This is an optimization exercise on Yosys and OpenROAD, whose aim is small area, a short achievable clock period and few clock cycles, not a production implementation.
RTL that was checked went through simulation tests only; none was proved equivalent to the original.
Not every run is shown, and edits may drop behaviour that the tests do not exercise.
Function not checked in runs 2 and 3: the RTL went through the layout flow alone.
No activity file was given, so power comes from the tool's default toggle rates.

Figure 1. Pin map (run 1).
Scale: 1 px per µm. Pins as bars across the die edge, other pins in gray.
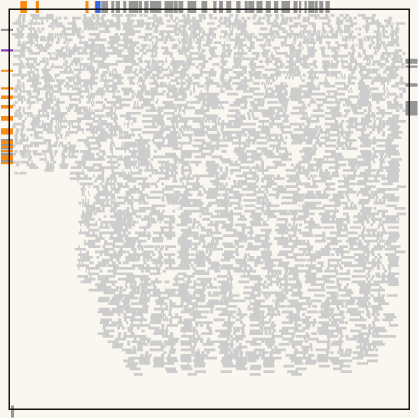
Figure 2. Wires at chosen ports, followed through buffers (run 1).
Scale: 1 px per µm.
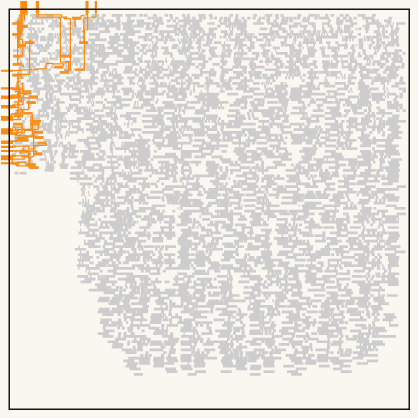
Figure 3. Top view of the die (run 1).
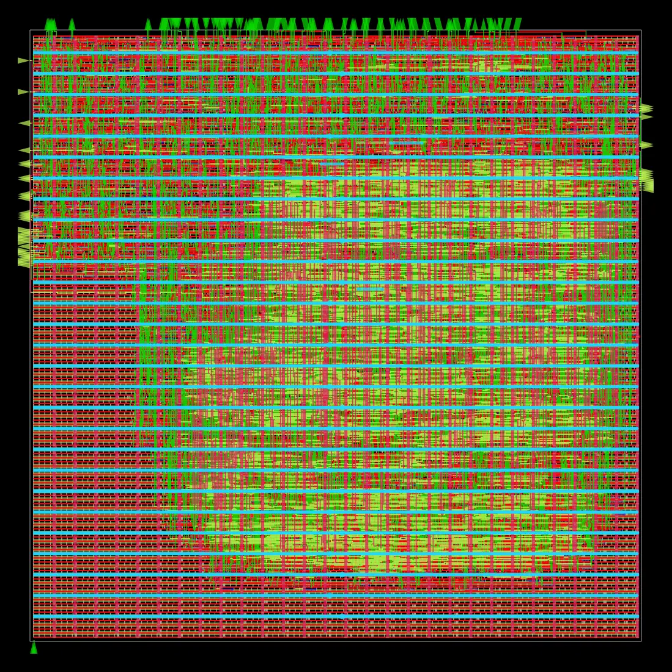
`config.mk`:
```
export PLATFORM = sky130hd
export DESIGN_NAME = core
export DESIGN_NICKNAME = core
export VERILOG_FILES = /design/flow/design.v
export SDC_FILE = /design/flow/constraint.sdc
export NUM_CORES = 4
export LEC_CHECK = 0
export CAP_MARGIN = 20
export CORE_MARGIN = 2
export CORE_UTILIZATION = 40
export PLACE_DENSITY = 0.55
export SETUP_SLACK_MARGIN = 5
export SLEW_MARGIN = 20
```
`constraint.sdc`:
```
create_clock -name core_clock -period 12.0 [get_ports {i_clk}]
set_input_delay 2.4000 -clock core_clock [delete_from_list [all_inputs] [get_ports {i_clk}]]
set_output_delay 2.4000 -clock core_clock [all_outputs]
set_load 0.01 [all_outputs]
```
`design.v`:
```
module core #(                              
	parameter ADDR_W = 32,
	parameter INST_W = 32,
	parameter DATA_W = 32
)(
	input                   i_clk,
	input                   i_rst_n,
	output [ ADDR_W-1 : 0 ] o_i_addr,
	input  [ INST_W-1 : 0 ] i_i_inst,
	output                  o_d_wen,
	output [ ADDR_W-1 : 0 ] o_d_addr,
	output [ DATA_W-1 : 0 ] o_d_wdata,
	input  [ DATA_W-1 : 0 ] i_d_rdata,
	output [        1 : 0 ] o_status,
	output                  o_status_valid
);
reg     [31:0]  pc;          
reg             f_v;         
reg             boot;        
reg     [31:0]  sk;          
reg             sk_v;
reg     [31:0]  ir;
reg     [31:0]  r_sa, r_sb;    
reg             r_v;
reg     [31:0]  rpn;         
reg             halt;        
wire    [3:0]   r_op = ir[29:26];
wire    [4:0]   r_rs = ir[25:21];
wire    [4:0]   r_rt = ir[20:16];
wire    [4:0]   r_rd = ir[15:11];
wire    [15:0]  r_im = ir[15:0];
wire    r_lw    = (r_op == 4'd1);
wire    r_sw    = (r_op == 4'd2);
wire    r_sub   = (r_op == 4'd4);
wire    r_addi  = (r_op == 4'd5);
wire    r_or    = (r_op == 4'd6);
wire    r_xor   = (r_op == 4'd7);
wire    r_beq   = (r_op == 4'd8);
wire    r_bne   = (r_op == 4'd9);
wire    r_eof   = (r_op == 4'd10);
wire    r_br    = r_beq | r_bne;
wire    r_use_s = ~r_eof;
wire    r_use_t = ~(r_lw | r_addi | r_eof);
wire    r_wr    = r_lw | (r_op == 4'd3) | r_sub | r_addi | r_or | r_xor;
wire    r_use_im= r_lw | r_sw | r_addi;
wire    r_itype = r_lw | r_sw | r_addi | r_br;
wire    [4:0]   r_dst = (r_lw | r_addi) ? r_rt : r_rd;
reg             e_v, e_wr, e_lw, e_sw, e_sub, e_or, e_xor, e_use_im, e_itype, e_eof, e_arith;
reg     [4:0]   e_dst;
reg     [31:0]  e_a, e_b;
reg     [15:0]  e_im;
reg             e_fa, e_fb;
reg             e_beq, e_bne;
reg     [31:0]  e_tgt;
reg     [31:0]  m_res;
reg     [31:0]  m_wdata;
reg             m_wen;
reg             m_v;
reg     [1:0]   m_status;
reg             m_wr, m_lw;
reg     [4:0]   m_dst;
reg     [31:0]  w_res;
reg             w_wr, w_lw;
reg     [4:0]   w_dst;
wire    [31:0]  rf_a, rf_b;
wire    [31:0]  w_val = w_lw ? i_d_rdata : w_res;
Register u_register (
    .i_clk  (i_clk),
    .i_rst_n(i_rst_n),
    .i_sa   (r_sa),
    .i_sb   (r_sb),
    .i_we   (w_wr),
    .i_wa   (w_dst),
    .i_wd   (w_val),
    .o_rda  (rf_a),
    .o_rdb  (rf_b)
);
wire    hit_ea = e_v & e_wr & (e_dst == r_rs);
wire    hit_eb = e_v & e_wr & (e_dst == r_rt);
wire    hit_ma = m_v & m_wr & (m_dst == r_rs);
wire    hit_mb = m_v & m_wr & (m_dst == r_rt);
wire    hit_wa = w_wr & (w_dst == r_rs);
wire    hit_wb = w_wr & (w_dst == r_rt);
wire    stall_a = r_use_s & (hit_ea ? e_lw : (hit_ma & m_lw));
wire    stall_b = r_use_t & (hit_eb ? e_lw : (hit_mb & m_lw));
wire    stall   = r_v & (stall_a | stall_b);
wire    [31:0]  r_a = hit_ma ? m_res : hit_wa ? w_val : rf_a;
wire    [31:0]  r_b = hit_mb ? m_res : hit_wb ? w_val : rf_b;
wire    [31:0]  r_tgt = rpn + {16'd0, r_im};
wire            redirect;                    
wire    issue   = ~(stall & (sk_v | f_v));
wire    r_go    = r_v & ~stall & ~halt & ~redirect;      
always @(posedge i_clk or negedge i_rst_n) begin
    if (~i_rst_n) begin
        pc   <= 32'd0;
        f_v  <= 1'b1;
        boot <= 1'b1;
        sk_v <= 1'b0;
        r_v  <= 1'b0;
        rpn  <= 32'd0;
        halt <= 1'b0;
    end
    else begin
        boot <= 1'b0;
        if (redirect) begin
            pc   <= e_tgt;
            rpn  <= e_tgt;
            f_v  <= 1'b0;
            sk_v <= 1'b0;
            r_v  <= 1'b0;
        end
        else begin
            if (issue) pc <= pc + 32'd4;
            f_v <= issue & ~boot;
            if (stall) begin
                if (~sk_v & f_v) sk_v <= 1'b1;
            end
            else begin
                sk_v <= 1'b0;
                r_v  <= sk_v | f_v;
            end
            if (~stall & (sk_v | f_v))
                rpn <= rpn + 32'd4;
        end
        if (r_go & r_eof) halt <= 1'b1;
    end
end
wire    [31:0]  nxt_inst = sk_v ? sk : i_i_inst;
always @(posedge i_clk) begin
    if (stall) begin
        if (~sk_v) sk <= i_i_inst;
    end
    else begin
        ir   <= nxt_inst;
        r_sa <= 32'd1 << nxt_inst[25:21];
        r_sb <= 32'd1 << nxt_inst[20:16];
    end
end
always @(posedge i_clk or negedge i_rst_n) begin
    if (~i_rst_n) begin
        e_v   <= 1'b0;
        e_wr  <= 1'b0;
        e_sw  <= 1'b0;
        e_beq <= 1'b0;
        e_bne <= 1'b0;
    end
    else begin
        e_v   <= r_go;
        e_wr  <= r_go & r_wr;
        e_sw  <= r_go & r_sw;
        e_beq <= r_go & r_beq;
        e_bne <= r_go & r_bne;
    end
end
always @(posedge i_clk) begin
    e_lw     <= r_lw;
    e_sub    <= r_sub;
    e_or     <= r_or;
    e_xor    <= r_xor;
    e_use_im <= r_use_im;
    e_itype  <= r_itype;
    e_eof    <= r_eof;
    e_arith  <= ~(r_or | r_xor | r_br | r_eof);
    e_dst    <= r_dst;
    e_a      <= r_a;
    e_b      <= r_b;
    e_im     <= r_im;
    e_tgt    <= r_tgt;
    e_fa     <= hit_ea;
    e_fb     <= hit_eb;
end
wire    [31:0]  x_a = e_fa ? m_res : e_a;
wire    [31:0]  x_b = e_fb ? m_res : e_b;
wire    [31:0]  x_res;
wire            x_ovf;
Alu u_alu (
    .i_a        (x_a),
    .i_b        (x_b),
    .i_im       (e_im),
    .i_use_im   (e_use_im),
    .i_sub      (e_sub),
    .i_or       (e_or),
    .i_xor      (e_xor),
    .o_result   (x_res),
    .o_overflow (x_ovf)
);
wire            x_eq = (x_a == x_b);
assign  redirect = (e_beq & x_eq) | (e_bne & ~x_eq);
wire    [1:0]   x_status = e_eof ? 2'd3 : (e_arith & x_ovf) ? 2'd2 : {1'b0, e_itype};
always @(posedge i_clk or negedge i_rst_n) begin
    if (~i_rst_n) begin
        m_v   <= 1'b0;
        m_wen <= 1'b0;
        m_wr  <= 1'b0;
        w_wr  <= 1'b0;
    end
    else begin
        m_v   <= e_v;
        m_wen <= e_sw;
        m_wr  <= e_wr;
        w_wr  <= m_wr;
    end
end
always @(posedge i_clk) begin
    m_res    <= x_res;
    m_wdata  <= x_b;
    m_status <= x_status;
    m_lw     <= e_lw;
    m_dst    <= e_dst;
    w_res    <= m_res;
    w_lw     <= m_lw;
    w_dst    <= m_dst;
end
assign  o_i_addr       = pc;
assign  o_d_wen        = m_wen;
assign  o_d_addr       = m_res;
assign  o_d_wdata      = m_wdata;
assign  o_status       = m_status;
assign  o_status_valid = m_v;
endmodule
module Register (
    input               i_clk,
    input               i_rst_n,
    input       [31:0]  i_sa,        
    input       [31:0]  i_sb,        
    input               i_we,
    input       [4:0]   i_wa,
    input       [31:0]  i_wd,
    output reg  [31:0]  o_rda,
    output reg  [31:0]  o_rdb
);
reg     [1023:0]    rf;
wire    [31:0]      wsel = (i_we ? (32'd1 << i_wa) : 32'd0) | {32{~i_rst_n}};
wire    [31:0]      wd   = i_wd & {32{i_rst_n}};
genvar k;
generate
    for (k = 0; k < 32; k = k + 1) begin : g_reg
        always @(posedge i_clk) begin
            if (wsel[k]) rf[32*k +: 32] <= wd;
        end
    end
endgenerate
integer j;
always @(*) begin
    o_rda = 32'd0;
    o_rdb = 32'd0;
    for (j = 0; j < 32; j = j + 1) begin
        o_rda = o_rda | ({32{i_sa[j]}} & rf[32*j +: 32]);
        o_rdb = o_rdb | ({32{i_sb[j]}} & rf[32*j +: 32]);
    end
end
endmodule
module Alu (
    input       [31:0]  i_a,
    input       [31:0]  i_b,
    input       [15:0]  i_im,
    input               i_use_im,    
    input               i_sub,       
    input               i_or,
    input               i_xor,
    output      [31:0]  o_result,
    output              o_overflow
);
wire    [31:0]  y   = (i_use_im ? {{16{i_im[15]}}, i_im} : i_b) ^ {32{i_sub}};
wire    [31:0]  sum = i_a + y + {31'd0, i_sub};
assign o_overflow = (i_a[31] == y[31]) & (sum[31] != i_a[31]);
assign o_result   = i_or  ? (i_a | i_b) :
                    i_xor ? (i_a ^ i_b) : sum;
endmodule
```
`flow/run.sh`:
```
#!/bin/bash
# Standard ORFS flow; timing repair aims for extra setup slack so that the
# achieved period (clock period less slack) is as short as possible.
bash standard.sh SETUP_SLACK_MARGIN=8 finish > standard.log 2>&1
```
`standard.sh`:
```
#!/bin/bash
# synth_recipe.tcl (not shown) runs the flow's synth.tcl, then flattens the netlist and writes it again
# the make line also repeats each setting of config.mk as NAME=value (left out here)
make -C /OpenROAD-flow-scripts/flow DESIGN_CONFIG=/design/flow/config.mk WORK_HOME=/design/flow/orfs CLKGATE_MAP_FILE= SYNTH_SCRIPT=/design/flow/synth_recipe.tcl "${@:-finish}"
```
==> impl_metrics.toml, run 1 <==
[logic_synthesis]
synthMuxAreaShare_pct = 3.07
synth_top_family_by_area = "compound AO/OA/AOI/OAI gates"
synth.distinct_cells = 76
synth_edf_count = 1148
synth_area_per_cell_um2 = 13.7
yosysWarnings = 2
async_flop_share_pct = 5.20
yosysSeqAreaShare_pct = 66.1
synth_cells = 4547
synth-seq-cells = 1461
synth_ff_type = "edfxtp_1"

[drt]
totalWireLength_um = 273000
ant_nets = 0
route.detailed.drc = 0
wire_per_inst_um = 39.3
viasPerCell = 6.99

[power]
p_per_area_nw_per_um2 = 208
p_leak_nw = 25.9

[min_path]
hp-start = "e_sw"
hold_path_depth = 0

[run_status]
status = "timing/DRC/antenna clean"

[floorplan]
start_util_pct = 40.3

[cells_and_area]
design_area_um2 = 72800
fillers = 13700
area_growth_pct = 17.0
final_cell_mix = "edfxtp_1, a22oi_1, a22o_1, a221oi_1, dfxtp_1"
final_common_cell = "edfxtp_1"
nets = 4920
drive_gt1_share_pct = 13.8

[clock_network]
root_buffer = "clkbuf_16"
cts_tree = "done"
clock-sinks = 1461

[critical_path]
end_kind = "register"
rr_worst_depth = 13
critical_path_class = "input port to register"

[timing]
setup_tns_ns = 0
setup_slack_ns = 7.97
tightest_slew_ns = 1.23
skew_ns = 0.0455
maxSlewHeadroom_pct = 17.4
final-max-slew-violation-count = 0

[global_routing]
antenna_found_initial = 8
grt_util_all_layers_pct = 33.6
grt_start_max_net_pins = 76
gr-total-overflow = 0

[placed_design]
post-place-ws_ns = 6.00
gp_congestion = 0.921

[job]
drv_cap = 0
Testbench counts for the RTL of run 1, summed over its fixed seeds: cycles 30,198.
## Picture notes: Figure 1
[orange] o_i_addr | pins: 32 | direction: output | edge: 21 west, 11 north
[purple] i_rst_n | pins: 1 | direction: input | edge: west
[blue] o_status | pins: 2 | direction: output | edge: north
die height: 398 µm
IO buf count: 163
Die W: 398 µm

## Picture notes: Figure 2
[orange] o_i_addr | bits: 32 | direction: output | end cells: 32 | buffers: 32 | wire: 1520 µm

## Picture notes: Figure 3
final cell count without fillers: 6946
die area: 159000 µm²
Final Util: 47.2%

[run 1: cell usage after synthesis, types with 5 or more instances]
master	instances	area [µm²]
a221o_1	5	50.1
nand4_1	146	913
and2_1	9	56.3
nor2_1	157	589
xor2_1	56	490
inv_1	100	375
ha_1	80	1000
nor2b_1	46	288
nor3_1	57	285
xnor2_1	108	946
o21a_1	14	105
o211ai_1	6	45.0
nor3b_1	6	45.0
nand2b_1	20	125
edfxtp_1	1148	34500
a211oi_1	20	150
mux2_2	86	968
a22o_1	326	2860
a21oi_1	146	731
mux2i_1	94	941
a21o_1	16	120
o21ai_0	144	721
dfrtp_1	74	1850
nor4_1	19	119
or2_2	10	62.6
a22oi_1	374	2810
a21boi_0	5	37.5
a31oi_1	9	56.3
nand3_1	104	521
a221oi_1	326	2860
nand2_1	180	676
and3_1	27	169
buf_1	31	116
dfxtp_1	237	4740
or4_1	32	240
clkbuf_1	258	968
[run 1: through the flow]
step / std cells / hold WS [ns]
floorplan: 4547 / 0.331
global placement: 6619 / 0.338
detailed placement: 6619 / 0.336
CTS: 6930 / 0.350
global route: 6941 / 0.366
finish: 6946 / 0.346
[run 1: sequential cells by signal, summed over array words and instances, names as in the netlist, 16 cells and up]
signal	flops
ir	30
e_a	32
u_register.rf	1024
sk	30
e_tgt	32
r_sb	32
rpn	31
r_sa	32
m_res	32
e_im	16
m_wdata	32
w_res	32
e_b	32
pc	31
[run 1: kinds of logic after synthesis]
group / count (synthesis)
flip-flops: 1461
AO/OA/AOI/OAI: 1434
AND/OR/NAND/NOR: 830
buffers and inverters: 395
multiplexers: 180
XOR/XNOR: 164
adder cells (fa/ha/maj): 82
other: 1
[run 1: worst paths after layout]
check | to | slack (ns)
max | u_register.rf[515] | 7.97
min | m_wen | 0.35
max reg2reg | e_beq | 8.05
min reg2reg | m_wen | 0.35
max in group asynchronous | rpn[28] | 9.83
min in group asynchronous | pc[11] | 1.51
[run 1: power by group]
| group | switching [mW] | internal, mW |
|---|---|---|
| Sequential | 0.696 | 6.78 |
| Combinational | 1.84 | 1.04 |
| Clock | 2.11 | 2.65 |
| Total | 4.64 | 10.5 |
[run 1: worst max-delay path, cell delays in order]
cell	delay (ns)
clkbuf_16	0.26
buf_12	0.29
buf_12	0.28
o21ai_4	0.31
buf_4	0.77
[run 1: area by class of cell]
cell class / count / area, µm² / area share, %
Multi-Input combinational cell: 2694 / 20500 / 28.2
Inverter: 100 / 375 / 0.516
Sequential cell: 1461 / 41200 / 56.6
Clock buffer: 201 / 4090 / 5.62
Clock inverter: 80 / 862 / 1.18
Antenna cell: 5 / 12.5 / 0.0172
Timing Repair Buffer: 361 / 3200 / 4.40
Tap cell: 2044 / 2560 / 3.51
[run 1: metal layers]
| metal | global-route usage (%) | vias up | routed length, µm |
|---|---|---|---|
| li1 | - | 18900 | - |
| met3 | 12.6 | 948 | 43400 |
| met1 | 45.1 | 24100 | 100000 |
| met4 | 18.7 | 6 | 19000 |
| met2 | 46.5 | 4638 | 110000 |
| met5 | 0 | - | 49 |
[run 1: timing repair]
item                                   in CTS  in global routing
cloned                                      6                  1
endpoints found under the hold margin       0                  0
buffers inserted                           24                  5
pin swaps                                  12                 12
setup endpoints to repair                1368                224
resized for setup                         188                 36
## Run 2: what changed since run 1
--- a/design.v
+++ b/design.v
@@ -231,11 +231,15 @@
 );
 reg     [1023:0]    rf;
-wire    [31:0]      wsel = (i_we ? (32'd1 << i_wa) : 32'd0) | {32{~i_rst_n}};
-wire    [31:0]      wd   = i_wd & {32{i_rst_n}};
+reg     [31:0]      vld;
+wire    [31:0]      wsel = i_we ? (32'd1 << i_wa) : 32'd0;
+always @(posedge i_clk or negedge i_rst_n) begin
+    if (~i_rst_n) vld <= 32'd0;
+    else          vld <= vld | wsel;
+end
 genvar k;
 generate
     for (k = 0; k < 32; k = k + 1) begin : g_reg
         always @(posedge i_clk) begin
-            if (wsel[k]) rf[32*k +: 32] <= wd;
+            if (wsel[k]) rf[32*k +: 32] <= i_wd;
         end
     end
@@ -249,4 +253,6 @@
         o_rdb = o_rdb | ({32{i_sb[j]}} & rf[32*j +: 32]);
     end
+    o_rda = o_rda & {32{|(i_sa & vld)}};
+    o_rdb = o_rdb & {32{|(i_sb & vld)}};
 end
 endmodule
Figure 4. Metal 2 (run 2).
Scale: 1 px per µm.
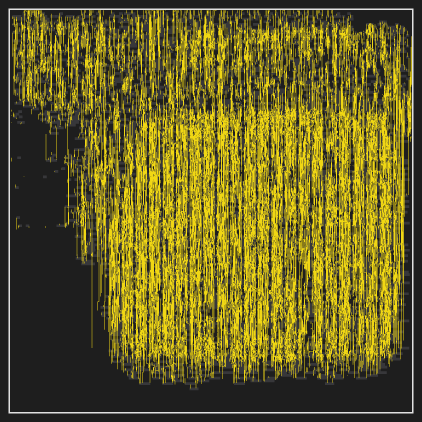
longest straight run: 234 µm
nets with wire on the layer: 4336
share of all routed wire: 41%
main direction: vertical
vias after detailed routing: 50200
M2 GR Usage: 48.5%
final wirelength: 285000 µm

Figure 5. Wires at chosen ports, followed through buffers (run 2).
Scale: 1 px per µm.
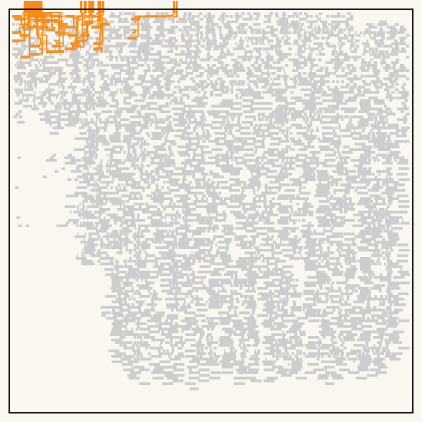
[orange] o_i_addr | bits: 32 | direction: output | end cells: 32 | buffers: 32 | wire: 1580 µm

Figure 6. Clock wires, drivers and flops (run 2).
Scale: 1.5 px per µm.
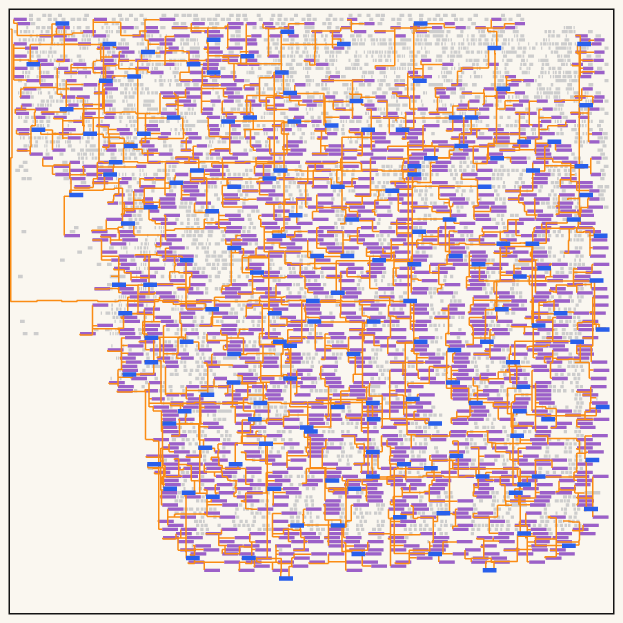
[blue] clock-net drivers | count: 161
[purple] flip-flops | count: 1493
[orange] clock wires | length: 19000 µm
routed clock nets: 162
flops lie: widely spread

==> impl_metrics.toml, run 2 <==
[run_status]
status = "timing/DRC/antenna clean"

[floorplan]
die_h_um = 402
start_util_pct = 40.2
dieArea_um2 = 162000

[logic_synthesis]
synth.distinct_cells = 83
yosysSeqAreaShare_pct = 66.1
synth_area_per_cell_um2 = 13.4
synth_area_leaders = "edfxtp_1, a22oi_1, dfxtp_1"
synth_edf_count = 1148
synth_cells = 4720

[timing]
setup_tns_ns = 0
final-max-slew-violation-count = 0
skew_ns = 0.0409

[cells_and_area]
final_cell_mix = "edfxtp_1, a22oi_1, dfxtp_1, nor2_1, nand3_1"
drive_gt1_share_pct = 12.9
largest_register_ffs = 1024
final_common_cell = "edfxtp_1"
fillers = 14200

[min_path]
hp-start = "m_lw"

[critical_path]
rr_worst_depth = 15
path_delay_family = "flip-flops"
crit_chain = "clkdlybuf4s15_2"
critical_path_class = "register to output pin"
slowest_delay_ns = 0.45
crit_buf_inv = 1
r2r_end = "m_res[18]"

[drt]
met3_length_um = 43100
wire_per_inst_um = 40.2
wl_met2_um = 118000
ant_nets = 0
viasPerCell = 7.09

[power]
seq_power_share_pct = 48.5
pwr-share-comb_pct = 13.8
p_int_mw = 9.65
p_switching_mw = 3.65

[clock_network]
clock-sinks = 1493
cts_tree = "done"

[placed_design]
gp_congestion = 0.912

[global_routing]
antenna_found_initial = 8
grt_util_all_layers_pct = 34.2
==> run 2: changes by cell type after synthesis, moves of 34 or more <==
cell / previous run / this run
nand2_1: 180 / 137
a221oi_1: 326 / 137
a22o_1: 326 / 137
a22oi_1: 374 / 849
nand3_1: 104 / 174
mux2i_1: 94 / 60
nor2_1: 157 / 221
o21ai_0: 144 / 87
nor2b_1: 46 / 6
clkbuf_1: 258 / 300
==> run 2: how the worst min path moves through the flow <==
stage                        to  slack (ns)  depth (start not counted)
final                      w_lw        0.35                          0
after floorplan           m_wen        0.33                          0
after global placement    m_wen        0.34                          0
after CTS                  m_lw        0.37                          0
after global routing       w_lw        0.38                          0
after detailed placement  m_wen        0.36                          0
==> run 2: power by group through the flow <==
stage,Combinational [mW],Clock (mW),Sequential [mW]
floorplan,1.01,0,6.48
global placement,1.76,0,6.55
detailed placement,1.78,0,6.56
CTS,1.77,5.03,6.45
global route,1.95,5.23,6.49
finish,1.84,5.01,6.45
==> run 2: metrics by stage <==
| step | util (%) | cells | hold WS (ns) | instance area (µm²) | power (mW) |
|---|---|---|---|---|---|
| 2_1_floorplan | - | 4720 | 0.331 | 63400 | 7.49 |
| 4_1_cts | 46.3 | 7064 | 0.368 | 73000 | 13.2 |
| 6_report | 46.5 | 7083 | 0.348 | 73300 | 13.3 |
| 3_3_place_gp | 42.8 | 6752 | 0.336 | 67600 | 8.31 |
| 3_5_place_dp | 42.9 | 6754 | 0.357 | 67600 | 8.34 |
| 5_1_grt | 46.5 | 7080 | 0.378 | 73300 | 13.7 |
==> run 2: final cells by class <==
class	instances	area, µm²	area share, %
Inverter	98	384	0.524
Sequential cell	1493	42000	57.3
Timing Repair Buffer	322	2860	3.90
Clock inverter	85	759	1.04
Tap cell	2072	2590	3.54
Clock buffer	214	4460	6.08
Antenna cell	4	10.0	0.0136
Multi-Input combinational cell	2795	20300	27.7
==> run 2: cell families (layout without fill, tap and decap cells) <==
group,count (synthesis),count (layout),share of synthesized area [%]
XOR/XNOR,161,161,2.22
flip-flops,1493,1493,66.1
AO/OA/AOI/OAI,1461,1461,17.2
buffers and inverters,433,719,2.60
other,1,5,0.00592
AND/OR/NAND/NOR,940,941,7.69
multiplexers,149,149,2.53
adder cells (fa/ha/maj),82,82,1.64
==> run 2: worst register-to-register path: cells and delay by family, from the launching register on <==
kind | cells | cell delay (ns)
buffers and inverters | 2 | 0.33
AOI/OAI and AO/OA | 8 | 1.63
xor gates and xnor gates | 1 | 0.13
adders and majority gates | 1 | 0.46
and+or+nand+nor | 2 | 0.47
muxes | 1 | 0.35
DFF | 1 | 0.44
==> run 2: metal layers <==
metal  up-vias  global-route usage (%)
met3      1210                    12.5
met4         8                    21.4
met5         -                   0.327
met1     24900                    44.2
met2      4761                    48.5
li1      19300                       -
==> run 2: what timing repair did <==
| action | CTS | global route |
|---|---|---|
| pin swaps | 0 | 17 |
| cloned | 2 | 1 |
| setup endpoints to repair | 278 | 96 |
| hold buffers | 0 | 0 |
| resized for setup | 183 | 31 |
| buffers inserted | 9 | 13 |
## Run 3: what changed since run 2
==> flow/run.sh (replaced) <==
#!/bin/bash
# Standard ORFS flow; timing repair aims for extra setup slack so that the
# achieved period (clock period less slack) is as short as possible.
bash standard.sh SETUP_SLACK_MARGIN=7 finish > standard.log 2>&1
Figure 7. Top view of the die (run 3).
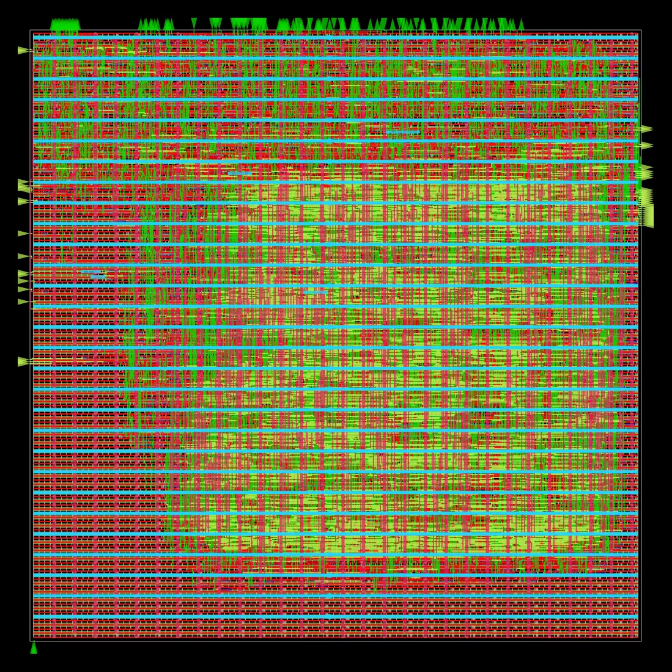
Die W: 402 µm
row count: 146
# IOs: 166
final wirelength: 283000 µm
die height: 402 µm

Figure 8. Metal 2 (run 3).
Scale: 1 px per µm.
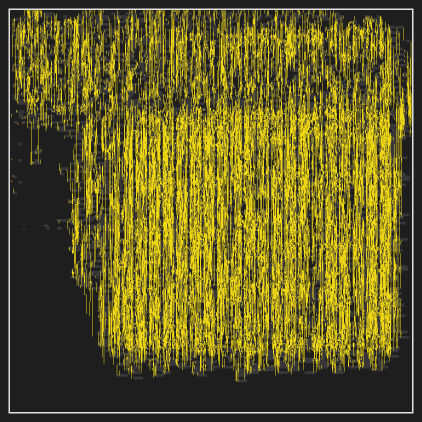
share of all routed wire: 40%
nets with wire on the layer: 4274

Figure 9. Wires at chosen ports, followed through buffers (run 3).
Scale: 1 px per µm.
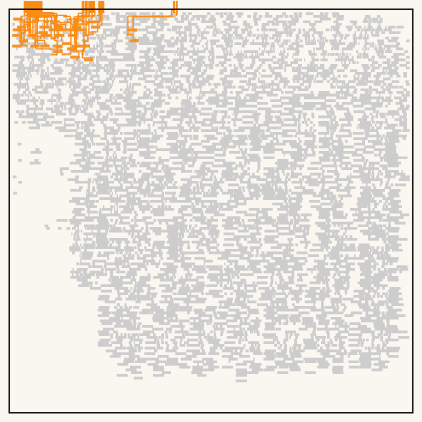
[orange] o_i_addr | bits: 32 | direction: output | end cells: 32 | buffers: 32 | wire: 1810 µm

==> impl_metrics.toml, run 3 <==
[logic_synthesis]
synth_top_family_by_area = "compound AO/OA/AOI/OAI gates"
synth_common_cells = "edfxtp_1, a22oi_1, clkbuf_1"
synth_compound_area_share_pct = 17.2
yosysSeqAreaShare_pct = 66.1
synth_top_area_share_pct = 54.4
async_flop_share_pct = 7.23
synth.most_common_cell = "edfxtp_1"
synth_edf_count = 1148
synth_cells = 4720
yosysTopAreaCell = "edfxtp_1"
synthMuxAreaShare_pct = 2.53
synth-seq-cells = 1493
synthSimpleGateAreaFrac_pct = 7.69
synth_ff_type = "edfxtp_1"
synth.distinct_cells = 83
synthAdderAreaFrac_pct = 1.64

[drt]
ant_nets = 0
wire_per_inst_um = 40.2
wl_met2_um = 115000
met3_length_um = 45000
vias = 49900
viasPerCell = 7.08

[clock_network]
ctsHoldBuffers = 0
cts_tree = "done"

[critical_path]
crit_chain = "buf_4 -> mux2_2 -> inv_1 -> ha_1 -> nor4_1 -> nand4_1 -> nor2_1 -> mux2i_4 -> buf_4 -> buf_4 -> nor2_1 -> a21oi_1"
crit_top_cell = "buf_4"
crit_path_top_delay_cell = "buf_4"
critical_path_class = "register to register"
end_kind = "register"

[cells_and_area]
regArea_um2 = 41900
top_register = "u_register.rf"
fillers = 14100
final_common_cell = "edfxtp_1"
nets = 4988
stdcell_count = 7046
drive_gt1_share_pct = 11.1
area_growth_pct = 14.9
largest_register_ffs = 1024
multi_input_area_um2 = 20100
final_cell_mix = "edfxtp_1, a22oi_1, dfxtp_1, nor2_1, nand3_1"

[timing]
final-max-slew-violation-count = 0
skew_ns = 0.0365
maxSlewHeadroom_pct = 12.3
hold_violations = 0
tightest_slew_ns = 1.31
setup_tns_ns = 0

[floorplan]
dieArea_um2 = 162000
start_util_pct = 40.2

[placed_design]
gp_congestion = 0.926
place_inst = 6752
io_buffers = 163

[global_routing]
grt_start_max_net_pins = 77
antenna_found_initial = 11
first_global_vias = 47600
grt_util_all_layers_pct = 34.0
gr-total-overflow = 0

[job]
drv_cap = 0

[power]
p_per_area_nw_per_um2 = 183
p_leak_nw = 24.9

[run_status]
status = "timing/DRC/antenna clean"
run 3: area by class of cell:
type | instances | area share (%)
timing repair buffer | 295 | 3.60
sequential | 1493 | 57.6
multi-input combinational | 2794 | 27.6
clock inverter | 82 | 1.19
antenna | 6 | 0.0206
inverter | 98 | 0.505
clock buffer | 206 | 5.96
tap | 2072 | 3.56
run 3: kinds of logic (layout without fill, tap and decap cells):
group | Yosys count | count (layout)
AO/OA/AOI/OAI | 1461 | 1461
XOR/XNOR | 161 | 161
adder cells (fa/ha/maj) | 82 | 82
buffers and inverters | 433 | 681
flip-flops | 1493 | 1493
multiplexers | 149 | 149
other | 1 | 7
AND/OR/NAND/NOR | 940 | 940
run 3: power breakdown:
part           switching [mW]  internal [mW]  total [mW]  leakage, nW
Clock                    2.11           2.91        5.01         2.55
Combinational            1.16          0.679        1.84         8.30
Sequential              0.303           6.15        6.46         14.0
Total                    3.56           9.74        13.3         24.9
run 3: metal layers:
metal  GRT usage (%)  vias to the layer above
met2            47.4                     4942
met5           0.149                        -
met4            21.8                       10
met3            12.0                     1174
met1            44.7                    24500
li1                -                    19200
run 3: timing repair:
| item | 4_1_cts | 5_1_grt |
|---|---|---|
| endpoints found under the setup margin | 0 | 2 |
| gates resized for setup | 0 | 1 |
| setup buffers | 0 | 0 |
run 3: through the flow:
stage          hold WS [ns]  total power [mW]  cell area [µm²]  worst slack [ns]
2_1_floorplan         0.331              7.49            63400              7.24
3_3_place_gp          0.334              8.32            67600              7.23
3_5_place_dp          0.336              8.34            67600              7.24
4_1_cts               0.349              13.3            72800              7.21
5_1_grt               0.354              13.7            72800              7.01
6_report              0.347              13.3            72800              7.15
run 3: path summary, 6_finish.rpt:
kind,start,to,slack [ns],depth (start not counted)
max,e_fb,rpn[9],7.15,12
min,e_sw,m_wen,0.35,0
max reg2reg,e_fb,rpn[9],7.15,12
min reg2reg,e_sw,m_wen,0.35,0
max in group asynchronous,i_rst_n,u_register.vld[16],9.00,2
min in group asynchronous,i_rst_n,pc[23],1.65,1
run 3: critical path: cells and delay by family, from the launching register on:
kind	cells	cell delay, ns
and+or+nand+nor	4	1.72
buffers and inverters	4	1.42
muxes	2	0.76
DFF	1	0.32
adders and majority gates	1	0.24
AOI/OAI and AO/OA	1	0.17
## Run 4: what changed since run 3
--- a/design.v
+++ b/design.v
@@ -46,11 +46,11 @@
 wire    r_itype = r_lw | r_sw | r_addi | r_br;
 wire    [4:0]   r_dst = (r_lw | r_addi) ? r_rt : r_rd;
-reg             e_v, e_wr, e_lw, e_sw, e_sub, e_or, e_xor, e_use_im, e_itype, e_eof, e_arith;
+reg             e_v, e_wr, e_lw, e_sw, e_sub, e_or, e_xor, e_itype, e_eof, e_arith;
 reg     [4:0]   e_dst;
-reg     [31:0]  e_a, e_b;
-reg     [15:0]  e_im;
-reg             e_fa, e_fb;
+reg     [31:0]  e_a;
+reg     [31:0]  e_y;         
+reg             e_fa, e_fb, e_fy;
 reg             e_beq, e_bne;
-reg     [31:0]  e_tgt;
+reg     [31:0]  e_tgt;       
 reg     [31:0]  m_res;
 reg     [31:0]  m_wdata;
@@ -133,7 +133,7 @@
     else begin
         ir   <= nxt_inst;
-        r_sa <= 32'd1 << nxt_inst[25:21];
-        r_sb <= 32'd1 << nxt_inst[20:16];
-    end
+    end
+    r_sa <= 32'd1 << (stall ? r_rs : nxt_inst[25:21]);
+    r_sb <= 32'd1 << (stall ? r_rt : nxt_inst[20:16]);
 end
 always @(posedge i_clk or negedge i_rst_n) begin
@@ -158,5 +158,4 @@
     e_or     <= r_or;
     e_xor    <= r_xor;
-    e_use_im <= r_use_im;
     e_itype  <= r_itype;
     e_eof    <= r_eof;
@@ -164,12 +163,14 @@
     e_dst    <= r_dst;
     e_a      <= r_a;
-    e_b      <= r_b;
-    e_im     <= r_im;
-    e_tgt    <= r_tgt;
+    e_y      <= (r_use_im ? {{16{r_im[15]}}, r_im} : r_b) ^ {32{r_sub}};
+    e_tgt    <= r_sw ? r_b : r_tgt;
     e_fa     <= hit_ea;
     e_fb     <= hit_eb;
+    e_fy     <= hit_eb & ~r_use_im;
 end
 wire    [31:0]  x_a = e_fa ? m_res : e_a;
-wire    [31:0]  x_b = e_fb ? m_res : e_b;
+wire    [31:0]  x_b = e_fb ? m_res : e_y;
+wire    [31:0]  x_sd = e_fb ? m_res : e_tgt;
+wire    [31:0]  x_y = e_fy ? (m_res ^ {32{e_sub}}) : e_y;
 wire    [31:0]  x_res;
 wire            x_ovf;
@@ -177,6 +178,5 @@
     .i_a        (x_a),
     .i_b        (x_b),
-    .i_im       (e_im),
-    .i_use_im   (e_use_im),
+    .i_y        (x_y),
     .i_sub      (e_sub),
     .i_or       (e_or),
@@ -204,5 +204,5 @@
 always @(posedge i_clk) begin
     m_res    <= x_res;
-    m_wdata  <= x_b;
+    m_wdata  <= x_sd;
     m_status <= x_status;
     m_lw     <= e_lw;
@@ -231,15 +231,16 @@
 );
 reg     [1023:0]    rf;
-reg     [31:0]      vld;
-wire    [31:0]      wsel = i_we ? (32'd1 << i_wa) : 32'd0;
-always @(posedge i_clk or negedge i_rst_n) begin
-    if (~i_rst_n) vld <= 32'd0;
-    else          vld <= vld | wsel;
-end
+reg                 run;         
+always @(posedge i_clk or negedge i_rst_n) begin
+    if (~i_rst_n) run <= 1'b0;
+    else          run <= 1'b1;
+end
+wire    [31:0]      wsel = (i_we ? (32'd1 << i_wa) : 32'd0) | {32{~run}};
+wire    [31:0]      wd   = i_wd & {32{run}};
 genvar k;
 generate
     for (k = 0; k < 32; k = k + 1) begin : g_reg
         always @(posedge i_clk) begin
-            if (wsel[k]) rf[32*k +: 32] <= i_wd;
+            if (wsel[k]) rf[32*k +: 32] <= wd;
         end
     end
@@ -253,6 +254,4 @@
         o_rdb = o_rdb | ({32{i_sb[j]}} & rf[32*j +: 32]);
     end
-    o_rda = o_rda & {32{|(i_sa & vld)}};
-    o_rdb = o_rdb & {32{|(i_sb & vld)}};
 end
 endmodule
@@ -260,6 +259,5 @@
     input       [31:0]  i_a,
     input       [31:0]  i_b,
-    input       [15:0]  i_im,
-    input               i_use_im,    
+    input       [31:0]  i_y,
     input               i_sub,       
     input               i_or,
@@ -268,7 +266,6 @@
     output              o_overflow
 );
-wire    [31:0]  y   = (i_use_im ? {{16{i_im[15]}}, i_im} : i_b) ^ {32{i_sub}};
-wire    [31:0]  sum = i_a + y + {31'd0, i_sub};
-assign o_overflow = (i_a[31] == y[31]) & (sum[31] != i_a[31]);
+wire    [31:0]  sum = i_a + i_y + {31'd0, i_sub};
+assign o_overflow = (i_a[31] == i_y[31]) & (sum[31] != i_a[31]);
 assign o_result   = i_or  ? (i_a | i_b) :
                     i_xor ? (i_a ^ i_b) : sum;
==> flow/run.sh (replaced) <==
#!/bin/bash
# Standard ORFS flow; timing repair aims for extra setup slack so that the
# achieved period (clock period less slack) is as short as possible.
bash standard.sh SETUP_SLACK_MARGIN=8.3 finish > standard.log 2>&1
--- a/config.mk
+++ b/config.mk
@@ -9,4 +9,6 @@
 export CORE_MARGIN = 2
 export CORE_UTILIZATION = 40
+export CTS_CLUSTER_DIAMETER = 60
+export CTS_CLUSTER_SIZE = 20
 export PLACE_DENSITY = 0.55
 export SETUP_SLACK_MARGIN = 5
Figure 10. Metal 2 (run 4).
Scale: 1 px per µm.
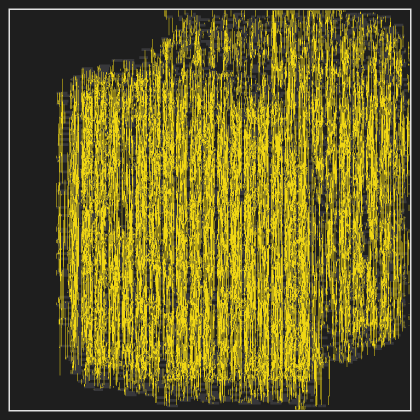
wire length on this layer: 128 mm
nets with wire on the layer: 4301
main direction: vertical
share of all routed wire: 43%
longest straight run: 133 µm
M2 GR Usage: 54.0%
final wirelength: 296000 µm
vias after detailed routing: 50300

Figure 11. Clock wires, drivers and flops (run 4).
Scale: 1.5 px per µm.
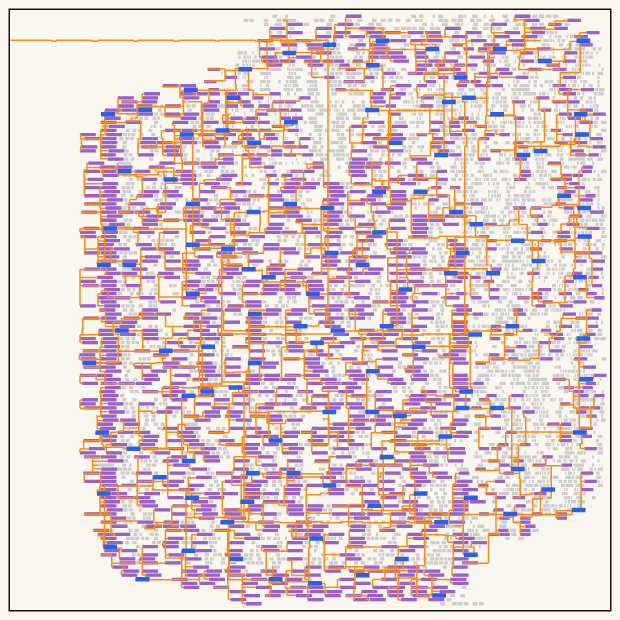
[blue] clock-net drivers | count: 119
[orange] clock wires | length: 17100 µm
[purple] flip-flops | count: 1446
routed clock nets: 120
flops lie: widely spread

Figure 12. Wires at chosen ports, followed through buffers (run 4).
Scale: 1 px per µm.
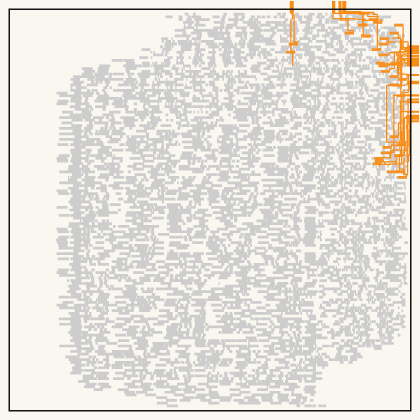
[orange] o_i_addr | bits: 32 | direction: output | end cells: 32 | buffers: 32 | wire: 1730 µm

==> impl_metrics.toml, run 4 <==
[global_routing]
use_met3_pct = 13.5
use_met1_pct = 42.9
antenna_found_initial = 16
top_usage_layer = "met2"
grt_start_max_net_pins = 78
first_global_vias = 47300
gr-total-overflow = 0

[timing]
setup_tns_ns = 0
holdWs_ns = 0.358
skew_ns = 0.0449

[cells_and_area]
area_growth_pct = 17.2
nets = 4966
top_register = "u_register.rf"

[critical_path]
crit_buf_inv = 3
crit_start = "m_res[0]"
crit_path_top_delay_cell = "dfxtp_2"
reg2reg_from = "r_sb[6]"

[placed_design]
io_buffers = 163

[logic_synthesis]
synth_cells = 4601
yosysSeqAreaShare_pct = 64.1
async_flop_share_pct = 5.33
synth_common_cells = "edfxtp_1, a221oi_1, a22o_1"
synth.most_common_cell = "edfxtp_1"
synth_top_area_share_pct = 51.9

[power]
p_per_area_nw_per_um2 = 208
p_switching_mw = 5.06
pwr-share-comb_pct = 22.9
p_int_mw = 10.3

[run_status]
status = "timing/DRC/antenna clean"

[drt]
viasPerCell = 7.19

[min_path]
hp-start = "e_lw"

[floorplan]
die_h_um = 400
io_pins = 166

[clock_network]
root_buffer = "clkbuf_16"
ctsHoldBuffers = 0
Testbench counts for the RTL of run 4, summed over its fixed seeds: cycles 30,198.
[run 4: repair_timing]
item | CTS | global route
cloned | 4 | 3
resized for setup | 604 | 80
setup buffers | 88 | 26
pin swaps | 10 | 19
endpoints found under the setup margin | 531 | 219
[run 4: metal layers]
metal | vias up | share of wire (%)
li1 | 19200 | -
met1 | 24600 | 34
met2 | 4884 | 43
met3 | 1520 | 15
met4 | 26 | 8.3
met5 | - | 0.12
[run 4: kinds of logic after synthesis]
kind of cell	count (synthesis)	synth area share (%)
muxes	250	4.18
adders and majority gates	83	1.69
other	2	0.0120
AOI/OAI and AO/OA	1487	18.8
DFF	1446	64.1
buffers and inverters	393	2.42
xor gates and xnor gates	204	2.85
and+or+nand+nor	736	5.96
[run 4: final timing paths]
check | to | slack [ns] | cells after the start
setup / recovery | o_d_addr[0] | 8.10 | 3
hold / removal | m_lw | 0.36 | 0
setup reg to reg | e_y[12] | 8.15 | 9
hold reg to reg | m_lw | 0.36 | 0
max in group asynchronous | u_register.run | 9.70 | 1
min in group asynchronous | rpn[13] | 1.65 | 1
[run 4: layout make-up]
type                            count  area, µm²
Antenna cell                        8       20.0
Inverter                           75        285
Multi-Input combinational cell   2763      22200
Clock buffer                      131       3100
Sequential cell                  1446      40500
Timing Repair Buffer              412       3620
Tap cell                         2058       2570
Clock inverter                     95       1190
Fill cell                       13700      82500
[run 4: stage by stage]
| step | util, % | power, mW | instances | area (µm²) |
|---|---|---|---|---|
| floorplan | - | 9.01 | 4601 | 62800 |
| global placement | 43.1 | 10.5 | 6633 | 67300 |
| detailed placement | 43.1 | 10.6 | 6633 | 67300 |
| CTS | 46.6 | 15.0 | 6951 | 72700 |
| global route | 47.1 | 15.8 | 6980 | 73500 |
| finish | 47.1 | 15.3 | 6988 | 73500 |
[run 4: worst reg2reg max path: cells and delay by family (launching register included)]
kind / cells / cell delay [ns]
simple gates: 2 / 1.17
compound gates: 4 / 1.00
flops: 1 / 0.54
buf+inv: 1 / 0.48
mux: 1 / 0.38
xor+xnor: 1 / 0.16
[run 4: power by group through the flow]
stage                     clock, mW  sequential, mW  combinational, mW
after floorplan                   0            7.34               1.67
after detailed placement          0            7.67               2.89
after global routing           4.52            7.56               3.70
final                          4.32            7.50               3.50
after global placement            0            7.67               2.87
after CTS                      4.33            7.45               3.25
## Run 5: what changed since run 4
--- a/config.mk
+++ b/config.mk
@@ -8,8 +8,8 @@
 export CAP_MARGIN = 20
 export CORE_MARGIN = 2
-export CORE_UTILIZATION = 40
+export CORE_UTILIZATION = 50
 export CTS_CLUSTER_DIAMETER = 60
 export CTS_CLUSTER_SIZE = 20
-export PLACE_DENSITY = 0.55
+export PLACE_DENSITY = 0.65
 export SETUP_SLACK_MARGIN = 5
 export SLEW_MARGIN = 20
Figure 13. Metal 2 (run 5).
Scale: 1 px per µm.
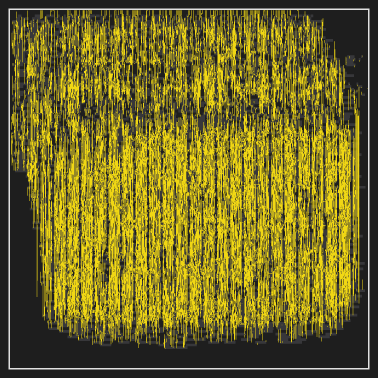
main direction: vertical
longest straight run: 193 µm
nets with wire on the layer: 4339
share of all routed wire: 39%

Figure 14. Top view of the die (run 5).
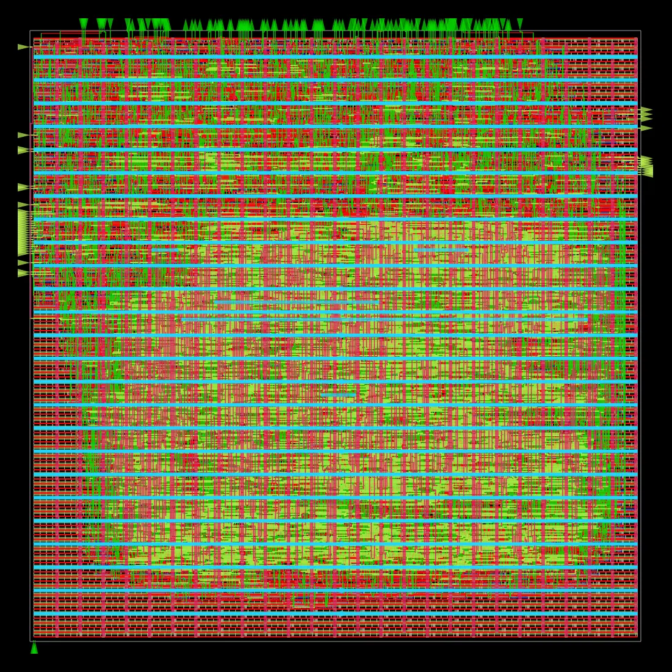
Final Util: 58.2%
final wirelength: 273000 µm
die height: 358 µm
final instance area: 72300 µm²

Figure 15. Pin map (run 5).
Scale: 1.5 px per µm. Pins as bars across the die edge, other pins in gray.
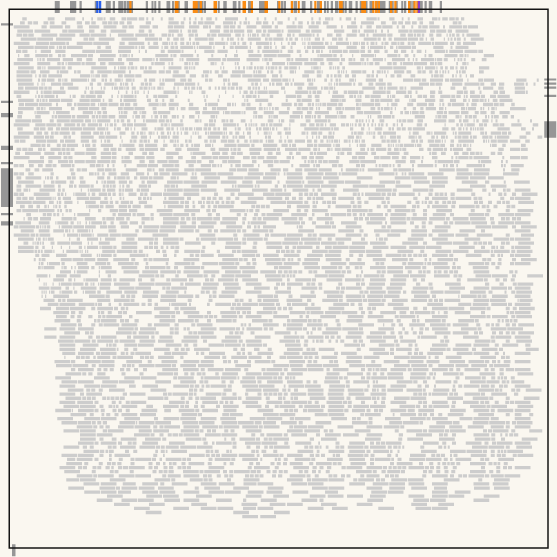
[blue] o_status | pins: 2 | direction: output | edge: north
[orange] o_i_addr | pins: 32 | direction: output | edge: north
[purple] i_rst_n | pins: 1 | direction: input | edge: north
all pins by edge: 123 north, 29 west, 12 east, 2 south

==> impl_metrics.toml, run 5 <==
[logic_synthesis]
synth_ff_type = "edfxtp_1"
yosysWarnings = 2
synth.most_common_cell = "edfxtp_1"
synth_area_per_cell_um2 = 13.6
synth_cells = 4601
synth.distinct_cells = 76
synth_top_area_share_pct = 51.9
yosysSeqAreaShare_pct = 64.1

[cells_and_area]
drive_gt1_share_pct = 18.5
area_growth_pct = 15.2
largest_register_ffs = 1024
multi_input_area_um2 = 22000
regArea_um2 = 40400
nets = 4945

[clock_network]
root_buffer = "clkbuf_16"

[placed_design]
io_buffers = 163

[floorplan]
row_count = 129
io_pins = 166
dieArea_um2 = 128000

[run_status]
status = "timing/DRC/antenna clean"

[timing]
tightest_slew_ns = 1.36
setup_tns_ns = 0
maxSlewHeadroom_pct = 8.38
final-max-slew-violation-count = 0

[global_routing]
grt_start_max_net_pins = 61
first_global_vias = 47700
gr-total-overflow = 0

[min_path]
hold_end = "m_lw"

[critical_path]
critical_path_class = "register to register"
end_kind = "register"
r2r_setup_slack_ns = 8.24

[drt]
wire_per_inst_um = 41.7
vias = 50800

[power]
power_mw = 14.9

[job]
drv_cap = 0
-- run 5: cell counts after synthesis --
Identical to the previous run, type by type.
-- run 5: cell families after synthesis --
group                    share of synthesized area, %
adder cells (fa/ha/maj)                          1.69
XOR/XNOR                                         2.85
AND/OR/NAND/NOR                                  5.96
buffers and inverters                            2.42
AO/OA/AOI/OAI                                    18.8
multiplexers                                     4.18
other                                          0.0120
flip-flops                                       64.1
-- run 5: power by group --
group,internal (mW),total [mW],switching (mW)
sequential,6.74,7.46,0.722
combinational,1.28,3.34,2.06
clock,2.05,4.08,2.03
-- run 5: critical path, stage by stage, from the launching register on --
cell and delay, ns:
dfxtp_2 0.52, buf_4 0.46, a22o_1 0.32, a221oi_1 0.26
nand4_1 0.17, nor3_1 1.05, a21oi_1 0.16, mux2i_1 0.31
o21ai_0 0.16, xor2_1 0.17
-- run 5: final cells by class --
cell class,count,area share [%]
Tap cell,1637,2.83
Timing Repair Buffer,396,4.73
Multi-Input combinational cell,2763,30.5
Sequential cell,1446,56.0
Antenna cell,13,0.0450
Clock buffer,127,4.15
Clock inverter,89,1.39
Inverter,75,0.390
-- run 5: per-layer routing --
layer / GRT usage, % / vias to the layer above / share of wire (%)
met3: 18.8 / 1443 / 18
met4: 25.9 / 10 / 8.3
li1: - / 19200 / -
met1: 54.5 / 24500 / 34
met5: 1.26 / - / 0.14
met2: 56.2 / 5585 / 39
-- run 5: stage by stage --
stage | util (%) | cell area [µm²] | std cells | worst slack, ns
final | 58.2 | 72300 | 6546 | 8.24
after detailed placement | 53.7 | 66700 | 6206 | 7.16
after CTS | 57.7 | 71600 | 6508 | 8.15
after global routing | 58.2 | 72200 | 6537 | 8.21
after global placement | 53.7 | 66700 | 6206 | 7.20
after floorplan | - | 62800 | 4601 | 8.31
-- run 5: timing repair --
action / in CTS / in global routing
endpoints found under the setup margin: 623 / 343
pin swaps: 7 / 11
cloned: 6 / 0
hold buffers: 0 / 0
setup buffers: 80 / 20
gates resized for setup: 560 / 59
hold endpoints to repair: 0 / 0
-- run 5: worst max path at each step --
stage | end | depth (start not counted) | from | slack [ns]
2_1_floorplan | u_register.rf[1000] | 2 | i_d_rdata[8] | 8.31
3_3_place_gp | m_status[1] | 14 | e_fa | 7.20
3_5_place_dp | m_status[0] | 14 | e_sub | 7.16
4_1_cts | e_y[28] | 6 | i_d_rdata[28] | 8.15
5_1_grt | o_i_addr[21] | 1 | pc[21] | 8.21
6_report | e_y[13] | 9 | r_sb[6] | 8.24
## Run 6: what changed since run 5
--- a/config.mk
+++ b/config.mk
@@ -8,8 +8,8 @@
 export CAP_MARGIN = 20
 export CORE_MARGIN = 2
-export CORE_UTILIZATION = 50
+export CORE_UTILIZATION = 60
 export CTS_CLUSTER_DIAMETER = 60
 export CTS_CLUSTER_SIZE = 20
-export PLACE_DENSITY = 0.65
+export PLACE_DENSITY = 0.75
 export SETUP_SLACK_MARGIN = 5
 export SLEW_MARGIN = 20
Figure 16. Pin map (run 6).
Scale: 1.5 px per µm. Pins as bars across the die edge, other pins in gray.
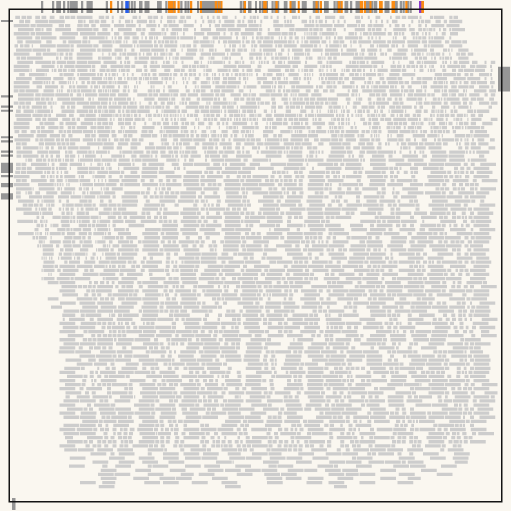
[orange] o_i_addr | pins: 32 | direction: output | edge: north
[purple] i_rst_n | pins: 1 | direction: input | edge: north
[blue] o_status | pins: 2 | direction: output | edge: north
all pins by edge: 133 north, 19 west, 12 east, 2 south
Die W: 327 µm
die height: 327 µm

Figure 17. Metal 2 (run 6).
Scale: 1 px per µm.
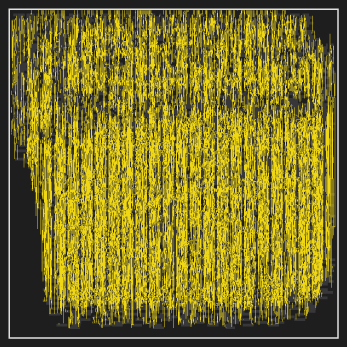
nets with wire on the layer: 4421
longest straight run: 179 µm
main direction: vertical

Figure 18. Top view of the die (run 6).
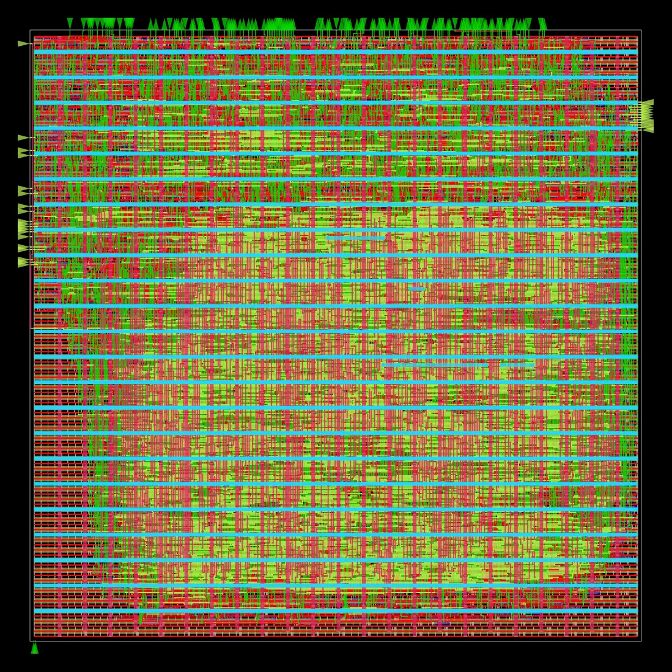
final instance area: 71600 µm²
final wirelength: 263000 µm
final cell count without fillers: 6287
Final Util: 69.1%

==> impl_metrics.toml, run 6 <==
[cells_and_area]
drive_gt1_share_pct = 18.7
nets = 4954
area_growth_pct = 14.1
largest_register_ffs = 1024
top_register = "u_register.rf"
final_common_cell = "edfxtp_1"

[global_routing]
antenna_found_initial = 8
grt_start_max_net_pins = 83
gr-total-overflow = 0
first_global_vias = 47900
grt_util_all_layers_pct = 47.6

[drt]
vias = 51900
wire_per_inst_um = 41.8
dr.pass1.iters = 14
ant_nets = 0
route.detailed.drc = 0

[floorplan]
dieArea_um2 = 107000
start_util_pct = 60.5
row_count = 118

[logic_synthesis]
synth_cells = 4601
synth_top_area_share_pct = 51.9
synth_common_cells = "edfxtp_1, a221oi_1, a22o_1"
synth-seq-cells = 1446
synth_ff_type = "edfxtp_1"
synth.most_common_cell = "edfxtp_1"
synth_area_leaders = "edfxtp_1, dfxtp_1, a221oi_1"
yosysWarnings = 2
async_flop_share_pct = 5.33
yosysSeqAreaShare_pct = 64.1
synth_edf_count = 1084
synth.distinct_cells = 76
syn-num-nets = 4750
synth_area_per_cell_um2 = 13.6
yosysTopAreaCell = "edfxtp_1"

[placed_design]
place_inst = 5946
post-place-ws_ns = 6.99
io_buffers = 163
gp_congestion = 0.971

[critical_path]
crit_start = "i_d_rdata[24]"
reg2reg_from = "r_sb[16]"
worstPathRequired_ns = 12.61
r2r_setup_slack_ns = 8.30
end_kind = "register"
critical_path_class = "input port to register"

[clock_network]
cts_tree = "done"
root_buffer = "clkbuf_16"
clock-sinks = 1446
clk_path_buf_depth = 3
ctsHoldBuffers = 0

[min_path]
hp-start = "e_sw"

[timing]
final-max-slew-violation-count = 0
tightest_slew_ns = 1.32
skew_ns = 0.0349
setup_tns_ns = 0
maxSlewHeadroom_pct = 11.1
hold_violations = 0

[job]
drv_cap = 0

[power]
p_per_area_nw_per_um2 = 204
p_leak_nw = 25.8

[run_status]
status = "timing/DRC/antenna clean"
[run 6: cell counts after synthesis]
Identical to the previous run, type by type.
[run 6: worst max-delay path, cell delays in order]
cell and delay (ns):
clkdlybuf4s50_1 0.44, mux2i_1 0.73, a21oi_1 0.15, mux2i_1 0.33
a21oi_1 0.13, xor2_1 0.19
[run 6: path summary, 6_finish.rpt]
| path | end | depth (start not counted) |
|---|---|---|
| worst max-delay path | e_y[24] | 6 |
| worst min-delay path | m_wen | 0 |
| worst max register to register | e_y[12] | 9 |
| worst min register to register | m_wen | 0 |
| max in group asynchronous | m_v | 2 |
| min in group asynchronous | rpn[28] | 1 |
[run 6: stage by stage]
step                      instance area, µm²  total power, mW  utilization [%]
after detailed placement               66300             10.4             64.0
after floorplan                        62800             9.01                -
after global placement                 66300             10.3             64.0
after global routing                   71500             15.0             69.0
after CTS                              70900             14.2             68.4
final                                  71600             14.6             69.1
[run 6: where the power goes]
part	internal, mW	total, mW	switching, mW
clock network	1.88	3.87	1.99
logic	1.24	3.31	2.07
registers	6.74	7.44	0.698
total	9.86	14.6	4.75
[run 6: layer usage]
| layer | wire length, µm | global-route usage, % | vias up |
|---|---|---|---|
| li1 | - | - | 19200 |
| met1 | 83000 | 59.2 | 24600 |
| met2 | 103000 | 63.9 | 6158 |
| met3 | 51500 | 24.8 | 1945 |
| met4 | 25700 | 32.5 | 9 |
| met5 | 107 | 0.799 | - |
[run 6: final cells by class]
cell class / instances / area (µm²)
diodes: 10 / 25.0
clock buffers: 119 / 2800
repair buffers: 410 / 3400
well taps: 1380 / 1730
fillers: 7081 / 32100
clock inverters: 83 / 925
repair inverters: 1 / 7.51
multi-input cells: 2763 / 22000
flip-flops and latches: 1446 / 40400
inverters: 75 / 285
[run 6: what timing repair did]
item	CTS	global route
setup endpoints to repair	532	380
resized for setup	477	82
gates cloned	6	2
pin swaps	10	17
buffers inserted	87	26
[run 6: cell families after synthesis]
logic type	share of synthesized area, %
xor+xnor	2.85
compound gates	18.8
flops	64.1
buf+inv	2.42
simple gates	5.96
fa+ha+maj	1.69
other cells	0.0120
mux	4.18
## Run 7: what changed since run 6
==> flow/run.sh (replaced) <==
#!/bin/bash
# Standard ORFS flow with two changes to how the layout is made:
#  - ports are buffered with buf_4 instead of the delay cell buffer_ports
#    would otherwise pick;
#  - timing repair aims for extra setup slack, so that the achieved period
#    (clock period less slack) is as short as possible.
bash standard.sh "BUFFER_PORTS_ARGS=-buffer_cell sky130_fd_sc_hd__buf_4" SETUP_SLACK_MARGIN=8.3 finish > standard.log 2>&1
--- a/config.mk
+++ b/config.mk
@@ -8,8 +8,8 @@
 export CAP_MARGIN = 20
 export CORE_MARGIN = 2
-export CORE_UTILIZATION = 60
+export CORE_UTILIZATION = 40
 export CTS_CLUSTER_DIAMETER = 60
 export CTS_CLUSTER_SIZE = 20
-export PLACE_DENSITY = 0.75
+export PLACE_DENSITY = 0.55
 export SETUP_SLACK_MARGIN = 5
 export SLEW_MARGIN = 20
Figure 19. Top view of the die (run 7).
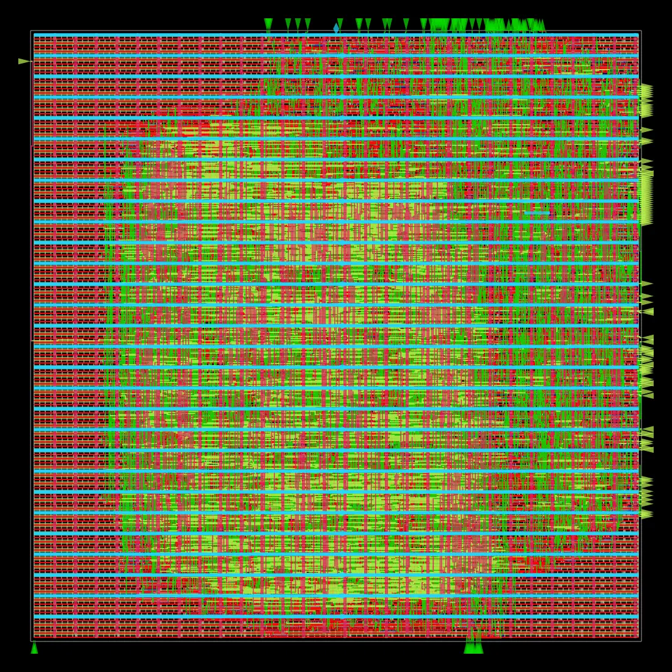
final wirelength: 296000 µm
row count: 145
Final Util: 47.2%
final cell count without fillers: 6995
Die W: 400 µm

Figure 20. Pin map (run 7).
Scale: 1 px per µm. Pins as bars across the die edge, other pins in gray.
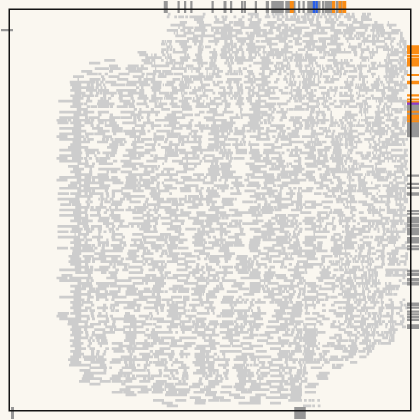
[purple] i_rst_n | pins: 1 | direction: input | edge: east
[orange] o_i_addr | pins: 32 | direction: output | edge: 24 east, 8 north
[blue] o_status | pins: 2 | direction: output | edge: north
all pins by edge: 85 east, 68 north, 12 south, 1 west
die height: 400 µm

Figure 21. Metal 2 (run 7).
Scale: 1 px per µm.
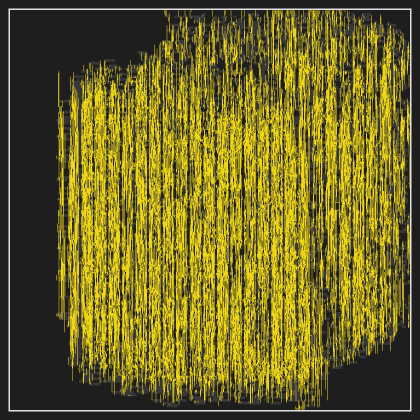
nets with wire on the layer: 4305
share of all routed wire: 43%

==> impl_metrics.toml, run 7 <==
[logic_synthesis]
async_flop_share_pct = 5.33
synth.most_common_cell = "edfxtp_1"
synth_top_area_share_pct = 51.9
synth_area_leaders = "edfxtp_1, dfxtp_1, a221oi_1"
syn-num-nets = 4750
synth_edf_count = 1084
yosysSeqAreaShare_pct = 64.1
synth_cells = 4601
synth_ff_type = "edfxtp_1"
yosysTopAreaCell = "edfxtp_1"
synth_common_cells = "edfxtp_1, a221oi_1, a22o_1"
synth_area_per_cell_um2 = 13.6
synth.distinct_cells = 76

[power]
switching_share_pct = 32.8
p_per_area_nw_per_um2 = 209
seq_power_share_pct = 48.8

[cells_and_area]
final_cell_mix = "edfxtp_1, a221oi_1, a22o_1, buf_4, a21oi_1"
area_growth_pct = 17.5
final_common_cell = "edfxtp_1"
drive_gt1_share_pct = 20.8
largest_register_ffs = 1024

[timing]
setup_tns_ns = 0
hold_violations = 0
holdWs_ns = 0.360

[drt]
vias = 50400
ant_nets = 0

[job]
drv_cap = 0

[run_status]
status = "timing/DRC/antenna clean"

[floorplan]
io_pins = 166
start_util_pct = 40.2

[clock_network]
ctsHoldBuffers = 0
clk_path_buf_depth = 3

[critical_path]
critical_path_class = "register to register"

[placed_design]
io_buffers = 163

[global_routing]
grt_start_max_net_pins = 78
grt_util_all_layers_pct = 35.9
first_global_vias = 47300
## run 7: cell counts after synthesis
No cell type changed its count.
## run 7: worst max-delay path, stage by stage (launching register included)
cell	delay [ns]
dfxtp_2	0.58
buf_4	0.49
a22o_1	0.30
a221oi_1	0.24
nand4_1	0.20
nor3_2	0.57
a21oi_1	0.17
mux2i_1	0.56
o21ai_0	0.33
xor2_1	0.20
## run 7: through the flow
step | worst slack, ns | cells | area [µm²] | power (mW)
6_report | 8.21 | 6995 | 73700 | 15.4
5_1_grt | 8.20 | 6987 | 73700 | 15.8
4_1_cts | 8.18 | 6965 | 73000 | 15.1
3_5_place_dp | 6.55 | 6637 | 66900 | 10.5
3_3_place_gp | 6.58 | 6637 | 66900 | 10.5
2_1_floorplan | 8.31 | 4601 | 62800 | 9.01
## run 7: path summary, 6_finish.rpt
kind                          start             end  slack (ns)  cells past startpoint
setup / recovery           r_sb[16]         e_y[12]        8.21                      9
hold / removal                 e_lw            m_lw        0.36                      0
setup reg to reg           r_sb[16]         e_y[12]        8.21                      9
hold reg to reg                e_lw            m_lw        0.36                      0
max in group asynchronous   i_rst_n  u_register.run        9.71                      1
min in group asynchronous   i_rst_n         rpn[14]        1.69                      1
## run 7: what timing repair did
item	CTS	global route
gates cloned	9	3
setup endpoints to repair	274	205
pin swaps	9	14
setup buffers	94	17
gates resized for setup	211	58
## run 7: area by class of cell
| class | instances | area [µm²] |
|---|---|---|
| diodes | 10 | 25.0 |
| clock buffers | 139 | 3190 |
| clock inverters | 86 | 1100 |
| fillers | 13700 | 82300 |
| inverters | 75 | 282 |
| multi-input cells | 2763 | 22200 |
| flip-flops and latches | 1446 | 40500 |
| well taps | 2058 | 2570 |
| repair buffers | 418 | 3790 |
## run 7: logic make-up after synthesis
kind of cell | share of synthesized area [%]
AO/OA/AOI/OAI | 18.8
flip-flops | 64.1
AND/OR/NAND/NOR | 5.96
buffers and inverters | 2.42
multiplexers | 4.18
XOR/XNOR | 2.85
adder cells (fa/ha/maj) | 1.69
other | 0.0120
## run 7: layer usage
metal,GRT usage (%),share of wire (%),wire length (µm)
met3,13.5,15,43700
met5,0,0.0047,14
met2,54.3,43,127000
met1,43.2,34,101000
met4,22.5,8.0,23700
## run 7: power groups by stage
stage	clock, mW	sequential, mW	combinational, mW
final	4.32	7.49	3.55
after global routing	4.52	7.56	3.75
after CTS	4.32	7.45	3.33
after detailed placement	0	7.67	2.82
after global placement	0	7.67	2.81
after floorplan	0	7.34	1.67
## Run 8: what changed since run 7
==> flow/run.sh (replaced) <==
#!/bin/bash
# Standard ORFS flow with two changes to how the layout is made:
#  - ports are buffered with buf_4 instead of the delay cell buffer_ports
#    would otherwise pick;
#  - timing repair aims for extra setup slack, so that the achieved period
#    (clock period less slack) is as short as possible.
bash standard.sh "BUFFER_PORTS_ARGS=-buffer_cell sky130_fd_sc_hd__buf_4" SETUP_SLACK_MARGIN=8.4 finish > standard.log 2>&1
--- a/config.mk
+++ b/config.mk
@@ -8,8 +8,8 @@
 export CAP_MARGIN = 20
 export CORE_MARGIN = 2
-export CORE_UTILIZATION = 40
+export CORE_UTILIZATION = 50
 export CTS_CLUSTER_DIAMETER = 60
 export CTS_CLUSTER_SIZE = 20
-export PLACE_DENSITY = 0.55
+export PLACE_DENSITY = 0.65
 export SETUP_SLACK_MARGIN = 5
 export SLEW_MARGIN = 20
Figure 22. Clock wires, drivers and flops (run 8).
Scale: 1.5 px per µm.
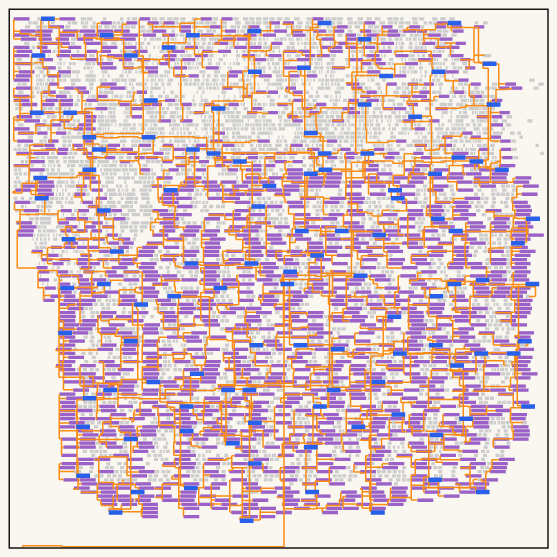
[orange] clock wires | length: 16300 µm
[purple] flip-flops | count: 1446
[blue] clock-net drivers | count: 113
routed clock nets: 114

Figure 23. Metal 2 (run 8).
Scale: 1 px per µm.
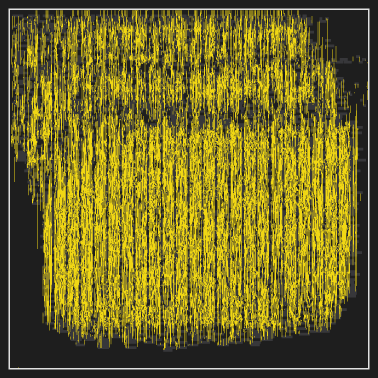
wire length on this layer: 108 mm
share of all routed wire: 40%
longest straight run: 175 µm

Figure 24. Pin map (run 8).
Scale: 1.5 px per µm. Pins as bars across the die edge, other pins in gray.
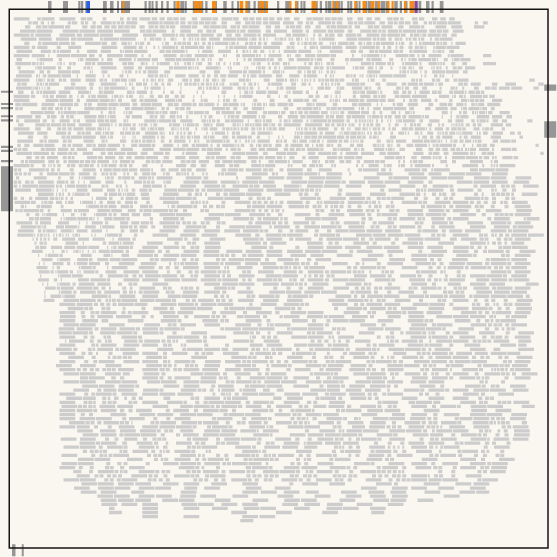
[orange] o_i_addr | pins: 32 | direction: output | edge: north
[purple] i_rst_n | pins: 1 | direction: input | edge: north
[blue] o_status | pins: 2 | direction: output | edge: north
die height: 358 µm
Die W: 358 µm

==> impl_metrics.toml, run 8 <==
[drt]
totalWireLength_um = 272000
dr.pass1.iters = 11
vias = 51000
ant_nets = 0
route.detailed.drc = 0

[min_path]
hold_end = "m_wen"
hp-start = "e_sw"
hold_path_depth = 0

[critical_path]
crit_start = "pc[9]"
path_delay_family = "flip-flops"
reg2reg_from = "e_fa"
end_kind = "output pin"
slowest_delay_ns = 0.44
critical_path_class = "register to output pin"
crit_buf_inv = 1
crit_chain = "buf_6"
crit_path_top_delay_cell = "dfrtp_2"

[cells_and_area]
final_cell_mix = "edfxtp_1, a221oi_1, a22o_1, buf_4, a21oi_1"
nets = 4971
area_growth_pct = 16.2
largest_register_ffs = 1024
final_common_cell = "edfxtp_1"
drive_gt1_share_pct = 21.6

[floorplan]
row_count = 129
io_pins = 166
start_util_pct = 50.5
dieArea_um2 = 128000

[placed_design]
io_buffers = 163
gp_congestion = 0.947
post-place-ws_ns = 7.07
postPlaceCellArea_um2 = 66300

[logic_synthesis]
synth_area_per_cell_um2 = 13.6
yosysTopAreaCell = "edfxtp_1"
syn-num-nets = 4750
synth-seq-cells = 1446
yosysSeqAreaShare_pct = 64.1
async_flop_share_pct = 5.33
yosysWarnings = 2
synth_common_cells = "edfxtp_1, a221oi_1, a22o_1"
synth_cells = 4601
synth_top_area_share_pct = 51.9
synth_ff_type = "edfxtp_1"

[global_routing]
antenna_found_initial = 16
grt_util_all_layers_pct = 41.4
grt_start_max_net_pins = 64
gr-total-overflow = 0
first_global_vias = 47800

[timing]
setup_slack_ns = 8.26
final-max-slew-violation-count = 0
setup_tns_ns = 0
skew_ns = 0.0392

[clock_network]
root_buffer = "clkbuf_16"

[run_status]
status = "timing/DRC/antenna clean"
run 8: cell counts after synthesis:
Identical to the previous run, type by type.
run 8: worst max-delay path by stage:
stage,cells after the start,endpoint
after detailed placement,10,r_sa[9]
after global routing,1,o_i_addr[9]
after floorplan,4,u_register.rf[384]
after global placement,10,r_sa[9]
after CTS,1,o_status_valid
final,1,o_i_addr[9]
run 8: power breakdown:
group / internal, mW / total (mW) / switching [mW]
clock network: 1.97 / 4.03 / 2.05
logic: 1.41 / 3.50 / 2.09
registers: 6.75 / 7.49 / 0.736
total: 10.1 / 15.0 / 4.88
run 8: logic make-up (layout without fill, tap and decap cells):
| group | count (synthesis) | count (layout) | synth area share, % |
|---|---|---|---|
| compound gates | 1487 | 1487 | 18.8 |
| flops | 1446 | 1446 | 64.1 |
| simple gates | 736 | 738 | 5.96 |
| buf+inv | 393 | 706 | 2.42 |
| mux | 250 | 250 | 4.18 |
| xor+xnor | 204 | 204 | 2.85 |
| fa+ha+maj | 83 | 83 | 1.69 |
| other cells | 2 | 19 | 0.0120 |
run 8: area by class of cell:
cell class	count	area (µm²)	share of cell area [%]
Antenna cell	17	42.5	0.0584
Clock buffer	120	2900	3.98
Clock inverter	89	988	1.36
Inverter	75	285	0.392
Multi-Input combinational cell	2764	22200	30.5
Sequential cell	1446	40500	55.6
Tap cell	1637	2050	2.81
Timing Repair Buffer	421	3900	5.35
Timing Repair inverter	1	7.51	0.0103
run 8: layer usage:
metal	part of all wire [%]	up-vias	GRT usage (%)
li1	-	19200	-
met1	34	24600	53.7
met2	40	5680	55.8
met3	18	1430	19.2
met4	8.1	8	25.7
met5	0.034	-	0.444
run 8: what timing repair did:
| item | 4_1_cts | 5_1_grt |
|---|---|---|
| setup buffers | 94 | 32 |
| setup endpoints to repair | 327 | 228 |
| hold buffers | 0 | 0 |
| pin swaps | 13 | 33 |
| gates cloned | 8 | 2 |
| gates resized for setup | 255 | 90 |
run 8: per-stage QoR:
| stage | instances | power (mW) | hold slack [ns] |
|---|---|---|---|
| 2_1_floorplan | 4601 | 9.01 | 0.325 |
| 3_3_place_gp | 6205 | 10.3 | 0.336 |
| 3_5_place_dp | 6206 | 10.3 | 0.332 |
| 4_1_cts | 6517 | 14.7 | 0.353 |
| 5_1_grt | 6558 | 15.4 | 0.371 |
| 6_report | 6570 | 15.0 | 0.354 |

==> gallery <==
Top view of the die.
panel A
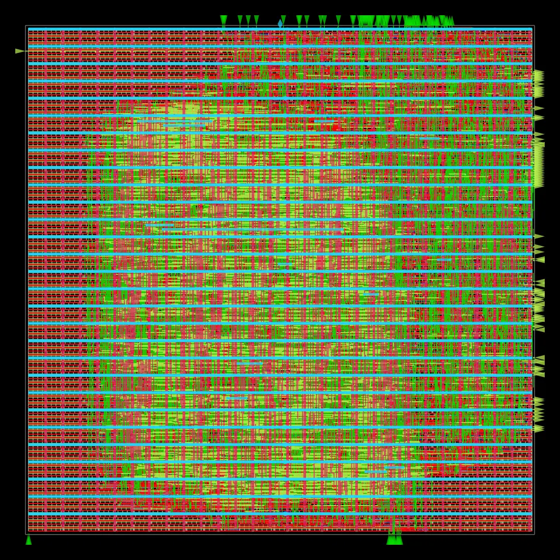
panel B
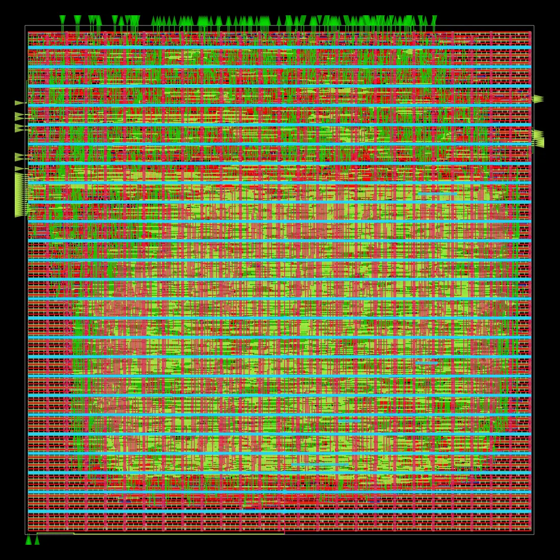
panel C
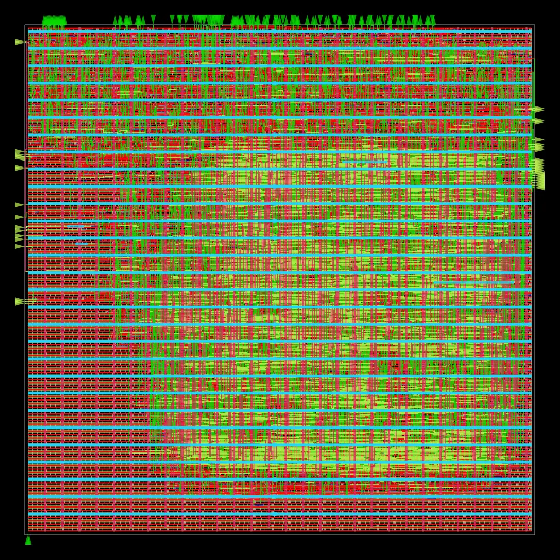
- highest utilization: panel B
- smallest die: panel B
Panel C is run 2.
Panel B is run 8.
Panel A is run 4.

static timing again, ports no longer ideal:
How much do the figures lean on ideal ports? The routed layouts below were timed once more, with nothing changed but the port constraints.
Step 1: set_driving_cell puts a clkbuf_16 on i_clk and a buf_2 on each other input, an assumption about the parent block.
Step 2 times the ports against the registers' clock, not the clock port: input delays grow and output delays shrink by t, the midpoint of the rising clock arrivals with the driver on.
Slacks: ideal ports / drivers / drivers and shift; pairs: ideal ports / drivers.
run	t, ns	slack for setup (ns)	hold slack, ns	slew at the worst register clock pin (ns)	cell pins on the clock port's net
run 1	0.863	7.971 / 7.964 / 7.145	0.346 / 0.346 / 0.346	0.07 / 0.07	1
run 2	0.894	8.047 / 7.969 / 7.700	0.348 / 0.348 / 0.348	0.07 / 0.07	1
run 3	0.870	7.153 / 7.153 / 7.153	0.347 / 0.347 / 0.347	0.07 / 0.07	1
run 4	0.891	8.096 / 8.011 / 7.401	0.358 / 0.358 / 0.358	0.09 / 0.09	1
run 5	0.859	8.240 / 8.169 / 7.487	0.355 / 0.355 / 0.355	0.09 / 0.09	1
run 6	0.822	8.238 / 8.213 / 7.464	0.352 / 0.352 / 0.352	0.09 / 0.09	1
run 7	0.849	8.209 / 8.142 / 7.454	0.360 / 0.360 / 0.360	0.09 / 0.09	1
run 8	0.842	8.260 / 8.188 / 7.638	0.354 / 0.354 / 0.354	0.09 / 0.09	1
After both steps every run listed still meets setup and hold. The setup slack of run 1, which loses most, moves by -0.007 ns with the drivers and by -0.826 ns with both steps.
